Source: an optimization exercise on an open RTL-to-GDS flow (aim: small area). Production flows keep margins and buffers that such runs may drop. At most, simulation tests tie the RTL to the original design; equivalence was not proved. Some runs may be left out. An edit can pass the tests and still lose a function that they never use. Only the layout flow was run in run 2; the RTL was not checked for function there. The clock cells of runs 5 and 6 come from the design's own scripts or RTL, not from TritonCTS. The clock port is modelled as an ideal driver, which makes a skipped or thinned clock tree look cheaper than it is; a real chip needs a root buffer or a tree.

===== flow/design.v =====
module rst(
    input [3:0] key_input,
    output rst_n
);
assign rst_n = (key_input == 4'b0000) ? 1'b0 : 1'b1;
endmodule
module key (
    input clk,
    input rst_n,
    input [3:0] key_in,
    output reg [3:0] key_out
);
    reg [3:0] last_valid_value;
    always @(posedge clk) begin
        if (~rst_n) begin
            key_out <= 4'b0001;  
            last_valid_value <= 4'b0001; 
        end
        else begin
            case (~key_in) 
                4'b0001: begin 
                    key_out <= 4'b0001;
                    last_valid_value <= 4'b0001;
                end
                4'b0010: begin 
                    key_out <= 4'b0010;
                    last_valid_value <= 4'b0010;
                end
                4'b0100: begin 
                    key_out <= 4'b0011;
                    last_valid_value <= 4'b0011;
                end
                4'b1000: begin 
                    key_out <= 4'b0100;
                    last_valid_value <= 4'b0100;
                end
                4'b0000: begin  
                    key_out <= last_valid_value;
                end
                default: begin  
                    key_out <= 4'b1111;  
                end
            endcase
        end
    end
endmodule
module sw(
    input [3:0] sw_i,
    output reg [3:0] sw_o
);
    always @(*) begin
        case (sw_i)
            4'b0001: sw_o = 4'b0001; 
            4'b0010: sw_o = 4'b0010; 
            4'b0100: sw_o = 4'b0011; 
            4'b1000: sw_o = 4'b0100; 
            default: sw_o = 4'b1111;  
        endcase
    end
endmodule
module clk_divider 
#(
   parameter   clk_freq = 480_000  
) 
(
    input         clk,
    input         rst_n,
    input [3:0]   period,  
    output reg    clk_out,
    output        tick      
);
    reg [31:0] counter;
    localparam [31:0] PERIOD_VALUE0 = clk_freq / 240000 / 2;
    localparam [31:0] PERIOD_VALUE1 = clk_freq / 120000 / 2;
    localparam [31:0] PERIOD_VALUE2 = clk_freq / 80000 / 2;
    localparam [31:0] PERIOD_VALUE3 = clk_freq / 60000 / 2;
    reg toggle;
    always @(*) begin
        case (period)
            4'd1: toggle = (counter >= PERIOD_VALUE0);
            4'd2: toggle = (counter >= PERIOD_VALUE1);
            4'd3: toggle = (counter >= PERIOD_VALUE2);
            4'd4: toggle = (counter >= PERIOD_VALUE3);
            default: toggle = 1'b0;
        endcase
    end
    assign tick = toggle & ~clk_out;
    always @(posedge clk) begin
        if (~rst_n) begin
            counter <= 0;
            clk_out <= 0;
        end
        else begin
            counter <= counter + 1;
            case (period)
                4'd1, 4'd2, 4'd3, 4'd4: begin
                    if (toggle) begin
                        counter <= 0;
                        clk_out <= ~clk_out;
                    end
                end
                default: begin
                    counter <= 0;
                    clk_out <= 0;
                end
            endcase
        end
    end
endmodule
module seg_display (
    input clk,
    input rst_n,
    input [7:0] value,   
    output [8:0] seg1,   
    output [8:0] seg2    
);
    reg [7:0] value_reg;
    always @(posedge clk) begin
        if(~rst_n)begin
            value_reg <= 8'hFF;
        end
        else begin
            value_reg <= value;
        end
    end
    wire [3:0] digit1 = value_reg[7:4];  
    wire [3:0] digit2 = value_reg[3:0];  
    nine_seg_decoder decoder1(.binary_value(digit1), .seg(seg1));
    nine_seg_decoder decoder2(.binary_value(digit2), .seg(seg2));
endmodule
module nine_seg_decoder (
    input [3:0] binary_value,
    output reg [8:0] seg
);
    always @(*) begin
        case (binary_value)
            4'h0: seg = 9'b111111000;  
            4'h1: seg = 9'b011000000;  
            4'h2: seg = 9'b110110100;  
            4'h3: seg = 9'b111100100;  
            4'h4: seg = 9'b011001100;  
            4'h5: seg = 9'b101101100;  
            4'h6: seg = 9'b101111100;  
            4'h7: seg = 9'b111000000;  
            4'h8: seg = 9'b111111100;  
            4'h9: seg = 9'b111101100;  
            4'hA: seg = 9'b111011100;  
            4'hB: seg = 9'b001111100;  
            4'hC: seg = 9'b100111000;  
            4'hD: seg = 9'b011110100;  
            4'hE: seg = 9'b100111100;  
            4'hF: seg = 9'b100011100;  
            default: seg = 9'b000000001;  
        endcase
    end
endmodule
module LED_mode1_driver 
#(
    parameter PERIOD = 240000   
) 
(
    input clk,
    input en,
    input rst_n,
    output reg [7:0] led_out
);
    reg [31:0] counter; 
    reg [2:0] current_led;
    always @(posedge clk) begin
        if (~rst_n) begin
            counter <= 32'd0;
            current_led <= 8'd0;
            led_out <= 8'b0000_0000; 
        end
        else if (en) begin
            if (counter < PERIOD / 4) begin
                led_out <= 1 << current_led;
                counter <= counter + 1;
            end
            else if (counter >= PERIOD / 4 && counter < PERIOD / 2) begin
                led_out <= 8'b0000_0000;
                counter <= counter + 1;
            end
            else if (counter >= PERIOD / 2 && counter < PERIOD / 4 * 3) begin
                led_out <= 1 << current_led;
                counter <= counter + 1;
            end
            else if (counter >= PERIOD / 4 * 3 && counter < PERIOD) begin
                led_out <= 8'b0000_0000;
                counter <= counter + 1;
            end
            else begin
                counter <= 32'd0;
                current_led <= current_led + 1;
                if (current_led >= 7) begin
                    current_led <= 8'd0;
                end
            end
        end
    end
endmodule
module LED_mode2_driver
#(
    parameter PERIOD = 240000   
)
(
    input clk,
    input en,
    input rst_n,
    output reg [7:0] led_out
);
    reg [31:0] counter; 
    reg [2:0] current_led; 
    reg [31:0] duty;
    reg [31:0] duty_counter; 
    wire [31:0] counter_inc = counter + 1;
    always @(posedge clk) begin
        if (~rst_n) begin
            duty <= 32'd0;
            counter <= 12'd0;
            current_led <= 8'd0;
        end
        else if (en) begin
            if (counter <= PERIOD / 4) begin
                counter <= counter_inc;
                if(counter_inc % 60 == 0) begin
                    duty <= duty + 1;
                end
            end
            else if (counter > PERIOD / 4 && counter <= PERIOD / 2) begin
                counter <= counter_inc;
                if(counter_inc % 60 == 0) begin
                    duty <= duty - 1;
                end
            end
            else if (counter > PERIOD / 2 && counter <= PERIOD / 4 * 3) begin
                counter <= counter_inc;
                if(counter_inc % 60 == 0) begin
                    duty <= duty + 1;
                end
            end
            else if (counter > PERIOD / 4 * 3 && counter < PERIOD) begin
                counter <= counter_inc;
                if(counter_inc % 60 == 0) begin
                    duty <= duty - 1;
                end
            end
            else if (counter == PERIOD) begin
                counter <= 32'd0;
                current_led <= current_led + 1;
            end
        end
    end
    wire [31:0] duty_counter_next = duty_counter >= PERIOD / 8 / 60  ? 0 : duty_counter + 1;
    always @(posedge clk) begin
        if(~rst_n)begin
            led_out <= 8'b0000_0000;
            duty_counter <= 32'd0;
        end
        else if (en) begin
            duty_counter <= duty_counter_next;
            led_out <= (duty_counter_next <= duty) ? (1 << current_led) : (8'b0000_0000); 
        end
    end
endmodule
module LED_mode3_driver(
    input clk,
    input en,
    input rst_n,
    output reg [7:0] led_out
);
reg [31:0] counter;
reg [31:0] pwm_counter[7:0];
reg [31:0] pwm_duty[7:0];
reg [2:0] current_led;
integer i;
always @(posedge clk) begin
    if (~rst_n) begin
        counter <= 0;
        current_led <= 0;
        for (i = 0; i < 8; i++) begin
            pwm_duty[i] <= 0;
        end
    end 
    else if (en) begin
        if (counter >= 30000) begin
            counter <= 0;
            current_led <= (current_led - 1) % 8;  
            pwm_duty[current_led] <= 900; 
            pwm_duty[(current_led + 1) % 8] <= pwm_duty[(current_led + 1) % 8] > 50 ? pwm_duty[(current_led + 1) % 8] - 250 : 0;
            pwm_duty[(current_led + 2) % 8] <= pwm_duty[(current_led + 2) % 8] > 50 ? pwm_duty[(current_led + 2) % 8] - 250 : 0;
            pwm_duty[(current_led + 3) % 8] <= pwm_duty[(current_led + 3) % 8] > 50 ? pwm_duty[(current_led + 3) % 8] - 100 : 0;
            pwm_duty[(current_led + 4) % 8] <= pwm_duty[(current_led + 4) % 8] > 50 ? pwm_duty[(current_led + 4) % 8] - 100 : 0;
            pwm_duty[(current_led + 5) % 8] <= pwm_duty[(current_led + 5) % 8] > 50 ? pwm_duty[(current_led + 5) % 8] - 50 : 0;
            pwm_duty[(current_led + 6) % 8] <= pwm_duty[(current_led + 6) % 8] > 50 ? pwm_duty[(current_led + 6) % 8] - 50 : 0;
            pwm_duty[(current_led + 7) % 8] <= pwm_duty[(current_led + 7) % 8] > 50 ? pwm_duty[(current_led + 7) % 8] - 50 : 0;
        end
        else begin
            counter <= counter + 1;
        end
    end
end
always @(posedge clk) begin
    if (~rst_n) begin
        for (i = 0; i < 8; i++) begin
            pwm_counter[i] <= 0;
        end
        led_out <= 0;
    end else if (en) begin
        for (i = 0; i < 8; i++) begin
            pwm_counter[i] <= pwm_counter[i] >= 900 ? 0 : pwm_counter[i] + 1;
            led_out[i] <= (pwm_counter[i] < pwm_duty[i]) ? 1 : 0;
        end
    end
end
endmodule
module LED_mode4_driver 
#(
    parameter PERIOD = 240000  
)
(
    input clk,
    input en,
    input rst_n,
    output reg [7:0] led_out
);
    reg [31:0] counter;
    reg [7:0] led_mask; 
    always @(posedge clk) begin
        if(~rst_n) begin
            led_mask <= 8'b0;
        end
        else if (en) begin
            if (counter <= PERIOD / 2 + 1) begin
                led_mask <= 8'b1111_0000;
            end
            else begin
                led_mask <= 8'b0000_1111;
            end
        end
    end
    wire [31:0] counter_inc = counter + 1;
    always @(posedge clk) begin
        if(~rst_n) begin
            led_out <= 8'b0;
            counter <= 32'd0;
        end
        else if (en) begin
            counter <= counter_inc;
            if (counter_inc % (PERIOD / 2 / 6) == 0) begin  
                led_out <= led_out ^ led_mask;
            end
            if (counter_inc == PERIOD) begin
                counter <= 32'd0;
            end
        end
    end 
endmodule
module driver_selector(
    input clk,
    input en,
    input rst_n,
    input [3:0]  mode_select,  
    output reg [7:0]  signal 
);
    wire [31:0] dirvers_signal;
    LED_mode1_driver driver1(
        .clk(clk),
        .en(en),
        .rst_n(rst_n),
        .led_out(dirvers_signal[7:0])
    );
    LED_mode2_driver driver2(
        .clk(clk),
        .en(en),
        .rst_n(rst_n),
        .led_out(dirvers_signal[15:8])
    );
    LED_mode3_driver driver3(
        .clk(clk),
        .en(en),
        .rst_n(rst_n),
        .led_out(dirvers_signal[23:16])
    );
    LED_mode4_driver driver4(
        .clk(clk),
        .en(en),
        .rst_n(rst_n),
        .led_out(dirvers_signal[31:24])
    );
    always @(posedge clk) begin
        if(~rst_n)begin
            signal <= 8'b1111_1111;
        end
        else if (en)
            case (mode_select)
                4'b0001: begin
                    signal <= ~dirvers_signal[7:0];
                end
                4'b0010: begin
                    signal <= ~dirvers_signal[15:8];
                end
                4'b0011: begin
                    signal <= ~dirvers_signal[23:16];
                end
                4'b0100: begin
                    signal <= ~dirvers_signal[31:24];
                end
                default: begin
                    signal <= 8'b1111_1111;
                end
            endcase
    end
endmodule   
module top (
    input clk,           
    input [3:0] sw_input,
    input [3:0] key_input,
    output [7:0] led,
    output [8:0] seg1,   
    output [8:0] seg2    
);
    wire [3:0] key_reg;
    wire [3:0] sw_input_reg;
    wire clk_divided;
    wire clk_tick;
    wire rst_n;
    rst rst_inst(
        .key_input(key_input),
        .rst_n(rst_n)
    );
    key key_inst(
        .clk(clk),
        .rst_n(rst_n),
        .key_in(key_input),
        .key_out(key_reg)
    );
    sw sw_inst(
        .sw_i(sw_input),
        .sw_o(sw_input_reg)
    );
    clk_divider clk_divider_inst(
        .clk(clk),
        .rst_n(rst_n),
        .period(sw_input_reg),
        .clk_out(clk_divided),
        .tick(clk_tick)
    );
    seg_display seg_display_inst(
        .clk(clk),
        .rst_n(rst_n),
        .value({key_reg, sw_input_reg}),
        .seg1(seg1),
        .seg2(seg2)
    );
    driver_selector driver_selector_inst(
        .clk(clk),
        .en(clk_tick),
        .rst_n(rst_n),
        .mode_select(key_reg),
        .signal(led)
    );
endmodule

===== flow/constraint.sdc =====
create_clock -name core_clock -period 25.0 [get_ports {clk}]
set_input_delay 5.0000 -clock core_clock [delete_from_list [all_inputs] [get_ports {clk}]]
set_output_delay 5.0000 -clock core_clock [all_outputs]
set_load 0.01 [all_outputs]

===== flow/config.mk =====
export PLATFORM = sky130hd
export DESIGN_NAME = top
export DESIGN_NICKNAME = top
export VERILOG_FILES = /design/flow/design.v
export SDC_FILE = /design/flow/constraint.sdc
export NUM_CORES = 8
export LEC_CHECK = 0
export CAP_MARGIN = 20
export CORE_MARGIN = 2
export CORE_UTILIZATION = 40
export SLEW_MARGIN = 20

===== flow/run.sh =====
#!/bin/bash
# synth_recipe.tcl (not shown) runs the flow's synth.tcl, then flattens the netlist and writes it again
# the make line also repeats each setting of config.mk as NAME=value (left out here)
make -C /OpenROAD-flow-scripts/flow DESIGN_CONFIG=/design/flow/config.mk WORK_HOME=/design/flow/orfs CLKGATE_MAP_FILE= SYNTH_SCRIPT=/design/flow/synth_recipe.tcl finish

### Hierarchy map of the flops, run 1

Scale bar: 100 µm.
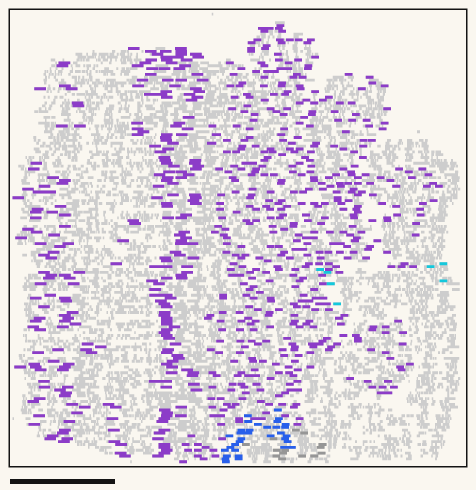
[driver_selector_inst] purple | sequential cells: 755 | where: all over the die
[key_inst] cyan | sequential cells: 7
[clk_divider_inst] blue | sequential cells: 33 | where: bottom center

### Drive-strength map, run 1

Scale bar: 100 µm.
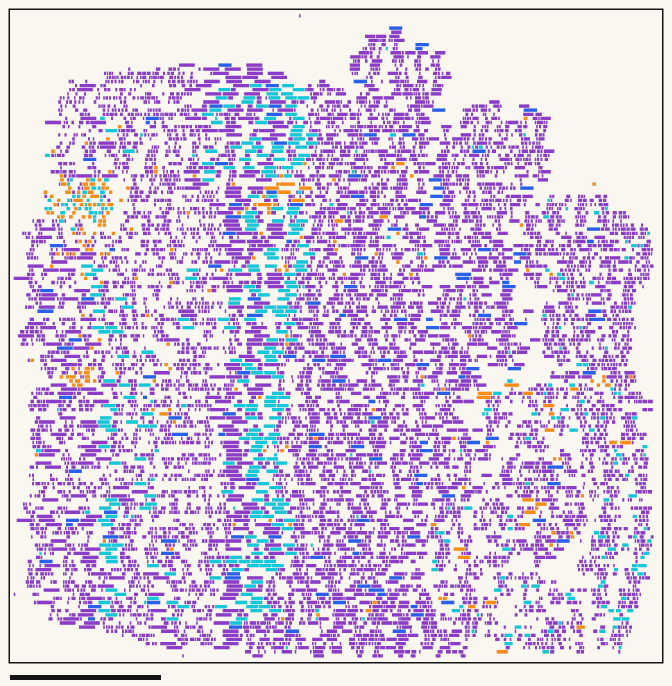
[x3 and x4] orange | cells: 213 | share: 2.4%
[x6 and larger] blue | cells: 134 | share: 1.5%
[x2] cyan | cells: 456 | share: 5.1%
[x1 and smaller] purple | cells: 8197 | share: 91%

==> run notes, run 1 <==
- Final ANT Viol Nets: 0
- Adder-cell share of the synthesized area: 6.26%
- IO buf count: 30
- Final #Nets: 9282
- Die footprint: approximately 0.19 mm²
- Detail Placement HPWL: 236 mm
- Area contributors post-synth: dfxtp_1 (15%), edfxtp_1 (10%), mux4_2 (7.9%)
- Library cells used by synthesis: ~140
- CTS tree: built
- Worst Reg-to-Reg Cells: 66
- Slowest-stage cell, CP: a211oi_2
- Startpoint Class: flop
- GPL Wtd Cong: ~1.1
- Worst EP arrival: 22210 ps
- FFs & Latches: ~810
- Warnings from Yosys: 11
- Total number of vias: between 70k and 80k
- Seq cells post-synth: 809
- Total global routing overflow: 0
- Final Cycle Share: 86.4%
- Seq/total area: 23.5%
- IO Count: 35
- R2R Path End: driver_selector_inst.driver4.led_out[2]$_SDFFE_PP0P_
- Register area share after synthesis: 25.6%
- Tap cells: 2385
- Layout fillers: 18.1k
- Die Y: 432 µm
- Max-slew violations: 0
- Met1 WL: 123 mm
- Repair and plain buffers: 185
- Top-area cell type share of the netlist area: 15.1%
- Non-CTS inverters: 418
- Share of cells above drive strength 1: 8.92%
- Post-layout min period: between 20000 and 25000 ps
- CTS root buffer: clkbuf_16
- Clock Buffer Count: 123
- Max Buffers Root-to-Sink: 3
- Antenna violations before repair: 25
- Non-clk buf share: approximately 1.9%
- Hold buffers post-CTS: 0
- Worst skew pair latency: 790 ps
- Number of flops mapped to enable cells by yosys: 256
- Clock Network Area Fraction: 4.24%
- H-tree depth: 3
- Cell taking the most area after synthesis: dfxtp_1
- Outcome: complete, no violations
- Worst stage delay on the critical path: between 700 and 800 ps
- Multi-Input Combinational: 7409
- Hold endpoint: driver_selector_inst.driver3.led_out[2]$_SDFFE_PP0P_
- Most crowded layer after global routing: met2
- Core ar.: 0.183 mm²
- Initial core utilization: 40.2%
- Max-cap violations: 0
- Number of global-route vias before repair: roughly 70k
- DR vias/cell: between 6 and 7
- Met2 wire len: between 100 and 150 mm
- Type of the worst setup path: reg2reg
- Area share of and/or/nand/nor cells after synthesis: 22.4%
- Multi-input combinational area share: 64.6%
- Residual DRC: 0
- Leading cell kind: multi-input combinational cells
- Worst slew margin: 17.2%
- Max frequency: 46.3 MHz
- Area of the multi-input gates: 0.0515 mm²
- # rows: 157
- Top layer in use: met5
- Final setup fails: 0
- Crit. End Element: flop
- Worst Tran Pin Value: approximately 1200 ps
- GRT met1 Usage: 41.0%
### Signal wires on met4, run 1

Scale bar: 100 µm. Supply wires on this layer in gray. Cells faint in the background.
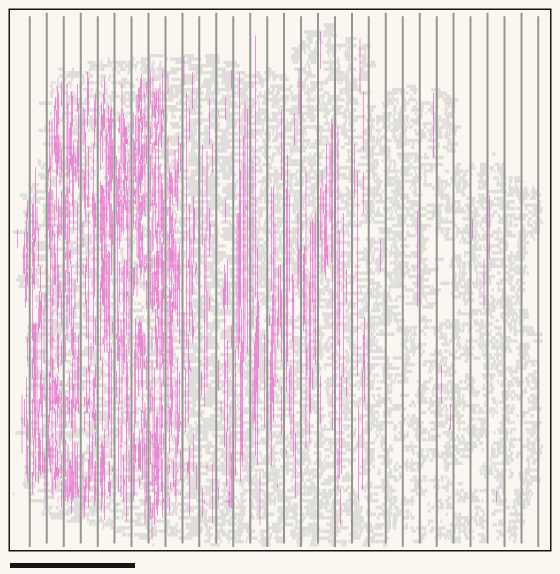
wire length on this layer: 27.4 mm
nets with wire on the layer: 331

-- run 1: worst max-delay path, delay by kind of cell, from the launching register on --
family,cells,cell delay [ps]
adders and majority gates,1,320
DFF,1,480
xor gates and xnor gates,5,1300
AOI/OAI and AO/OA,34,10530
muxes,5,1980
and+or+nand+nor,21,6790
-- run 1: flip-flops by register name, summed over array words and instances, names as in the netlist, 32 cells and up --
signal / count
clk_divider_inst.counter: 32
driver_selector_inst.driver1.counter: 32
driver_selector_inst.driver2.counter: 32
driver_selector_inst.driver2.duty: 32
driver_selector_inst.driver2.duty_counter: 32
driver_selector_inst.driver3.counter: 32
driver_selector_inst.driver3.pwm_counter: 256
driver_selector_inst.driver3.pwm_duty: 256
driver_selector_inst.driver4.counter: 32
-- run 1: stage by stage --
step	worst slack [ps]	instances	area [µm²]	util, %	hold slack (ps)
after floorplan	7590	9195	73600	-	432
after global placement	4040	11200	76300	41.7	441
after detailed placement	3640	11200	76300	41.8	449
after CTS	3610	11400	79700	43.6	458
after global routing	1740	11400	79700	43.6	479
final	3400	11400	79700	43.6	457
-- run 1: worst max-delay path by stage --
stage | end | cells past startpoint | startpoint
after global placement | driver_selector_inst.driver4.led_out[4]$_SDFFE_PP0P_ | 66 | driver_selector_inst.driver4.counter[0]$_SDFFE_PP0P_
after floorplan | driver_selector_inst.driver4.led_out[0]$_SDFFE_PP0P_ | 69 | driver_selector_inst.driver4.counter[0]$_SDFFE_PP0P_
after detailed placement | driver_selector_inst.driver4.led_out[7]$_SDFFE_PP0P_ | 66 | driver_selector_inst.driver4.counter[0]$_SDFFE_PP0P_
after CTS | driver_selector_inst.driver4.led_out[4]$_SDFFE_PP0P_ | 66 | driver_selector_inst.driver4.counter[0]$_SDFFE_PP0P_
after global routing | driver_selector_inst.driver4.led_out[3]$_SDFFE_PP0P_ | 66 | driver_selector_inst.driver4.counter[0]$_SDFFE_PP0P_
final | driver_selector_inst.driver4.led_out[2]$_SDFFE_PP0P_ | 66 | driver_selector_inst.driver4.counter[0]$_SDFFE_PP0P_
--- run 2 (changed files replaced; the others as in run 1) ---
==> flow/design.v <==
module top (
    input        clk,
    input  [3:0] sw_input,
    input  [3:0] key_input,
    output [7:0] led,
    output [8:0] seg1,
    output [8:0] seg2
);
    wire rst = (key_input == 4'b0000);
    wire       sw_ok  = (sw_input == 4'b0001) | (sw_input == 4'b0010) |
                        (sw_input == 4'b0100) | (sw_input == 4'b1000);
    wire [1:0] sw_idx = {sw_input[3] | sw_input[2], sw_input[3] | sw_input[1]};
    wire [3:0] nk     = ~key_input;
    wire       k_one  = (nk == 4'b0001) | (nk == 4'b0010) | (nk == 4'b0100) | (nk == 4'b1000);
    wire       k_none = (nk == 4'b0000);
    wire [1:0] k_idx  = {nk[3] | nk[2], nk[3] | nk[1]};
    reg  [1:0] lv;
    reg        kinv;
    always @(posedge clk) begin
        if (rst) begin
            lv   <= 2'd0;
            kinv <= 1'b0;
        end else begin
            if (k_one) lv <= k_idx;
            kinv <= ~(k_one | k_none);
        end
    end
    reg       kd_inv, sd_inv;
    reg [1:0] kd_idx, sd_idx;
    always @(posedge clk) begin
        if (rst) begin
            kd_inv <= 1'b1;
            sd_inv <= 1'b1;
        end else begin
            kd_inv <= kinv;
            sd_inv <= ~sw_ok;
        end
        kd_idx <= lv;
        sd_idx <= sw_idx;
    end
    function [8:0] segdec(input inv, input [1:0] idx);
        begin
            if (inv) segdec = 9'b100011100;
            else case (idx)
                2'd0: segdec = 9'b011000000;
                2'd1: segdec = 9'b110110100;
                2'd2: segdec = 9'b111100100;
                default: segdec = 9'b011001100;
            endcase
        end
    endfunction
    assign seg1 = segdec(kd_inv, kd_idx);
    assign seg2 = segdec(sd_inv, sd_idx);
    reg  [2:0] dcnt;
    reg        dco;
    wire       tog  = sw_ok & (dcnt > {1'b0, sw_idx});
    wire       tick = tog & ~dco;
    always @(posedge clk) begin
        if (rst | ~sw_ok) begin
            dcnt <= 3'd0;
            dco  <= 1'b0;
        end else if (tog) begin
            dcnt <= 3'd0;
            dco  <= ~dco;
        end else begin
            dcnt <= dcnt + 3'd1;
        end
    end
    reg       mv;
    reg [1:0] mi;
    always @(posedge clk) begin
        if (rst) begin
            mv <= 1'b0;
            mi <= 2'b10;
        end else if (tick) begin
            if (~mv & mi[1]) begin
                mv <= 1'b0;
                mi <= 2'b00;
            end else begin
                mv <= ~kinv;
                mi <= kinv ? 2'b00 : lv;
            end
        end
    end
    reg [5:0] r;
    reg [9:0] d;
    reg       up, sec;
    reg [2:0] cur;
    wire      wrap12 = ~up & (d == 10'd0);
    always @(posedge clk) begin
        if (rst) begin
            r   <= 6'd59;
            d   <= 10'd1;
            up  <= 1'b0;
            sec <= 1'b1;
            cur <= 3'd7;
        end else if (tick) begin
            if (wrap12) begin
                up  <= 1'b1;
                sec <= 1'b0;
                cur <= cur + 3'd1;
            end else if (r == 6'd59) begin
                r <= 6'd0;
                if (up) begin
                    d <= d + 10'd1;
                    if (d == 10'd999) up <= 1'b0;
                end else begin
                    d <= d - 10'd1;
                    if (d == 10'd1 && !sec) begin
                        up  <= 1'b1;
                        sec <= 1'b1;
                    end
                end
            end else begin
                r <= r + 6'd1;
            end
        end
    end
    reg [8:0] dc;
    always @(posedge clk) begin
        if (rst) dc <= 9'd500;
        else if (tick) dc <= (dc == 9'd500) ? 9'd0 : dc + 9'd1;
    end
    reg [14:0] c3;
    reg [2:0]  h3;
    reg [3:0]  nev;
    reg [9:0]  pwm;
    always @(posedge clk) begin
        if (rst) begin
            c3  <= 15'd29999;
            h3  <= 3'd2;
            nev <= 4'd15;
            pwm <= 10'd899;
        end else if (tick) begin
            pwm <= (pwm == 10'd900) ? 10'd0 : pwm + 10'd1;
            if (c3 == 15'd30000) begin
                c3 <= 15'd0;
                h3 <= h3 - 3'd1;
                if (nev != 4'd8) nev <= nev + 4'd1;
            end else begin
                c3 <= c3 + 15'd1;
            end
        end
    end
    reg [14:0] t4;
    reg [3:0]  s4;
    always @(posedge clk) begin
        if (rst) begin
            t4 <= 15'd19999;
            s4 <= 4'd11;
        end else if (tick) begin
            if (t4 == 15'd19999) begin
                t4 <= 15'd0;
                s4 <= (s4 == 4'd11) ? 4'd0 : s4 + 4'd1;
            end else begin
                t4 <= t4 + 15'd1;
            end
        end
    end
    wire sel1 = mv & (mi == 2'd0);
    wire sel2 = mv & (mi == 2'd1);
    wire sel3 = mv & (mi == 2'd2);
    wire sel4 = mv & (mi == 2'd3);
    wire on1  = up;
    wire on2  = ({1'b0, dc} <= d);
    wire blk  = s4[0];
    wire hi4  = (s4 >= 4'd6);
    wire [7:0] thr;
    assign thr[0] = (nev > 4'd0) & (pwm < 10'd900);
    assign thr[1] = (nev > 4'd1) & (pwm < 10'd650);
    assign thr[2] = (nev > 4'd2) & (pwm < 10'd400);
    assign thr[3] = (nev > 4'd3) & (pwm < 10'd300);
    assign thr[4] = (nev > 4'd4) & (pwm < 10'd200);
    assign thr[5] = (nev > 4'd5) & (pwm < 10'd150);
    assign thr[6] = (nev > 4'd6) & (pwm < 10'd100);
    assign thr[7] = (nev > 4'd7) & (pwm < 10'd50);
    wire [7:0] p;
    assign p[0]   = (sel1 & on1) | (sel2 & on2) | (sel3 & thr[0]) | (sel4 & blk);
    assign p[3:1] = ({3{sel3}} & thr[3:1]) | {3{sel4 & blk}};
    assign p[7:4] = {4{sel3}} & thr[7:4];
    wire [2:0] a = sel3 ? h3 : sel4 ? {~hi4, 2'b00} : cur;
    wire [15:0] pp = {p, p} << a;
    assign led = ~pp[15:8];
endmodule
### Wire density map, run 2

The die is cut into 26 by 26 equal tiles; dark purple is low, yellow is high, scaled to the fullest tile. Values are wire area over tile area, all layers added.
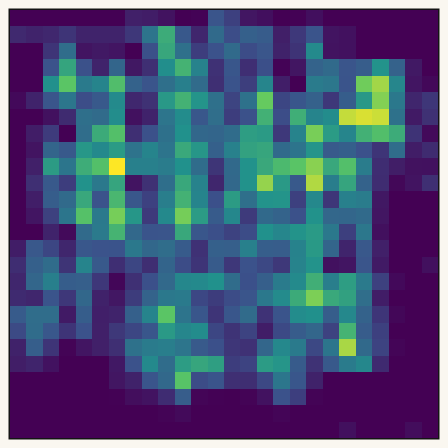
tiles over half the peak: 13%
nearly empty tiles: 25%
densest ninth of the die: center
emptiest ninth of the die: lower left
fullest tile: 0.58

### Drive-strength map, run 2

Scale bar: 50 µm.
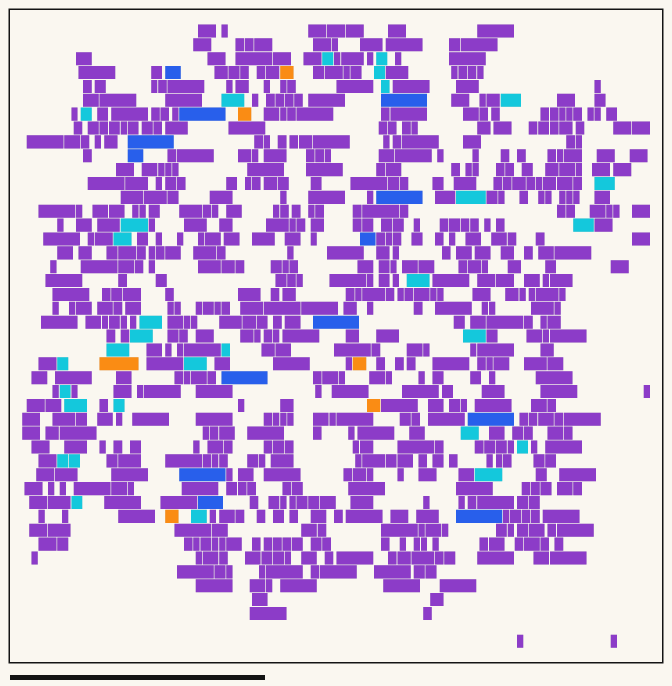
[x6 and larger] blue | cells: 13 | share: 1.7%
[x2] cyan | cells: 30 | share: 3.9%
[x1 and smaller] purple | cells: 729 | share: 94%
[x3 and x4] orange | cells: 6 | share: 0.77%
final worst slack: 16540 ps
Repair and plain buffers: 35
area grow syn2layout: 10.5%
post-route cell area: 0.00678 mm²

==> run 2 against run 1 <==
Against the previous run: still clean; sequential cell count fell by 712; fmax increased to 2.6 times the previous value; hold slack lost 47 ps; die area down 91%; routed wire length shrank 96%; register-to-register slack gained 19000 ps; clock skew shrank 36 ps; sequential share of layout area increased by 5.1 points; non-clock buffer count fell by 150; synthesized cell count fell by 92%; final cell count shrank 92%; largest cell class unchanged.
==> run notes, run 2 <==
- Post-layout min period: 8460 ps
- Placed Area: 0.00650 mm²
- DR vias/cell: 5.81
- Final #Nets: ~800
- Final ANT Viol Nets: 0
- Total number of vias: about 5.6k
- Slowest-stage cell, CP: o32ai_1
- Core ar.: 0.0151 mm²
- CTS root buffer: clkbuf_16
- Clock Buffer Count: 11
- GPL Wtd Cong: slightly above 0.9
- FFs & Latches: 97
- Detail Placement HPWL: 10.3 mm
- Number of flops mapped to enable cells by yosys: 0
- Seq cells post-synth: 97
- Startpoint Class: flop
- Number of global-route vias before repair: between 5k and 6k
- Worst skew pair latency: 350 ps
- Hold buffers post-CTS: 0
- Register area share after synthesis: between 30% and 40%
- CTS tree: built
- Top-area cell type share of the netlist area: 31.6%
- Fin util: 45.0%
- Warnings from Yosys: 1
- Share of cells above drive strength 1: 6.30%
- Max frequency: 118 MHz
- Antenna violations before repair: 0
- Type of the worst setup path: reg2out
- Max-cap violations: 0
- Biggest regs: c3 (15), t4 (15)
- Max Buffers Root-to-Sink: 2
- Final Cycle Share: 33.8%
- Worst Reg-to-Reg Cells: 8
- H-tree depth: 3
- Outcome: complete, no violations
- Area contributors post-synth: dfxtp_1 (32%), ha_1 (7.7%), xnor2_1 (5.7%)
- Multi-Input Combinational: between 500 and 600
- Total global routing overflow: 0
- Die Y: 128 µm
- Hold endpoint: kd_idx[0]$_DFF_P_
- Layout fillers: 1487
- Max-slew violations: 0
- Tap cells: 188
### Signal wires on met4, run 2

Scale bar: 50 µm. Supply wires on this layer in gray. Cells faint in the background.
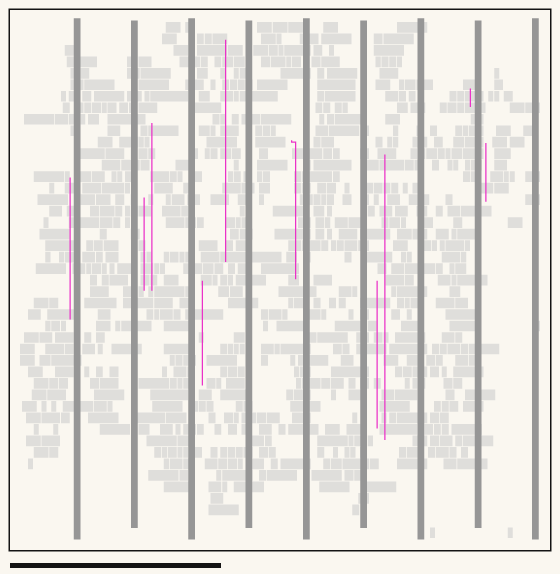
wire length on this layer: 325 µm
main direction: vertical
share of all routed wire: 2.2%
nets with wire on the layer: 8

==> run 2: cells by family after synthesis <==
kind of cell    Yosys count  synth area share, %
mux                       9                 1.53
fa+ha+maj                39                 7.91
flops                    97                 31.6
buf+inv                  93                 6.26
other cells               1               0.0611
compound gates          156                 17.4
xor+xnor                 43                 6.14
simple gates            336                 29.0
==> run 2: worst max path at each step <==
stage / startpoint / to / slack (ps) / cells after the start
after detailed placement: sw_input[2] / h3[1]$_SDFFE_PP1P_ / 16750 / 11
after floorplan: d[5]$_SDFFE_PP0P_ / led[0] / 17920 / 9
after global placement: sw_input[2] / h3[1]$_SDFFE_PP1P_ / 16880 / 11
after global routing: d[7]$_SDFFE_PP0P_ / led[0] / 16430 / 9
final: d[7]$_SDFFE_PP0P_ / led[0] / 16540 / 9
after CTS: d[7]$_SDFFE_PP0P_ / led[0] / 16580 / 9
==> run 2: critical path, delay by kind of cell, from the launching register on <==
| family | cells | cell delay (ps) |
|---|---|---|
| DFF | 1 | 420 |
| and+or+nand+nor | 1 | 220 |
| AOI/OAI and AO/OA | 4 | 1300 |
| adders and majority gates | 1 | 320 |
| muxes | 1 | 270 |
| buffers and inverters | 2 | 580 |
==> run 2: per-layer routing <==
layer | vias to the layer above | global-route usage (%) | part of all wire (%)
met5 | - | 0 | 0
met4 | 0 | 6.66 | 2.2
met3 | 23 | 3.38 | 3.8
met2 | 133 | 30.4 | 47
met1 | 2645 | 23.9 | 47
li1 | 2811 | - | -
==> run 2: per-stage QoR <==
stage / instances / setup WS [ps] / hold WS (ps)
after floorplan: 777 / 17920 / 373
after global placement: 950 / 16880 / 404
after detailed placement: 950 / 16750 / 408
after CTS: 966 / 16580 / 414
after global routing: 966 / 16430 / 439
final: 966 / 16540 / 410
==> run 3, diff against run 2 <==
--- a/flow/design.v
+++ b/flow/design.v
@@ -89,2 +89,6 @@
     wire      wrap12 = ~up & (d == 10'd0);
+    wire      adv12  = tick & ~wrap12;
+    wire      r_end  = adv12 & r[5] & r[4] & r[3] & r[1] & r[0];           
+    wire      d_top  = d[9] & d[8] & d[7] & d[6] & d[5] & d[2] & d[1] & d[0];  
+    wire      d_one  = (d == 10'd1);
     always @(posedge clk) begin
@@ -96,33 +100,29 @@
             cur <= 3'd7;
-        end else if (tick) begin
-            if (wrap12) begin
+        end else begin
+            r   <= r_end ? 6'd0 : r + {5'd0, adv12};
+            if (r_end) d <= up ? d + 10'd1 : d - 10'd1;
+            if (tick & wrap12) begin
                 up  <= 1'b1;
                 sec <= 1'b0;
-                cur <= cur + 3'd1;
-            end else if (r == 6'd59) begin
-                r <= 6'd0;
-                if (up) begin
-                    d <= d + 10'd1;
-                    if (d == 10'd999) up <= 1'b0;
-                end else begin
-                    d <= d - 10'd1;
-                    if (d == 10'd1 && !sec) begin
-                        up  <= 1'b1;
-                        sec <= 1'b1;
-                    end
-                end
-            end else begin
-                r <= r + 6'd1;
+            end else if (r_end & up & d_top) begin
+                up  <= 1'b0;
+            end else if (r_end & ~up & d_one & ~sec) begin
+                up  <= 1'b1;
+                sec <= 1'b1;
             end
+            cur <= cur + {2'd0, tick & wrap12};
         end
     end
-    reg [8:0] dc;
+    reg  [8:0] dc;
+    wire       dc_end = tick & dc[8] & dc[7] & dc[6] & dc[5] & dc[4] & dc[2];   
     always @(posedge clk) begin
         if (rst) dc <= 9'd500;
-        else if (tick) dc <= (dc == 9'd500) ? 9'd0 : dc + 9'd1;
+        else dc <= dc_end ? 9'd0 : dc + {8'd0, tick};
     end
-    reg [14:0] c3;
-    reg [2:0]  h3;
-    reg [3:0]  nev;
-    reg [9:0]  pwm;
+    reg  [14:0] c3;
+    reg  [2:0]  h3;
+    reg  [3:0]  nev;
+    reg  [9:0]  pwm;
+    wire        c3_end  = tick & c3[14] & c3[13] & c3[12] & c3[10] & c3[8] & c3[5] & c3[4];  
+    wire        pwm_end = tick & pwm[9] & pwm[8] & pwm[7] & pwm[2];   
     always @(posedge clk) begin
@@ -133,10 +133,23 @@
             pwm <= 10'd899;
-        end else if (tick) begin
-            pwm <= (pwm == 10'd900) ? 10'd0 : pwm + 10'd1;
-            if (c3 == 15'd30000) begin
-                c3 <= 15'd0;
-                h3 <= h3 - 3'd1;
-                if (nev != 4'd8) nev <= nev + 4'd1;
-            end else begin
-                c3 <= c3 + 15'd1;
+        end else begin
+            pwm <= pwm_end ? 10'd0 : pwm + {9'd0, tick};
+            c3  <= c3_end ? 15'd0 : c3 + {14'd0, tick};
+            h3  <= h3 - {2'd0, c3_end};
+            nev <= nev + {3'd0, c3_end & ~(nev[3] & ~nev[2])};
+        end
+    end
+    reg  [14:0] t4;
+    reg         blk;
+    reg  [2:0]  q4;
+    wire        t4_end = tick & t4[14] & t4[11] & t4[10] & t4[9] & t4[4] & t4[3] & t4[2] & t4[1] & t4[0];  
+    always @(posedge clk) begin
+        if (rst) begin
+            t4  <= 15'd19999;
+            blk <= 1'b1;
+            q4  <= 3'b100;
+        end else begin
+            t4  <= t4_end ? 15'd0 : t4 + {14'd0, tick};
+            if (t4_end) begin
+                blk <= ~blk;
+                if (blk) q4 <= {q4[1:0], ~q4[2]};
             end
@@ -144,17 +157,3 @@
     end
-    reg [14:0] t4;
-    reg [3:0]  s4;
-    always @(posedge clk) begin
-        if (rst) begin
-            t4 <= 15'd19999;
-            s4 <= 4'd11;
-        end else if (tick) begin
-            if (t4 == 15'd19999) begin
-                t4 <= 15'd0;
-                s4 <= (s4 == 4'd11) ? 4'd0 : s4 + 4'd1;
-            end else begin
-                t4 <= t4 + 15'd1;
-            end
-        end
-    end
+    wire hi4 = q4[2];
     wire sel1 = mv & (mi == 2'd0);
@@ -164,5 +163,3 @@
     wire on1  = up;
-    wire on2  = ({1'b0, dc} <= d);
-    wire blk  = s4[0];
-    wire hi4  = (s4 >= 4'd6);
+    wire on2  = d[9] | (dc <= d[8:0]);
     wire [7:0] thr;
==> run 3 against run 2 <==
Against the previous run: sequential share of layout area increased by 3.1 points; non-clock buffer count is 3 lower; die area shrank 12%; critical path depth rose by 7; synthesized cell count shrank 15%; final cell count shrank 12%; fmax down 0.41%; clock-buffer cell count is the same; register-to-register slack lost 700 ps.
==> run notes, run 3 <==
- Synth Instances: about 660
- Max frequency: between 100 and 150 MHz
- GPL Wtd Cong: 0.881
- IO Count: 35
- CP most frequent cell: ha_1
- Biggest regs: c3 (15), t4 (15)
- 1st-iter DRT viols: 289
- Worst hold path class: reg2reg
- Library cells used by synthesis: 62
- Post-Synthesis Cell Area: 0.00540 mm²
- Mean Syn Cell Area: 8.24 µm²
- Crit-path max FO: 23
- R2R Path End: c3[12]$_SDFF_PP1_
- Hold buffers post-CTS: 0
- # rows: 42
- Worst EP arrival: 8710 ps
- Worst Hold Launch: lv[0]$_SDFFE_PP0N_
- Die footprint: between 0.01 and 0.015 mm²
- R2R Path Start: dcnt[0]$_SDFF_PP0_
- Register area share after synthesis: 36.0%
- Sequence of cells on the critical path: clkdlybuf4s50_1, or2_2, ha_1, nand2_1, o21ai_0, nand2_1, or4b_4, clkinv_2, ha_1, ha_1, nand3_1, nor3_1, and3_1, nand3_1, xor2_1, o21ai_0
- Outcome: complete, no violations
- Final #Nets: 714
- Slowest-stage cell, CP: or4b_4
- R2R setup slack: 21480 ps
- Post-layout min period: 8490 ps
- WL final: approximately 11 mm
- # clock sinks: 97
- Fin util: between 40% and 50%
- Crit. End Element: flop
- H-tree depth: 3
- Max-slew violations: 0
- CTS tree: built
- Clock slew at reported path FFs: about 70 ps
- Number of global-route vias before repair: approximately 4.2k
- Number of flops mapped to enable cells by yosys: 0
- DRT Pass-1 Iters: 4
- Synth async-reset ratio: 0%
- Most common cell in the netlist: dfxtp_1
- Total number of vias: 4506
- Setup TNS: 0 ps
- Synth cell count leaders: dfxtp_1 (97), nand2_1 (55), nor2_1 (54)
- Hold endpoint: kd_idx[0]$_DFF_P_
- RSZ-0062 raised after global routing: false
- CTS Buf Count: 9
- Post-CTS Resized: 0
- Residual DRC: 0
- Worst stage delay on the critical path: 550 ps
- WP data required: 25210 ps
- Number of setup buffers added after CTS: 0
- First-pass GRT wire length: between 15 and 20 mm
- Worst slew margin: 37.2%
- Crit path max-delay family: simple AND/OR/NAND/NOR gates
- Die width: 120 µm
- Total global routing overflow: 0
- Initial core utilization: 40.9%
- N_diodes: 0
- Worst Reg-to-Reg Cells: 15
- Type of the worst setup path: in2reg
- Final ANT Viol Nets: 0
- Area contributors post-synth: dfxtp_1 (36%), ha_1 (8.8%), xnor2_1 (5.5%)
- Post-synth top flop: dfxtp_1
- DR vias/cell: 5.31
- Final setup fails: 0
- Final Cycle Share: 34.0%
- Most frequent cells in the layout: dfxtp_1 (97), nand2_1 (55), nor2_1 (54)
- WHS Path Cells: 0
- Largest net degree at the start of global routing: 54
- Max-cap violations: 0
- Share of cells above drive strength 1: between 5 and 6%
- Max Buffers Root-to-Sink: 2
- Detail Placement HPWL: 7.92 mm
- Worst Tran Pin Value: 935 ps
- Seq cells post-synth: 97
- Startpoint Class: input port
- Top-area cell type share of the netlist area: roughly 36%
- Cell taking the most area after synthesis: dfxtp_1
- Antenna violations before repair: 0
- Final Hold Viols: 0
- Warnings from Yosys: 1
- Worst Path Buf+Inv: 2
- CTS root buffer: clkbuf_16
- Commonest non-fill, non-tap cell in the layout: dfxtp_1
- Core ar.: 0.0132 mm²
- Die Y: 120 µm
- IO buf count: 30
run 3: cell count changes after synthesis, moves of 9 or more:
cell      delta
xor2_1      +22
nor4_1      -13
nor3_1      -22
a31oi_1     -12
o211ai_1    -10
nand2_1     -15
o311ai_0     -9
run 3: layout make-up:
| cell class | instances | area [µm²] |
|---|---|---|
| Clock inverter | 5 | 80.1 |
| Inverter | 38 | 144 |
| Multi-Input combinational cell | 489 | 3180 |
| Sequential cell | 97 | 1940 |
| Clock buffer | 11 | 233 |
| Fill cell | 1291 | 7080 |
| Timing Repair Buffer | 32 | 315 |
| Tap cell | 176 | 220 |
run 3: cell families (layout without fill, tap and decap cells):
group                    after synthesis  count (layout)  synth area share [%]
AND/OR/NAND/NOR                      263             263                  24.9
AO/OA/AOI/OAI                        111             111                  12.5
flip-flops                            97              97                  36.0
buffers and inverters                 72              86                  5.56
XOR/XNOR                              59              59                  9.57
adder cells (fa/ha/maj)               39              39                  8.99
multiplexers                          13              13                  2.46
other                                  1               4                0.0694
run 3: worst max-delay path by stage:
stage | start | end | slack [ps] | depth (start not counted)
final | sw_input[3] | c3[12]$_SDFF_PP1_ | 16510 | 16
after global routing | sw_input[3] | c3[12]$_SDFF_PP1_ | 16290 | 16
after CTS | sw_input[3] | c3[12]$_SDFF_PP1_ | 16520 | 16
after detailed placement | sw_input[3] | c3[12]$_SDFF_PP1_ | 16190 | 16
after global placement | sw_input[3] | c3[12]$_SDFF_PP1_ | 16330 | 16
after floorplan | sw_input[3] | c3[12]$_SDFF_PP1_ | 16890 | 17
run 3: routing by layer:
layer / wire, µm / global-route usage, %
met2: 5140 / 26.8
met4: 254 / 8.38
met1: 5480 / 20.9
met5: 0 / 0
met3: 325 / 2.50
run 3: metrics by stage:
step / setup slack (ps) / instances / hold WS [ps] / cell area [µm²]
after floorplan: 16890 / 658 / 373 / 5410
after global placement: 16330 / 832 / 402 / 5800
after detailed placement: 16190 / 832 / 409 / 5800
after CTS: 16520 / 848 / 419 / 6110
after global routing: 16290 / 848 / 439 / 6110
final: 16510 / 848 / 416 / 6110
### Drive-strength map, run 3

Scale bar: 20 µm.
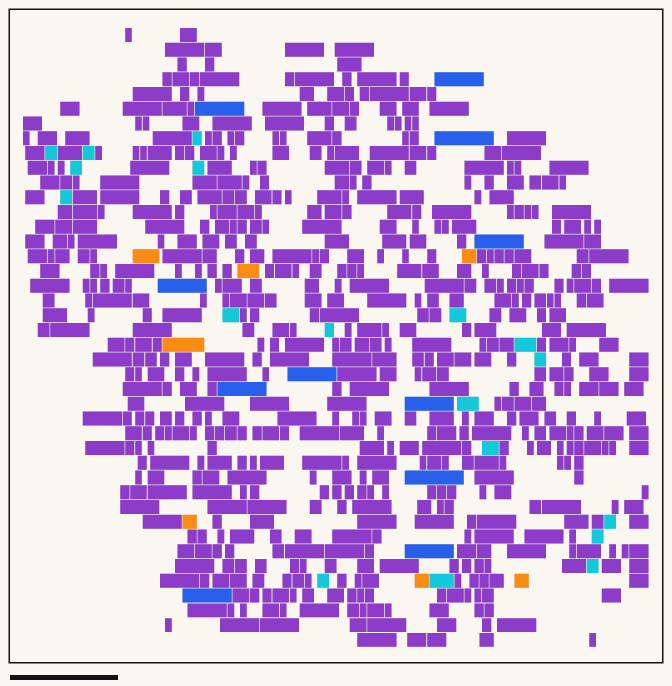
[x2] cyan | cells: 18 | share: 2.7%
[x1 and smaller] purple | cells: 636 | share: 95%
[x6 and larger] blue | cells: 11 | share: 1.6%
[x3 and x4] orange | cells: 7 | share: 1.0%
Repair and plain buffers: 32
area grow syn2layout: 13.2%

### Wire density map, run 3

The die is cut into 24 by 24 equal tiles; dark purple is low, yellow is high, scaled to the fullest tile. Values are wire area over tile area, all layers added.
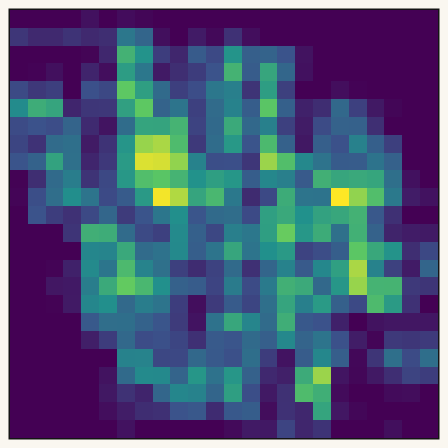
emptiest ninth of the die: upper right
fullest tile: 0.49
mean over tiles: 0.12
nearly empty tiles: 26%
tiles over half the peak: 17%
Total GRT Usage: 16.4%
Routed WL per cell: 13.2 µm

### Routed clock nets over the placement, run 3

Scale bar: 20 µm.
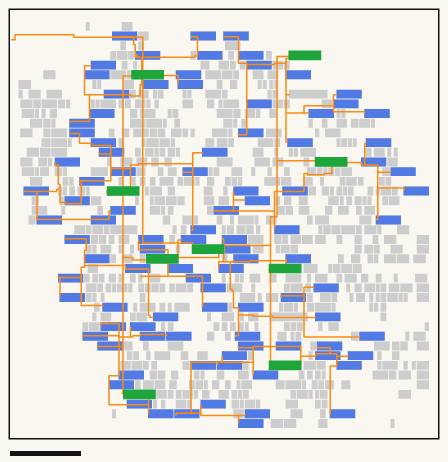
[clock-net drivers] green | count: 9
[flip-flops] blue | count: 97
[clock wires] orange | length: 1310 µm
routed clock nets: 10
worst skew pair latency: 360 ps
Max Clock Skew: 12.3 ps

--- run 4 (changed files replaced; the others as in run 3) ---
removed: flow/run.sh
==> flow/design.v <==
module top (
    input        clk,
    input  [3:0] sw_input,
    input  [3:0] key_input,
    output [7:0] led,
    output [8:0] seg1,
    output [8:0] seg2
);
    wire rst = (key_input == 4'b0000);
    wire       sw_ok  = (sw_input == 4'b0001) | (sw_input == 4'b0010) |
                        (sw_input == 4'b0100) | (sw_input == 4'b1000);
    wire [1:0] sw_idx = {sw_input[3] | sw_input[2], sw_input[3] | sw_input[1]};
    wire [3:0] nk     = ~key_input;
    wire       k_one  = (nk == 4'b0001) | (nk == 4'b0010) | (nk == 4'b0100) | (nk == 4'b1000);
    wire       k_none = (nk == 4'b0000);
    wire [1:0] k_idx  = {nk[3] | nk[2], nk[3] | nk[1]};
    reg  [1:0] lv;
    reg        kinv;
    always @(posedge clk) begin
        if (rst) begin
            lv   <= 2'd0;
            kinv <= 1'b0;
        end else begin
            if (k_one) lv <= k_idx;
            kinv <= ~(k_one | k_none);
        end
    end
    wire [3:0] swv = sw_input;
    wire       s8 = ~((swv == 4'b0001) | (swv == 4'b1000));                
    wire       s6 = (swv == 4'b0001) | (swv == 4'b0100) | (swv == 4'b1000);  
    wire       s3 = ~((swv == 4'b0001) | (swv == 4'b0010) | (swv == 4'b0100));  
    wire       k8 = kinv | (lv == 2'd1) | (lv == 2'd2);
    wire       k6 = ~kinv & (lv != 2'd1);
    wire       k3 = kinv | (lv == 2'd3);
    reg  [2:0] ks, ss;    
    always @(posedge clk) begin
        if (rst) begin
            ks <= 3'b101;
            ss <= 3'b101;
        end else begin
            ks <= {k8, k6, k3};
            ss <= {s8, s6, s3};
        end
    end
    function [8:0] segdec(input [2:0] e);
        begin
            segdec = {e[2], ~(e[2] & e[0]), e[1], e[2] & ~e[0], ~e[1], e[0], e[2] | e[0], 2'b00};
        end
    endfunction
    assign seg1 = segdec(ks);
    assign seg2 = segdec(ss);
    reg  [2:0] dcnt;
    reg        dco;
    wire       tog  = sw_ok & (dcnt > {1'b0, sw_idx});
    wire       tick = tog & ~dco;
    always @(posedge clk) begin
        if (rst | ~sw_ok) begin
            dcnt <= 3'd0;
            dco  <= 1'b0;
        end else if (tog) begin
            dcnt <= 3'd0;
            dco  <= ~dco;
        end else begin
            dcnt <= dcnt + 3'd1;
        end
    end
    reg       mv;
    reg [1:0] mi;
    wire      m_r0 = ~mv & mi[1];
    wire      m_r1 = ~mv & mi[0];
    always @(posedge clk) begin
        if (rst) begin
            mv <= 1'b0;
            mi <= 2'b10;
        end else if (tick) begin
            if (m_r0) begin
                mv <= 1'b0;
                mi <= 2'b01;
            end else begin
                mv <= ~kinv;
                mi <= kinv ? 2'b00 : lv;
            end
        end
    end
    reg [5:0] r;
    reg [9:0] d;
    reg       up, sec;
    reg [2:0] cur;
    wire      wrap12 = ~up & (d == 10'd0);
    wire      adv12  = tick & ~wrap12;
    wire      r_end  = adv12 & r[5] & r[4] & r[3] & r[1] & r[0];           
    wire      d_top  = d[9] & d[8] & d[7] & d[6] & d[5] & d[2] & d[1] & d[0];  
    wire      d_one  = (d == 10'd1);
    always @(posedge clk) begin
        if (rst) begin
            r   <= 6'd59;
            d   <= 10'd1;
            up  <= 1'b0;
            sec <= 1'b1;
            cur <= 3'd7;
        end else begin
            r   <= r_end ? 6'd0 : r + {5'd0, adv12};
            if (r_end) d <= up ? d + 10'd1 : d - 10'd1;
            if (tick & wrap12) begin
                up  <= 1'b1;
                sec <= 1'b0;
            end else if (r_end & up & d_top) begin
                up  <= 1'b0;
            end else if (r_end & ~up & d_one & ~sec) begin
                up  <= 1'b1;
                sec <= 1'b1;
            end
            cur <= cur + {2'd0, tick & wrap12};
        end
    end
    reg  [8:0] dc;
    wire       dc_end = tick & dc[8] & dc[7] & dc[6] & dc[5] & dc[4] & dc[2];   
    always @(posedge clk) begin
        if (rst) dc <= 9'd500;
        else dc <= dc_end ? 9'd0 : dc + {8'd0, tick};
    end
    reg  [14:0] c3;
    reg  [2:0]  h3;
    reg         sat;
    reg  [4:0]  pwa;    
    reg  [5:0]  pwb;
    wire        c3_end  = tick & c3[14] & c3[13] & c3[12] & c3[10] & c3[8] & c3[5] & c3[4];  
    wire        pwb_end = tick & pwb[5] & pwb[4] & pwb[0];           
    wire        pwm_end = tick & pwa[4] & pwa[1];                    
    always @(posedge clk) begin
        if (rst) begin
            c3  <= 15'd29999;
            h3  <= 3'd2;
            sat <= 1'b0;
            pwa <= 5'd17;
            pwb <= 6'd49;
        end else begin
            pwb <= (pwb_end | pwm_end) ? 6'd0 : pwb + {5'd0, tick};
            pwa <= pwm_end ? 5'd0 : pwa + {4'd0, pwb_end};
            c3  <= c3_end ? 15'd0 : c3 + {14'd0, tick};
            h3  <= h3 - {2'd0, c3_end};
            if (c3_end & (h3 == 3'd2) & ~m_r1) sat <= 1'b1;
        end
    end
    wire [7:0] vis;
    genvar gv;
    generate for (gv = 0; gv < 8; gv = gv + 1) begin : g_vis
        if (gv == 0) assign vis[gv] = sat | (h3 != 3'd1);
        else         assign vis[gv] = sat | ((h3 >= 3'd2) & (h3 <= gv));
    end endgenerate
    reg  [14:0] t4;
    reg         blk;
    reg  [2:0]  q4;
    wire        t4_end = tick & t4[14] & t4[11] & t4[10] & t4[9] & t4[4] & t4[3] & t4[2] & t4[1] & t4[0];  
    always @(posedge clk) begin
        if (rst) begin
            t4  <= 15'd19999;
            blk <= 1'b1;
            q4  <= 3'b100;
        end else begin
            t4  <= t4_end ? 15'd0 : t4 + {14'd0, tick};
            if (t4_end) begin
                blk <= ~blk;
                if (blk) q4 <= {q4[1:0], ~q4[2]};
            end
        end
    end
    wire hi4 = q4[2];
    wire sel1 = mv & (mi == 2'd0);
    wire sel2 = mv & (mi == 2'd1);
    wire sel3 = mv & (mi == 2'd2);
    wire sel4 = mv & (mi == 2'd3);
    wire on1  = up;
    wire on2  = d[9] | (dc <= d[8:0]);
    wire [7:0] thr;
    assign thr[0] = (pwa < 5'd18);
    assign thr[1] = (pwa < 5'd13);
    assign thr[2] = (pwa < 5'd8);
    assign thr[3] = (pwa < 5'd6);
    assign thr[4] = (pwa < 5'd4);
    assign thr[5] = (pwa < 5'd3);
    assign thr[6] = (pwa < 5'd2);
    assign thr[7] = (pwa < 5'd1);
    wire [7:0] p;
    assign p[0]   = (sel1 & on1) | (sel2 & on2) | (sel3 & thr[0]) | (sel4 & blk);
    assign p[3:1] = ({3{sel3}} & thr[3:1]) | {3{sel4 & blk}};
    assign p[7:4] = {4{sel3}} & thr[7:4];
    wire [2:0] a = sel3 ? h3 : sel4 ? {~hi4, 2'b00} : cur;
    wire [15:0] pp = {p, p} << a;
    assign led = ~(pp[15:8] & (sel3 ? vis : 8'hff));
endmodule
==> flow/flow/run.sh <==
#!/bin/bash
# Own layout flow: ORFS with the standard synthesis steps, except that ABC
# maps for area (flow/area.abc), ports get the smallest buffer, and CTS uses no
# dummy loads. Each tool's output goes to a log file in this folder.
set -euo pipefail
W=$PWD
F=$W/flow
KNOBS=$(sed -n 's/^make .*CLKGATE_MAP_FILE= \(.*\) "\${@:-finish}"$/\1/p' standard.sh)

# synthesis script: synth_recipe.tcl, with the abc call using our own script
{
  echo "proc abc {args} {"
  echo "  set i [lsearch -exact \$args -script]"
  echo "  if {\$i >= 0} { set args [lreplace \$args \$i [expr {\$i + 1}] -script $F/area.abc] }"
  echo "  yosys abc {*}\$args"
  echo "}"
  cat synth_recipe.tcl
} > my_synth.tcl

MK=(make -C "$FLOW_HOME" DESIGN_CONFIG="$W/config.mk" WORK_HOME="$W/orfs" CLKGATE_MAP_FILE=)
eval "KN=($KNOBS)"
# drop the standard flow's SYNTH_SCRIPT, use ours
ARGS=()
for a in "${KN[@]}"; do
  case "$a" in SYNTH_SCRIPT=*) ;; *) ARGS+=("$a") ;; esac
done
ARGS+=("SYNTH_SCRIPT=$W/my_synth.tcl" "ADDER_MAP_FILE=")
ARGS+=("BUFFER_PORTS_ARGS=-buffer_cell sky130_fd_sc_hd__buf_1")
ARGS+=("CTS_ARGS=-sink_clustering_enable -repair_clock_nets -dont_use_dummy_load -buf_list sky130_fd_sc_hd__clkbuf_8")

"${MK[@]}" "${ARGS[@]}" synth > "$W/log_synth.txt" 2>&1
"${MK[@]}" "${ARGS[@]}" finish > "$W/log_layout.txt" 2>&1
R=$W/orfs/results/$FLOW_PLATFORM/top/base
: # left out here: write the final layout as DEF
==> flow/flow/area.abc <==
strash; ifraig; dc2; balance -l; resub -K 6 -l; rewrite -l; resub -K 6 -N 2 -l; refactor -l; resub -K 8 -l; balance -l; resub -K 8 -N 2 -l; rewrite -l; resub -K 10 -l; rewrite -z -l; resub -K 10 -N 2 -l; balance -l; resub -K 12 -l; refactor -z -l; resub -K 12 -N 2 -l; rewrite -z -l; balance -l; &get -n; &deepsyn -T 20; &put; &get -n; &dch -f; &nf -R 1000; &put; topo
==> flow/standard.sh <==
#!/bin/bash
# synth_recipe.tcl (not shown) runs the flow's synth.tcl, then flattens the netlist and writes it again
# the make line also repeats each setting of config.mk as NAME=value (left out here)
make -C /OpenROAD-flow-scripts/flow DESIGN_CONFIG=/design/flow/config.mk WORK_HOME=/design/flow/orfs CLKGATE_MAP_FILE= SYNTH_SCRIPT=/design/flow/synth_recipe.tcl "${@:-finish}"
### Drive-strength map, run 4

Scale bar: 20 µm.
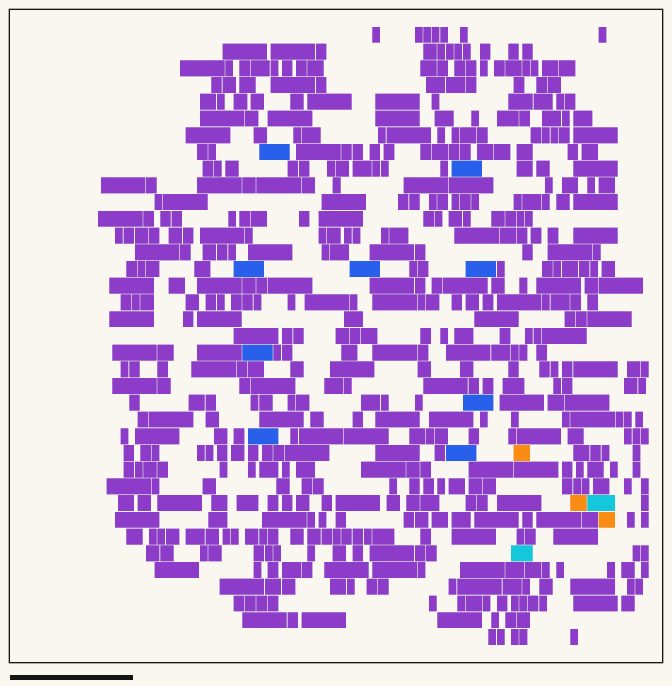
Repair and plain buffers: 33
area grow syn2layout: 10.1%

### Zoomed window, run 4

Scale bar: 5 µm. Window x 43 to 63, y 22 to 42 µm. Cells in gray, sequential cells in the stronger gray; small squares are vias.
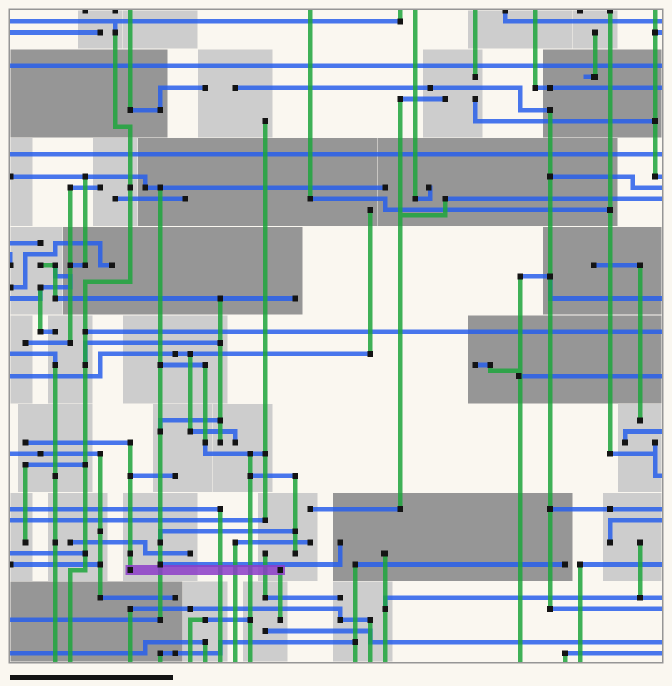
[M3] purple
[M1] blue
[M2] green
most frequent: dfxtp_1 (7), nor2_1 (3)
sequential cells in the window: 7
netlist names of flops here include: d (4)
cells with their middle in the window: 24

==> run 4 against run 3 <==
Against the previous run: still clean; sequential cell count is 2 lower; global-route usage is 0.20 points lower; non-clock buffer count is 1 higher; die area is 22% lower; hold slack better by 44 ps; clock-buffer cell count is 2 lower.
==> run notes, run 4 <==
- RSZ-0062 raised after global routing: false
- Worst skew pair latency: about 350 ps
- Detail Placement HPWL: approximately 6.2 mm
- Final worst slack: 16260 ps
- Final setup fails: 0
- Largest net degree at the start of global routing: 50
- Register area share after synthesis: between 40% and 50%
- Total global routing overflow: 0
- DRT Pass-1 Iters: 4
- CTS Buf Count: 9
- Die width: 106 µm
- Register Area: approximately 0.0019 mm²
- 1st-iter DRT viols: between 150 and 200
- Routed WL per cell: 12.5 µm
- Worst stage delay on the critical path: 500 ps
- Final Cycle Share: 35.0%
- Crit-path max FO: 8
- Most common cell in the netlist: dfxtp_1
- Setup TNS: 0 ps
- CP most frequent cell: nor2_1
- GPL Wtd Cong: around 0.84
- Worst Path Buf+Inv: 2
- Core ar.: ~0.01 mm²
- Total GRT Usage: between 10% and 20%
- Top-area cell type share of the netlist area: 45.7%
- Clock slew at reported path FFs: approximately 90 ps
- Post-CTS Resized: 0
- Final #Nets: 565
- Worst Hold Launch: t4[13]$_SDFF_PP0_
- Crit. End Element: output pin
- Area contributors post-synth: dfxtp_1 (46%), a21oi_1 (6.4%), o21ai_0 (5.5%)
- Worst EP arrival: about 3700 ps
- Number of setup buffers added after CTS: 0
- Critical Path Start: d[1]$_SDFFE_PP0N_
- Antenna violations before repair: 0
- Synth async-reset ratio: 0%
- Type of the worst setup path: reg2out
- Biggest regs: c3 (15), t4 (15), d (10)
- IO Count: 35
- Share of cells above drive strength 1: ~2.5%
- Max Buffers Root-to-Sink: 2
- Commonest non-fill, non-tap cell in the layout: dfxtp_1
- R2R Path Start: dcnt[0]$_SDFF_PP0_
- Post-Synthesis Cell Area: 0.00417 mm²
- Max-slew violations: 0
- Number of global-route vias before repair: 3334
- WHS: 460 ps
- Outcome: complete, no violations
- Worst Tran Pin Value: roughly 860 ps
- Worst hold path class: reg2reg
- First-pass GRT wire length: 15.1 mm
- Final ANT Viol Nets: 0
- Max frequency: about 110 MHz
- CTS root buffer: clkbuf_8
- Synth Instances: 513
- Max Clock Skew: around 24 ps
- WP data required: 20000 ps
- Mean Syn Cell Area: 8.12 µm²
- Hold buffers post-CTS: 0
- Crit path max-delay family: compound AO/OA/AOI/OAI gates
- IO buf count: 30
- WL final: just under 9 mm
- Post-route insts no fill: 690
- Most frequent cells in the layout: dfxtp_1 (95), a21oi_1 (53), nor2_1 (50)
- DP Worst Slack: 16310 ps
- Die Y: approximately 110 µm
- Layout fillers: 1020
- Seq cells post-synth: 95
- N_diodes: 0
- Slowest-stage cell, CP: dfxtp_1
- Post-layout min period: 8740 ps
- Synth cell count leaders: dfxtp_1 (95), a21oi_1 (53), nor2_1 (50)
- CTS tree: built
- Die footprint: 0.0112 mm²
- Number of flops mapped to enable cells by yosys: 0
- Warnings from Yosys: 1
- H-tree depth: 3
- Worst slew margin: 42.6%
- Startpoint Class: flop
### Routed clock nets over the placement, run 4

Scale bar: 20 µm.
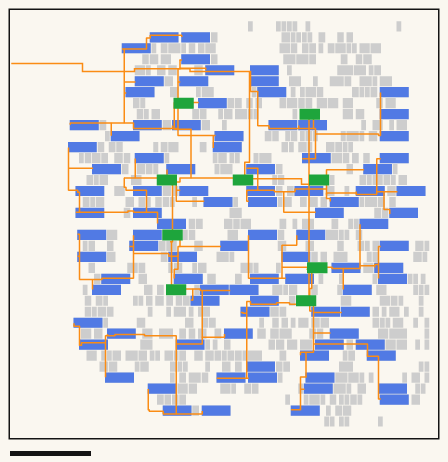
[clock wires] orange | length: 1040 µm
[flip-flops] blue | count: 95
[clock-net drivers] green | count: 9
routed clock nets: 10
flops lie: all over the die

-- run 4: changes by cell type after synthesis, sizes merged, moves of 8 or more --
cell,delta
nand3,-31
xnor2,-26
clkbuf,-25
a21oi,+28
xor2,-20
ha,-38
o31ai,+8
clkinv,+27
nand2,-10
mux2i,-9
inv,-36
-- run 4: layout make-up --
| type | instances | area share [%] |
|---|---|---|
| tap | 136 | 3.71 |
| inverter | 29 | 2.37 |
| sequential | 95 | 41.5 |
| multi-input combinational | 388 | 46.8 |
| timing repair buffer | 33 | 2.95 |
| clock buffer | 9 | 2.70 |
-- run 4: cell families after synthesis --
family / count (synthesis) / share of synthesized area [%]
other cells: 1 / 0.0900
compound gates: 161 / 23.2
mux: 3 / 0.751
flops: 95 / 45.7
buf+inv: 33 / 3.33
fa+ha+maj: 1 / 0.240
simple gates: 206 / 24.0
xor+xnor: 13 / 2.73
-- run 4: worst paths after layout --
| check | end | slack, ps | depth (start not counted) |
|---|---|---|---|
| max reg2reg | d[9]$_SDFFE_PP0N_ | 21430 | 15 |
| min | t4[13]$_SDFF_PP0_ | 460 | 1 |
| max | led[5] | 16260 | 16 |
| min reg2reg | t4[13]$_SDFF_PP0_ | 460 | 1 |
-- run 4: worst reg2reg max path: cells and delay by family, from the launching register on --
kind / cells / cell delay, ps
compound gates: 6 / 1120
simple gates: 7 / 1650
buf+inv: 2 / 340
flops: 1 / 390
-- run 4: per-layer routing --
| layer | part of all wire [%] | up-vias | track usage, % |
|---|---|---|---|
| li1 | - | 1927 | - |
| met1 | 51 | 1671 | 21.8 |
| met2 | 46 | 42 | 26.3 |
| met3 | 2.0 | 10 | 2.58 |
| met4 | 1.1 | 0 | 5.73 |
| met5 | 0 | - | 0 |
-- run 4: metrics by stage --
step | util, % | area [µm²]
after global placement | 43.6 | 4460
after global routing | 44.8 | 4590
after floorplan | - | 4180
after CTS | 44.8 | 4590
after detailed placement | 43.6 | 4460
final | 44.8 | 4590
==> run 5, diff against run 4 <==
--- a/flow/flow/run.sh
+++ b/flow/flow/run.sh
@@ -1,5 +1,8 @@
 #!/bin/bash
-# Own layout flow: ORFS with the standard synthesis steps, except that ABC
-# maps for area (flow/area.abc), ports get the smallest buffer, and CTS uses no
-# dummy loads. Each tool's output goes to a log file in this folder.
+# Own layout flow: ORFS with the standard synthesis steps, except that
+# Yosys does not extract adders and ABC maps for area (flow/area.abc); ports
+# get the smallest buffer; the clock tree is built by flow/mycts.tcl (a few
+# clock buffers, each driving one group of nearby flip-flops); one tie cell
+# drives all constant outputs.  Each tool's output goes to a log file in this
+# folder.
 set -euo pipefail
@@ -28,3 +31,4 @@
 ARGS+=("BUFFER_PORTS_ARGS=-buffer_cell sky130_fd_sc_hd__buf_1")
-ARGS+=("CTS_ARGS=-sink_clustering_enable -repair_clock_nets -dont_use_dummy_load -buf_list sky130_fd_sc_hd__clkbuf_8")
+ARGS+=("SKIP_REPAIR_TIE_FANOUT=1")
+export PRE_CTS_TCL=$F/mycts.tcl MYCTS_K=5 MYCTS_LEAF=sky130_fd_sc_hd__clkbuf_8 MYCTS_ROOT=sky130_fd_sc_hd__clkbuf_4 MYCTS_SLEW=115
 
==> flow/flow/mycts.tcl (new file) <==
# Own clock tree: the flops are split into groups by position (k-means); each
# group gets one clock buffer at its centre, driven straight from the clock
# port (or from one root buffer when there are more than 4 groups).
# Settings: MYCTS_K (groups), MYCTS_LEAF (leaf buffer), MYCTS_ROOT (root buffer).
proc mycts_build {} {
set mycts_k    $::env(MYCTS_K)
set mycts_leaf $::env(MYCTS_LEAF)
set mycts_root $::env(MYCTS_ROOT)
set block [ord::get_db_block]
set db [ord::get_db]
set clk_net [$block findNet clk]
set sinks {}
foreach it [$clk_net getITerms] {
  set inst [$it getInst]
  if {[string match "sky130_fd_sc_hd__df*" [[$inst getMaster] getName]]} {
    set b [$inst getBBox]
    lappend sinks [list $it [expr {([$b xMin] + [$b xMax]) / 2.0}] [expr {([$b yMin] + [$b yMax]) / 2.0}]]
  }
}
set n [llength $sinks]
puts "mycts: $n sinks, $mycts_k groups"
# k-means, deterministic start: sinks sorted by x then split evenly
set sorted [lsort -real -index 1 $sinks]
set cent {}
for {set k 0} {$k < $mycts_k} {incr k} {
  set grp [lrange $sorted [expr {$k * $n / $mycts_k}] [expr {($k + 1) * $n / $mycts_k - 1}]]
  set gx 0; set gy 0
  foreach s $grp { set gx [expr {$gx + [lindex $s 1]}]; set gy [expr {$gy + [lindex $s 2]}] }
  lappend cent [list [expr {$gx / [llength $grp]}] [expr {$gy / [llength $grp]}]]
}
set cap [expr {int(ceil(double($n) / $mycts_k))}]
for {set iter 0} {$iter < 30} {incr iter} {
  # balanced assignment: each sink to nearest centre with room (greedy by distance)
  set pairs {}
  set i 0
  foreach s $sinks {
    set k 0
    foreach c $cent {
      set d [expr {abs([lindex $s 1] - [lindex $c 0]) + abs([lindex $s 2] - [lindex $c 1])}]
      lappend pairs [list $d $i $k]
      incr k
    }
    incr i
  }
  set pairs [lsort -real -index 0 $pairs]
  array unset asg; array unset cnt
  for {set k 0} {$k < $mycts_k} {incr k} { set cnt($k) 0 }
  set left $n
  foreach p $pairs {
    set i [lindex $p 1]; set k [lindex $p 2]
    if {[info exists asg($i)] || $cnt($k) >= $cap} { continue }
    set asg($i) $k; incr cnt($k); incr left -1
    if {$left == 0} { break }
  }
  set newc {}
  for {set k 0} {$k < $mycts_k} {incr k} { set sx($k) 0.0; set sy($k) 0.0 }
  for {set i 0} {$i < $n} {incr i} {
    set k $asg($i); set s [lindex $sinks $i]
    set sx($k) [expr {$sx($k) + [lindex $s 1]}]; set sy($k) [expr {$sy($k) + [lindex $s 2]}]
  }
  for {set k 0} {$k < $mycts_k} {incr k} { lappend newc [list [expr {$sx($k) / max(1,$cnt($k))}] [expr {$sy($k) / max(1,$cnt($k))}]] }
  set cent $newc
}
set leafm [$db findMaster $mycts_leaf]
set src $clk_net
if {$mycts_k > 4} {
  set rootm [$db findMaster $mycts_root]
  set rx 0; set ry 0
  foreach c $cent { set rx [expr {$rx + [lindex $c 0]}]; set ry [expr {$ry + [lindex $c 1]}] }
  set r [odb::dbInst_create $block $rootm "clkbuf_root"]
  $r setLocation [expr {int($rx / $mycts_k)}] [expr {int($ry / $mycts_k)}]
  $r setPlacementStatus PLACED
  set rnet [odb::dbNet_create $block "clknet_root"]
  $rnet setSigType CLOCK
  [$r findITerm A] connect $clk_net
  [$r findITerm X] connect $rnet
  set src $rnet
}
for {set k 0} {$k < $mycts_k} {incr k} {
  set b [odb::dbInst_create $block $leafm "clkbuf_leaf_$k"]
  set c [lindex $cent $k]
  $b setLocation [expr {int([lindex $c 0])}] [expr {int([lindex $c 1])}]
  $b setPlacementStatus PLACED
  set net [odb::dbNet_create $block "clknet_leaf_$k"]
  $net setSigType CLOCK
  [$b findITerm A] connect $src
  [$b findITerm X] connect $net
  set leafnet($k) $net
}
for {set i 0} {$i < $n} {incr i} {
  set it [lindex [lindex $sinks $i] 0]
  $it disconnect
  $it connect $leafnet($asg($i))
}
for {set k 0} {$k < $mycts_k} {incr k} { puts "mycts: group $k: $cnt($k) sinks" }
}
mycts_build
# size each leaf buffer up until the estimated slew at its flops is under
# MYCTS_SLEW ps (placement parasitics)
proc mycts_slew {k} {
  set w 0
  foreach pin [get_pins -of_objects [get_nets clknet_leaf_$k] -filter "direction == input"] {
    foreach edge {rise fall} {
      set s [get_property $pin slew_max_$edge]
      set w [expr {max($w, [sta::time_ui_sta $s] * 1e12)}]
    }
  }
  return $w
}
proc mycts_size {} {
  set sizes {sky130_fd_sc_hd__clkbuf_2 sky130_fd_sc_hd__clkbuf_4 sky130_fd_sc_hd__clkbuf_8 sky130_fd_sc_hd__clkbuf_16}
  set_propagated_clock [all_clocks]
  estimate_parasitics -placement
  set k 0
  while {[llength [get_nets -quiet clknet_leaf_$k]]} {
    set inst [get_cells clkbuf_leaf_$k]
    while {1} {
      set w [mycts_slew $k]
      set cur [get_property [get_lib_cells -of_objects $inst] name]
      set i [lsearch $sizes $cur]
      puts "mycts: leaf $k $cur slew [format %.1f $w]"
      if {$w <= $::env(MYCTS_SLEW) || $i < 0 || $i >= [llength $sizes] - 1} { break }
      replace_cell $inst [lindex $sizes [expr {$i + 1}]]
      estimate_parasitics -placement
    }
    incr k
  }
}
mycts_size
# the clock tree is built; skip TritonCTS
rename clock_tree_synthesis triton_clock_tree_synthesis
proc clock_tree_synthesis {args} { puts "mycts: TritonCTS skipped" }
--- a/flow/config.mk
+++ b/flow/config.mk
@@ -9,3 +9,3 @@
 export CORE_MARGIN = 2
-export CORE_UTILIZATION = 40
+export CORE_UTILIZATION = 75
 export SLEW_MARGIN = 20
==> run 5 against run 4 <==
Against the previous run: die area is 45% lower; synthesized cell count stayed put; sequential cell count stayed put.
==> run notes, run 5 <==
- Outcome: complete, no violations
- R2R Path Start: dcnt[0]$_SDFF_PP0_
- WHS Path Cells: 1
- Die width: 78.5 µm
- DP Worst Slack: 16320 ps
- Post-CTS Resized: 0
- Worst EP arrival: 3660 ps
- Type of the worst setup path: reg2out
- Setup TNS: 0 ps
- Placed Area: 0.00437 mm²
- IO buf count: 30
- IO Count: 35
- Share of cells above drive strength 1: 2.01%
- Worst hold path class: reg2reg
- Startpoint Class: flop
- Synth Instances: between 500 and 600
- N_diodes: 0
- Antenna violations before repair: 0
- DR vias/cell: 6.15
- DRT Pass-1 Iters: 5
- Commonest non-fill, non-tap cell in the layout: dfxtp_1
- 1st-iter DRT viols: 158
- Worst Tran Pin Value: 842 ps
- Area grow syn2layout: 6.79%
- WP data required: 20000 ps
- Biggest regs: c3 (15), t4 (15), d (10)
- Hold endpoint: dcnt[0]$_SDFF_PP0_
- GPL Wtd Cong: between 0.8 and 0.9
- Placed insts: 614
- Hold buffers post-CTS: 0
- First-pass GRT wire length: between 15 and 20 mm
- Final Cycle Share: 34.7%
- Warnings from Yosys: 1
- Cell taking the most area after synthesis: dfxtp_1
- Most frequent cells in the layout: dfxtp_1 (95), a21oi_1 (53), nor2_1 (50)
- Core ar.: roughly 0.0054 mm²
- Max frequency: about 120 MHz
- Number of flops mapped to enable cells by yosys: 0
- R2R Path End: d[9]$_SDFFE_PP0N_
- Final #Nets: 559
- Fin util: slightly above 80%
- Crit. End Element: output pin
- Area contributors post-synth: dfxtp_1 (46%), a21oi_1 (6.4%), o21ai_0 (5.5%)
- Top-area cell type share of the netlist area: 45.7%
- Layout fillers: about 380
- Number of global-route vias before repair: 3524
- Post-Synthesis Cell Area: between 0.004 and 0.005 mm²
- Post-layout min period: 8660 ps
- Clock slew at reported path FFs: 110 ps
- Worst Reg-to-Reg Cells: 15
- Post-route cell area: 0.00445 mm²
- Worst Hold Launch: dcnt[0]$_SDFF_PP0_
- Post-route insts no fill: 620
- Final worst slack: 16340 ps
- Seq cells post-synth: 95
- Most common cell in the netlist: dfxtp_1
- Detail Placement HPWL: 6.34 mm
- Library cells used by synthesis: 47
- Initial core utilization: 76.6%
- R2R setup slack: roughly 21000 ps
- Final setup fails: 0
- Post-synth top flop: dfxtp_1
- RSZ-0062 raised after global routing: false
- Largest net degree at the start of global routing: 49
- Die Y: 78.5 µm
- Final Hold Viols: 0
- Residual DRC: 0
- Register area share after synthesis: ~46%
- Crit-path max FO: 8
- Number of setup buffers added after CTS: 0
- Worst slew margin: between 40 and 50%
- Mean Syn Cell Area: 8.12 µm²
- Max-slew violations: 0
- Synth async-reset ratio: 0%
- Total global routing overflow: 0
- Die footprint: 0.00617 mm²
- Synth cell count leaders: dfxtp_1 (95), a21oi_1 (53), nor2_1 (50)
- Final ANT Viol Nets: 0
- WHS: ~470 ps
- Max-cap violations: 0
- # rows: 27
run 5: cell type report:
class	instances	area, µm²	area share, %
tap	72	90.1	2.03
timing repair buffer	33	135	3.04
inverter	29	109	2.45
buffer	6	76.3	1.72
multi-input combinational	385	2140	48.0
sequential	95	1900	42.8
run 5: metal layers:
layer	vias up	routed length (µm)	GRT usage (%)
li1	1922	-	-
met1	1779	3790	36.7
met2	101	4510	55.6
met3	14	354	1.84
met4	0	121	5.09
met5	-	0	0
run 5: critical path, cell delays in order (launching register included):
cell and delay, ps:
dfxtp_1 510, clkinv_1 160, maj3_1 380, a21o_1 160, o221ai_1 60, a31oi_1 90
a221oi_1 220, nor2_1 80, o21ai_0 290, nand2_1 110, a211oi_1 320, o31a_1 210
a21boi_0 140, nand3_1 180, nor2_1 50, a21oi_1 130, buf_1 170
run 5: cell families (layout without fill, tap and decap cells):
| family | count (synthesis) | after routing | share of synthesized area [%] |
|---|---|---|---|
| adders and majority gates | 1 | 1 | 0.240 |
| DFF | 95 | 95 | 45.7 |
| buffers and inverters | 33 | 68 | 3.33 |
| xor gates and xnor gates | 13 | 13 | 2.73 |
| other | 1 | 1 | 0.0900 |
| and+or+nand+nor | 206 | 206 | 24.0 |
| AOI/OAI and AO/OA | 161 | 161 | 23.2 |
| muxes | 3 | 3 | 0.751 |
run 5: worst max path at each step:
| stage | start | to | slack [ps] | cells past startpoint |
|---|---|---|---|---|
| 2_1_floorplan | sw_input[3] | d[9]$_SDFFE_PP0N_ | 16050 | 15 |
| 3_3_place_gp | sw_input[3] | d[9]$_SDFFE_PP0N_ | 16510 | 17 |
| 3_5_place_dp | sw_input[3] | d[9]$_SDFFE_PP0N_ | 16320 | 17 |
| 4_1_cts | d[1]$_SDFFE_PP0N_ | led[5] | 16350 | 16 |
| 5_1_grt | d[1]$_SDFFE_PP0N_ | led[1] | 16000 | 16 |
| 6_report | d[1]$_SDFFE_PP0N_ | led[5] | 16340 | 16 |
### Wire density map, run 5

The die is cut into 16 by 16 equal tiles; dark purple is low, yellow is high, scaled to the fullest tile. Values are wire area over tile area, all layers added.
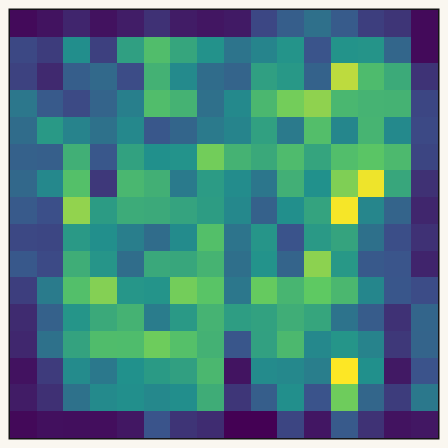
WL final: 8.77 mm
Total GRT Usage: 29.2%
Routed WL per cell: 14.1 µm
total number of vias: 3816

### Routed clock nets over the placement, run 5

Scale bar: 20 µm.
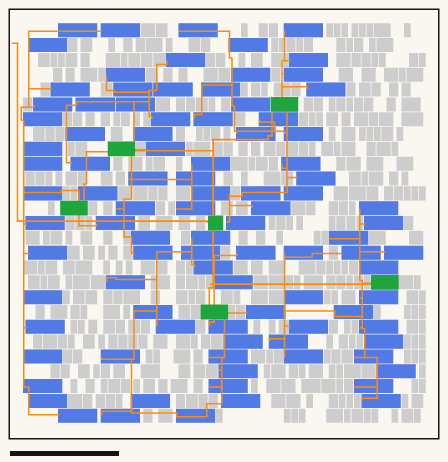
[clock-net drivers] green | count: 6
[flip-flops] blue | count: 95
[clock wires] orange | length: 795 µm
routed clock nets: 7
worst skew pair latency: 400 ps
Max Clock Skew: 10.4 ps

### Signal wires on met4, run 5

Scale bar: 20 µm. Supply wires on this layer in gray. Cells faint in the background.
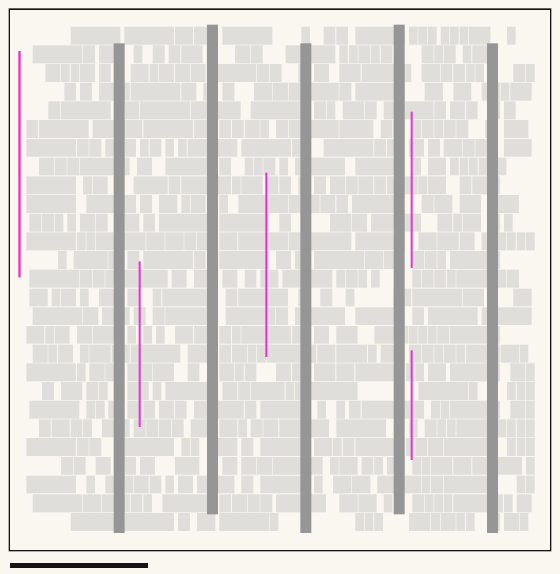
main direction: vertical
share of all routed wire: 1.4%
longest straight run: 32.6 µm
nets with wire on the layer: 5
wire length on this layer: 121 µm

==> run 6, diff against run 5 <==
--- a/flow/flow/run.sh
+++ b/flow/flow/run.sh
@@ -3,4 +3,5 @@
 # Yosys does not extract adders and ABC maps for area (flow/area.abc); ports
-# get the smallest buffer; the clock tree is built by flow/mycts.tcl (a few
-# clock buffers, each driving one group of nearby flip-flops); one tie cell
+# get the smallest buffer; the clock tree is built by flow/mycts.tcl (a root
+# clock inverter and a few leaf inverters, each driving one group of nearby
+# flip-flops); one tie cell
 # drives all constant outputs.  Each tool's output goes to a log file in this
@@ -32,3 +33,3 @@
 ARGS+=("SKIP_REPAIR_TIE_FANOUT=1")
-export PRE_CTS_TCL=$F/mycts.tcl MYCTS_K=5 MYCTS_LEAF=sky130_fd_sc_hd__clkbuf_8 MYCTS_ROOT=sky130_fd_sc_hd__clkbuf_4 MYCTS_SLEW=115
+export PRE_CTS_TCL=$F/mycts.tcl MYCTS_K=6 MYCTS_LEAF=sky130_fd_sc_hd__clkinv_4 MYCTS_ROOT=sky130_fd_sc_hd__clkinv_4 MYCTS_SLEW=115
 
==> flow/flow/area.abc (replaced) <==
strash; ifraig; dc2; balance -l; resub -K 6 -l; rewrite -l; resub -K 6 -N 2 -l; refactor -l; resub -K 8 -l; balance -l; resub -K 8 -N 2 -l; rewrite -l; resub -K 10 -l; rewrite -z -l; resub -K 10 -N 2 -l; balance -l; resub -K 12 -l; refactor -z -l; resub -K 12 -N 2 -l; rewrite -z -l; balance -l; &get -n; &deepsyn -J 100 -T 600; &put; &get -n; &dch -f; &nf -R 1000; &put; topo
--- a/flow/flow/mycts.tcl
+++ b/flow/flow/mycts.tcl
@@ -1,5 +1,13 @@
-# Own clock tree: the flops are split into groups by position (k-means); each
-# group gets one clock buffer at its centre, driven straight from the clock
-# port (or from one root buffer when there are more than 4 groups).
-# Settings: MYCTS_K (groups), MYCTS_LEAF (leaf buffer), MYCTS_ROOT (root buffer).
+# Own clock tree, sourced by ORFS's cts step (PRE_CTS_TCL) in place of
+# TritonCTS.  The flip-flops are split into MYCTS_K groups of equal size by
+# position (k-means); each group gets one leaf driver (MYCTS_LEAF) at its
+# centre.  When there are more than four groups, or the leaves are
+# inverters, the leaves are driven by one root cell (MYCTS_ROOT) at the clock
+# port, so the port drives a single pin (root and leaf inverters together
+# keep the clock's polarity); otherwise the port drives the leaves.  Each leaf is then sized up
+# until the estimated slew at its flip-flops' clock pins is at most
+# MYCTS_SLEW ps.
+foreach {v d} {MYCTS_K 6 MYCTS_LEAF sky130_fd_sc_hd__clkinv_4 MYCTS_ROOT sky130_fd_sc_hd__clkinv_4 MYCTS_SLEW 115} {
+  if {![info exists ::env($v)]} { set ::env($v) $d }
+}
 proc mycts_build {} {
@@ -65,3 +73,4 @@
 set src $clk_net
-if {$mycts_k > 4} {
+set inv [string match "*inv*" $mycts_leaf]
+if {$mycts_k > 4 || $inv} {
   set rootm [$db findMaster $mycts_root]
@@ -75,3 +84,3 @@
   [$r findITerm A] connect $clk_net
-  [$r findITerm X] connect $rnet
+  [$r findITerm [expr {[string match "*inv*" $mycts_root] ? "Y" : "X"}]] connect $rnet
   set src $rnet
@@ -86,3 +95,3 @@
   [$b findITerm A] connect $src
-  [$b findITerm X] connect $net
+  [$b findITerm [expr {$inv ? "Y" : "X"}]] connect $net
   set leafnet($k) $net
@@ -110,3 +119,7 @@
 proc mycts_size {} {
-  set sizes {sky130_fd_sc_hd__clkbuf_2 sky130_fd_sc_hd__clkbuf_4 sky130_fd_sc_hd__clkbuf_8 sky130_fd_sc_hd__clkbuf_16}
+  if {[string match "*inv*" $::env(MYCTS_LEAF)]} {
+    set sizes {sky130_fd_sc_hd__clkinv_2 sky130_fd_sc_hd__clkinv_4 sky130_fd_sc_hd__clkinv_8 sky130_fd_sc_hd__clkinv_16}
+  } else {
+    set sizes {sky130_fd_sc_hd__clkbuf_2 sky130_fd_sc_hd__clkbuf_4 sky130_fd_sc_hd__clkbuf_8 sky130_fd_sc_hd__clkbuf_16}
+  }
   set_propagated_clock [all_clocks]
@@ -132 +145,5 @@
 proc clock_tree_synthesis {args} { puts "mycts: TritonCTS skipped" }
+# ORFS would next clone clock inverters next to each flip-flop; the tree is
+# already built, so skip that too.
+rename repair_clock_inverters orfs_repair_clock_inverters
+proc repair_clock_inverters {args} { puts "mycts: repair_clock_inverters skipped" }
### Wire density map, run 6

The die is cut into 16 by 16 equal tiles; dark purple is low, yellow is high, scaled to the fullest tile. Values are wire area over tile area, all layers added.
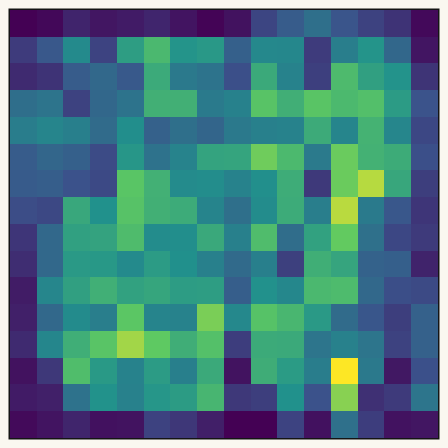
nearly empty tiles: 1.6%
tiles over half the peak: 34%
fullest tile: 0.55
WL final: 8.71 mm
total number of vias: 3839

### Zoomed window, run 6

Scale bar: 5 µm. Window x 29 to 49, y 14 to 34 µm. Cells in gray, sequential cells in the stronger gray; small squares are vias.
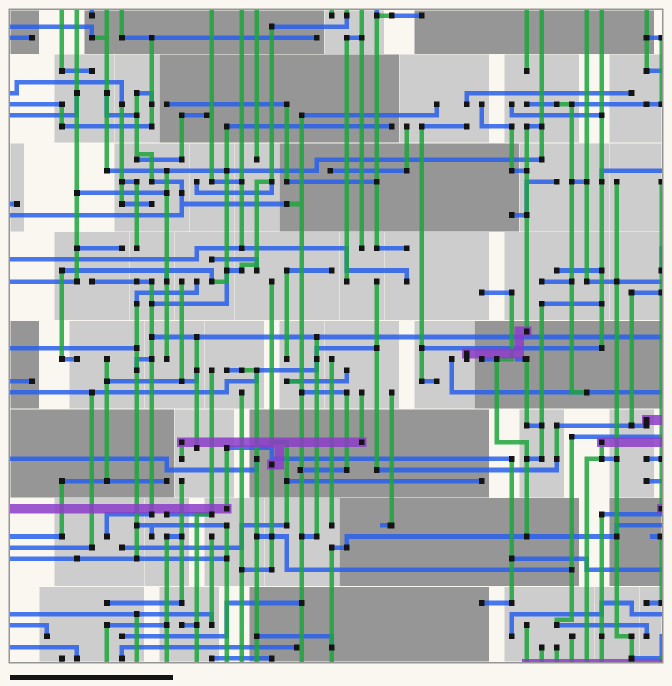
[M2] green
[M3] purple
[M1] blue
most frequent: dfxtp_1 (7), nand2_1 (6), o21ai_0 (4)
sequential cells in the window: 7
cells with their middle in the window: 41
netlist names of flops here include: t4 (2)

==> run 6 against run 5 <==
Against the previous run: synthesized area did not move; first-iteration DRC count increased by 10%; register-to-register slack lost 30 ps; routed wire length is 0.71% lower; clock skew up 18 ps; via count grew 0.60%; critical endpoint is now d[8]$_SDFFE_PP0N_.
==> run notes, run 6 <==
- Synth Instances: 513
- Worst Tran Pin Value: 863 ps
- Worst EP arrival: between 8000 and 9000 ps
- Clock slew at reported path FFs: 110 ps
- Post-synth top flop: dfxtp_1
- Area contributors post-synth: dfxtp_1 (46%), a21oi_1 (6.4%), o21ai_0 (5.5%)
- Core ar.: 0.00544 mm²
- Mean Syn Cell Area: between 8 and 9 µm²
- Final ANT Viol Nets: 0
- Crit-path max FO: 20
- Routed WL per cell: between 10 and 15 µm
- Die width: 78.5 µm
- Total GRT Usage: 29.2%
- Register area share after synthesis: 45.7%
- Met3 WL post-DR: 281 µm
- Detail Placement HPWL: 6.34 mm
- Worst skew pair latency: 300 ps
- Max-slew violations: 0
- Die footprint: 0.00617 mm²
- Met2 wire len: roughly 4.5 mm
- Placed insts: 614
- Synth cell count leaders: dfxtp_1 (95), a21oi_1 (53), nor2_1 (50)
- WP data required: 25200 ps
- Number of setup buffers added after CTS: 0
- Final setup fails: 0
- WHS: 468 ps
- Startpoint Class: input port
- Hold buffers post-CTS: 0
- Multiplexer area fraction after synthesis: 0.751%
- Worst hold path class: reg2reg
- Warnings from Yosys: 1
- Most frequent cells in the layout: dfxtp_1 (95), a21oi_1 (53), nor2_1 (50)
- Number of global-route vias before repair: 3518
- Residual DRC: 0
- Main combinational cell family by area after synthesis: simple AND/OR/NAND/NOR gates
- Setup TNS: 0 ps
- # rows: 27
- Outcome: complete, no violations
- Placed Area: 0.00437 mm²
- Post-CTS Resized: 0
- Synth async-reset ratio: 0%
- Initial core utilization: approximately three quarters
- Crit. End Element: flop
- DRT Pass-1 Iters: 5
- Biggest regs: c3 (15), t4 (15), d (10)
- Number of flops mapped to enable cells by yosys: 0
- Post-route insts no fill: about 620
- Top-area cell type share of the netlist area: a little under half
- Type of the worst setup path: in2reg
- Top layer in use: met4
- Max frequency: roughly 120 MHz
- 1st-iter DRT viols: 174
- R2R setup slack: between 20000 and 25000 ps
- Adder-cell share of the synthesized area: less than 1%
- RSZ-0062 raised after global routing: false
- DR vias/cell: 6.18
- Post-layout min period: roughly 8500 ps
### Drive-strength map, run 6

Scale bar: 20 µm.
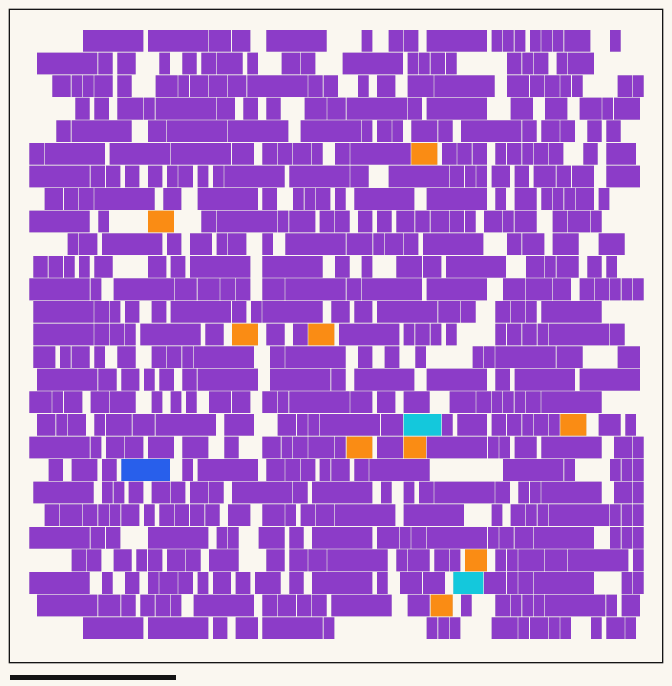
area grow syn2layout: 6.61%
final worst slack: 16470 ps
post-route cell area: 0.00444 mm²

run 6: cell counts after synthesis:
Identical to the previous run, type by type.
run 6: cell type report:
cell class	instances	area, µm²	share of cell area, %
inverters	36	178	4.00
multi-input cells	385	2140	48.1
flip-flops and latches	95	1900	42.8
well taps	72	90.1	2.03
repair buffers	33	135	3.04
run 6: through the flow:
| step | utilization [%] |
|---|---|
| floorplan | - |
| finish | 81.6 |
| CTS | 81.6 |
| global placement | 80.4 |
| detailed placement | 80.4 |
| global route | 81.6 |
run 6: final timing paths:
path | startpoint | endpoint | cells after the start
worst max-delay path | sw_input[3] | d[8]$_SDFFE_PP0N_ | 18
worst min-delay path | dcnt[0]$_SDFF_PP0_ | dcnt[0]$_SDFF_PP0_ | 1
worst max register to register | dcnt[0]$_SDFF_PP0_ | d[8]$_SDFFE_PP0N_ | 16
worst min register to register | dcnt[0]$_SDFF_PP0_ | dcnt[0]$_SDFF_PP0_ | 1
run 6: per-layer routing:
layer	global-route usage [%]	vias to the layer above
met5	0	-
met4	4.91	0
met3	1.61	13
met2	55.5	97
met1	36.8	1803
li1	-	1926
run 6: cells by family after synthesis:
| logic type | count (synthesis) |
|---|---|
| DFF | 95 |
| buffers and inverters | 33 |
| AOI/OAI and AO/OA | 161 |
| other | 1 |
| xor gates and xnor gates | 13 |
| adders and majority gates | 1 |
| and+or+nand+nor | 206 |
| muxes | 3 |
run 6: worst max-delay path, cell delays in order:
cell and delay [ps]:
buf_1 110, or2_0 270, a21oi_1 160, o21ai_0 140
a21boi_0 180, nor3_2 170, buf_4 250, o211ai_1 150
nor2_1 240, nand4_1 250, or3_1 410, nor3_1 190
nor2_1 60, a21oi_1 330, o21ai_0 280, nor2_1 220
o21ai_0 150, a21oi_1 190

-- what the ideal ports hide --
The results above use ideal ports. As a check the final layouts listed here were re-extracted and re-timed, cells and wires unchanged. Step 1: set_driving_cell puts a clkbuf_16 on clk and a buf_2 on each other input, an assumption about the parent block. Step 2 moves the port delays by t, midway between the first and last clock arrival at a register: inputs arrive t later, outputs are due t later. That takes back most of the time a late clock gives input paths. Three values: no drivers, after step 1, after step 2; two values: the first two.
| run | t (ns) | setup WS [ns] | slew at the worst register clock pin (ns) | worst slew at a driven data input, ns |
|---|---|---|---|---|
| run 1 | 0.852 | 3.398 / 3.398 / 3.398 | 0.08 / 0.08 | 0.04 |
| run 2 | 0.390 | 16.541 / 16.499 / 16.794 | 0.07 / 0.07 | 0.03 |
| run 3 | 0.391 | 16.506 / 16.522 / 16.131 | 0.07 / 0.07 | 0.03 |
| run 4 | 0.368 | 16.259 / 16.226 / 16.291 | 0.09 / 0.09 | 0.03 |
| run 5 | 0.417 | 16.337 / 16.311 / 16.175 | 0.11 / 0.11 | 0.03 |
| run 6 | 0.322 | 16.466 / 16.459 / 16.160 | 0.11 / 0.11 | 0.03 |
After both steps setup and hold are still met in every run listed. The setup slack of run 3, which loses most, moves by +0.016 ns with the drivers and by -0.375 ns with both steps.
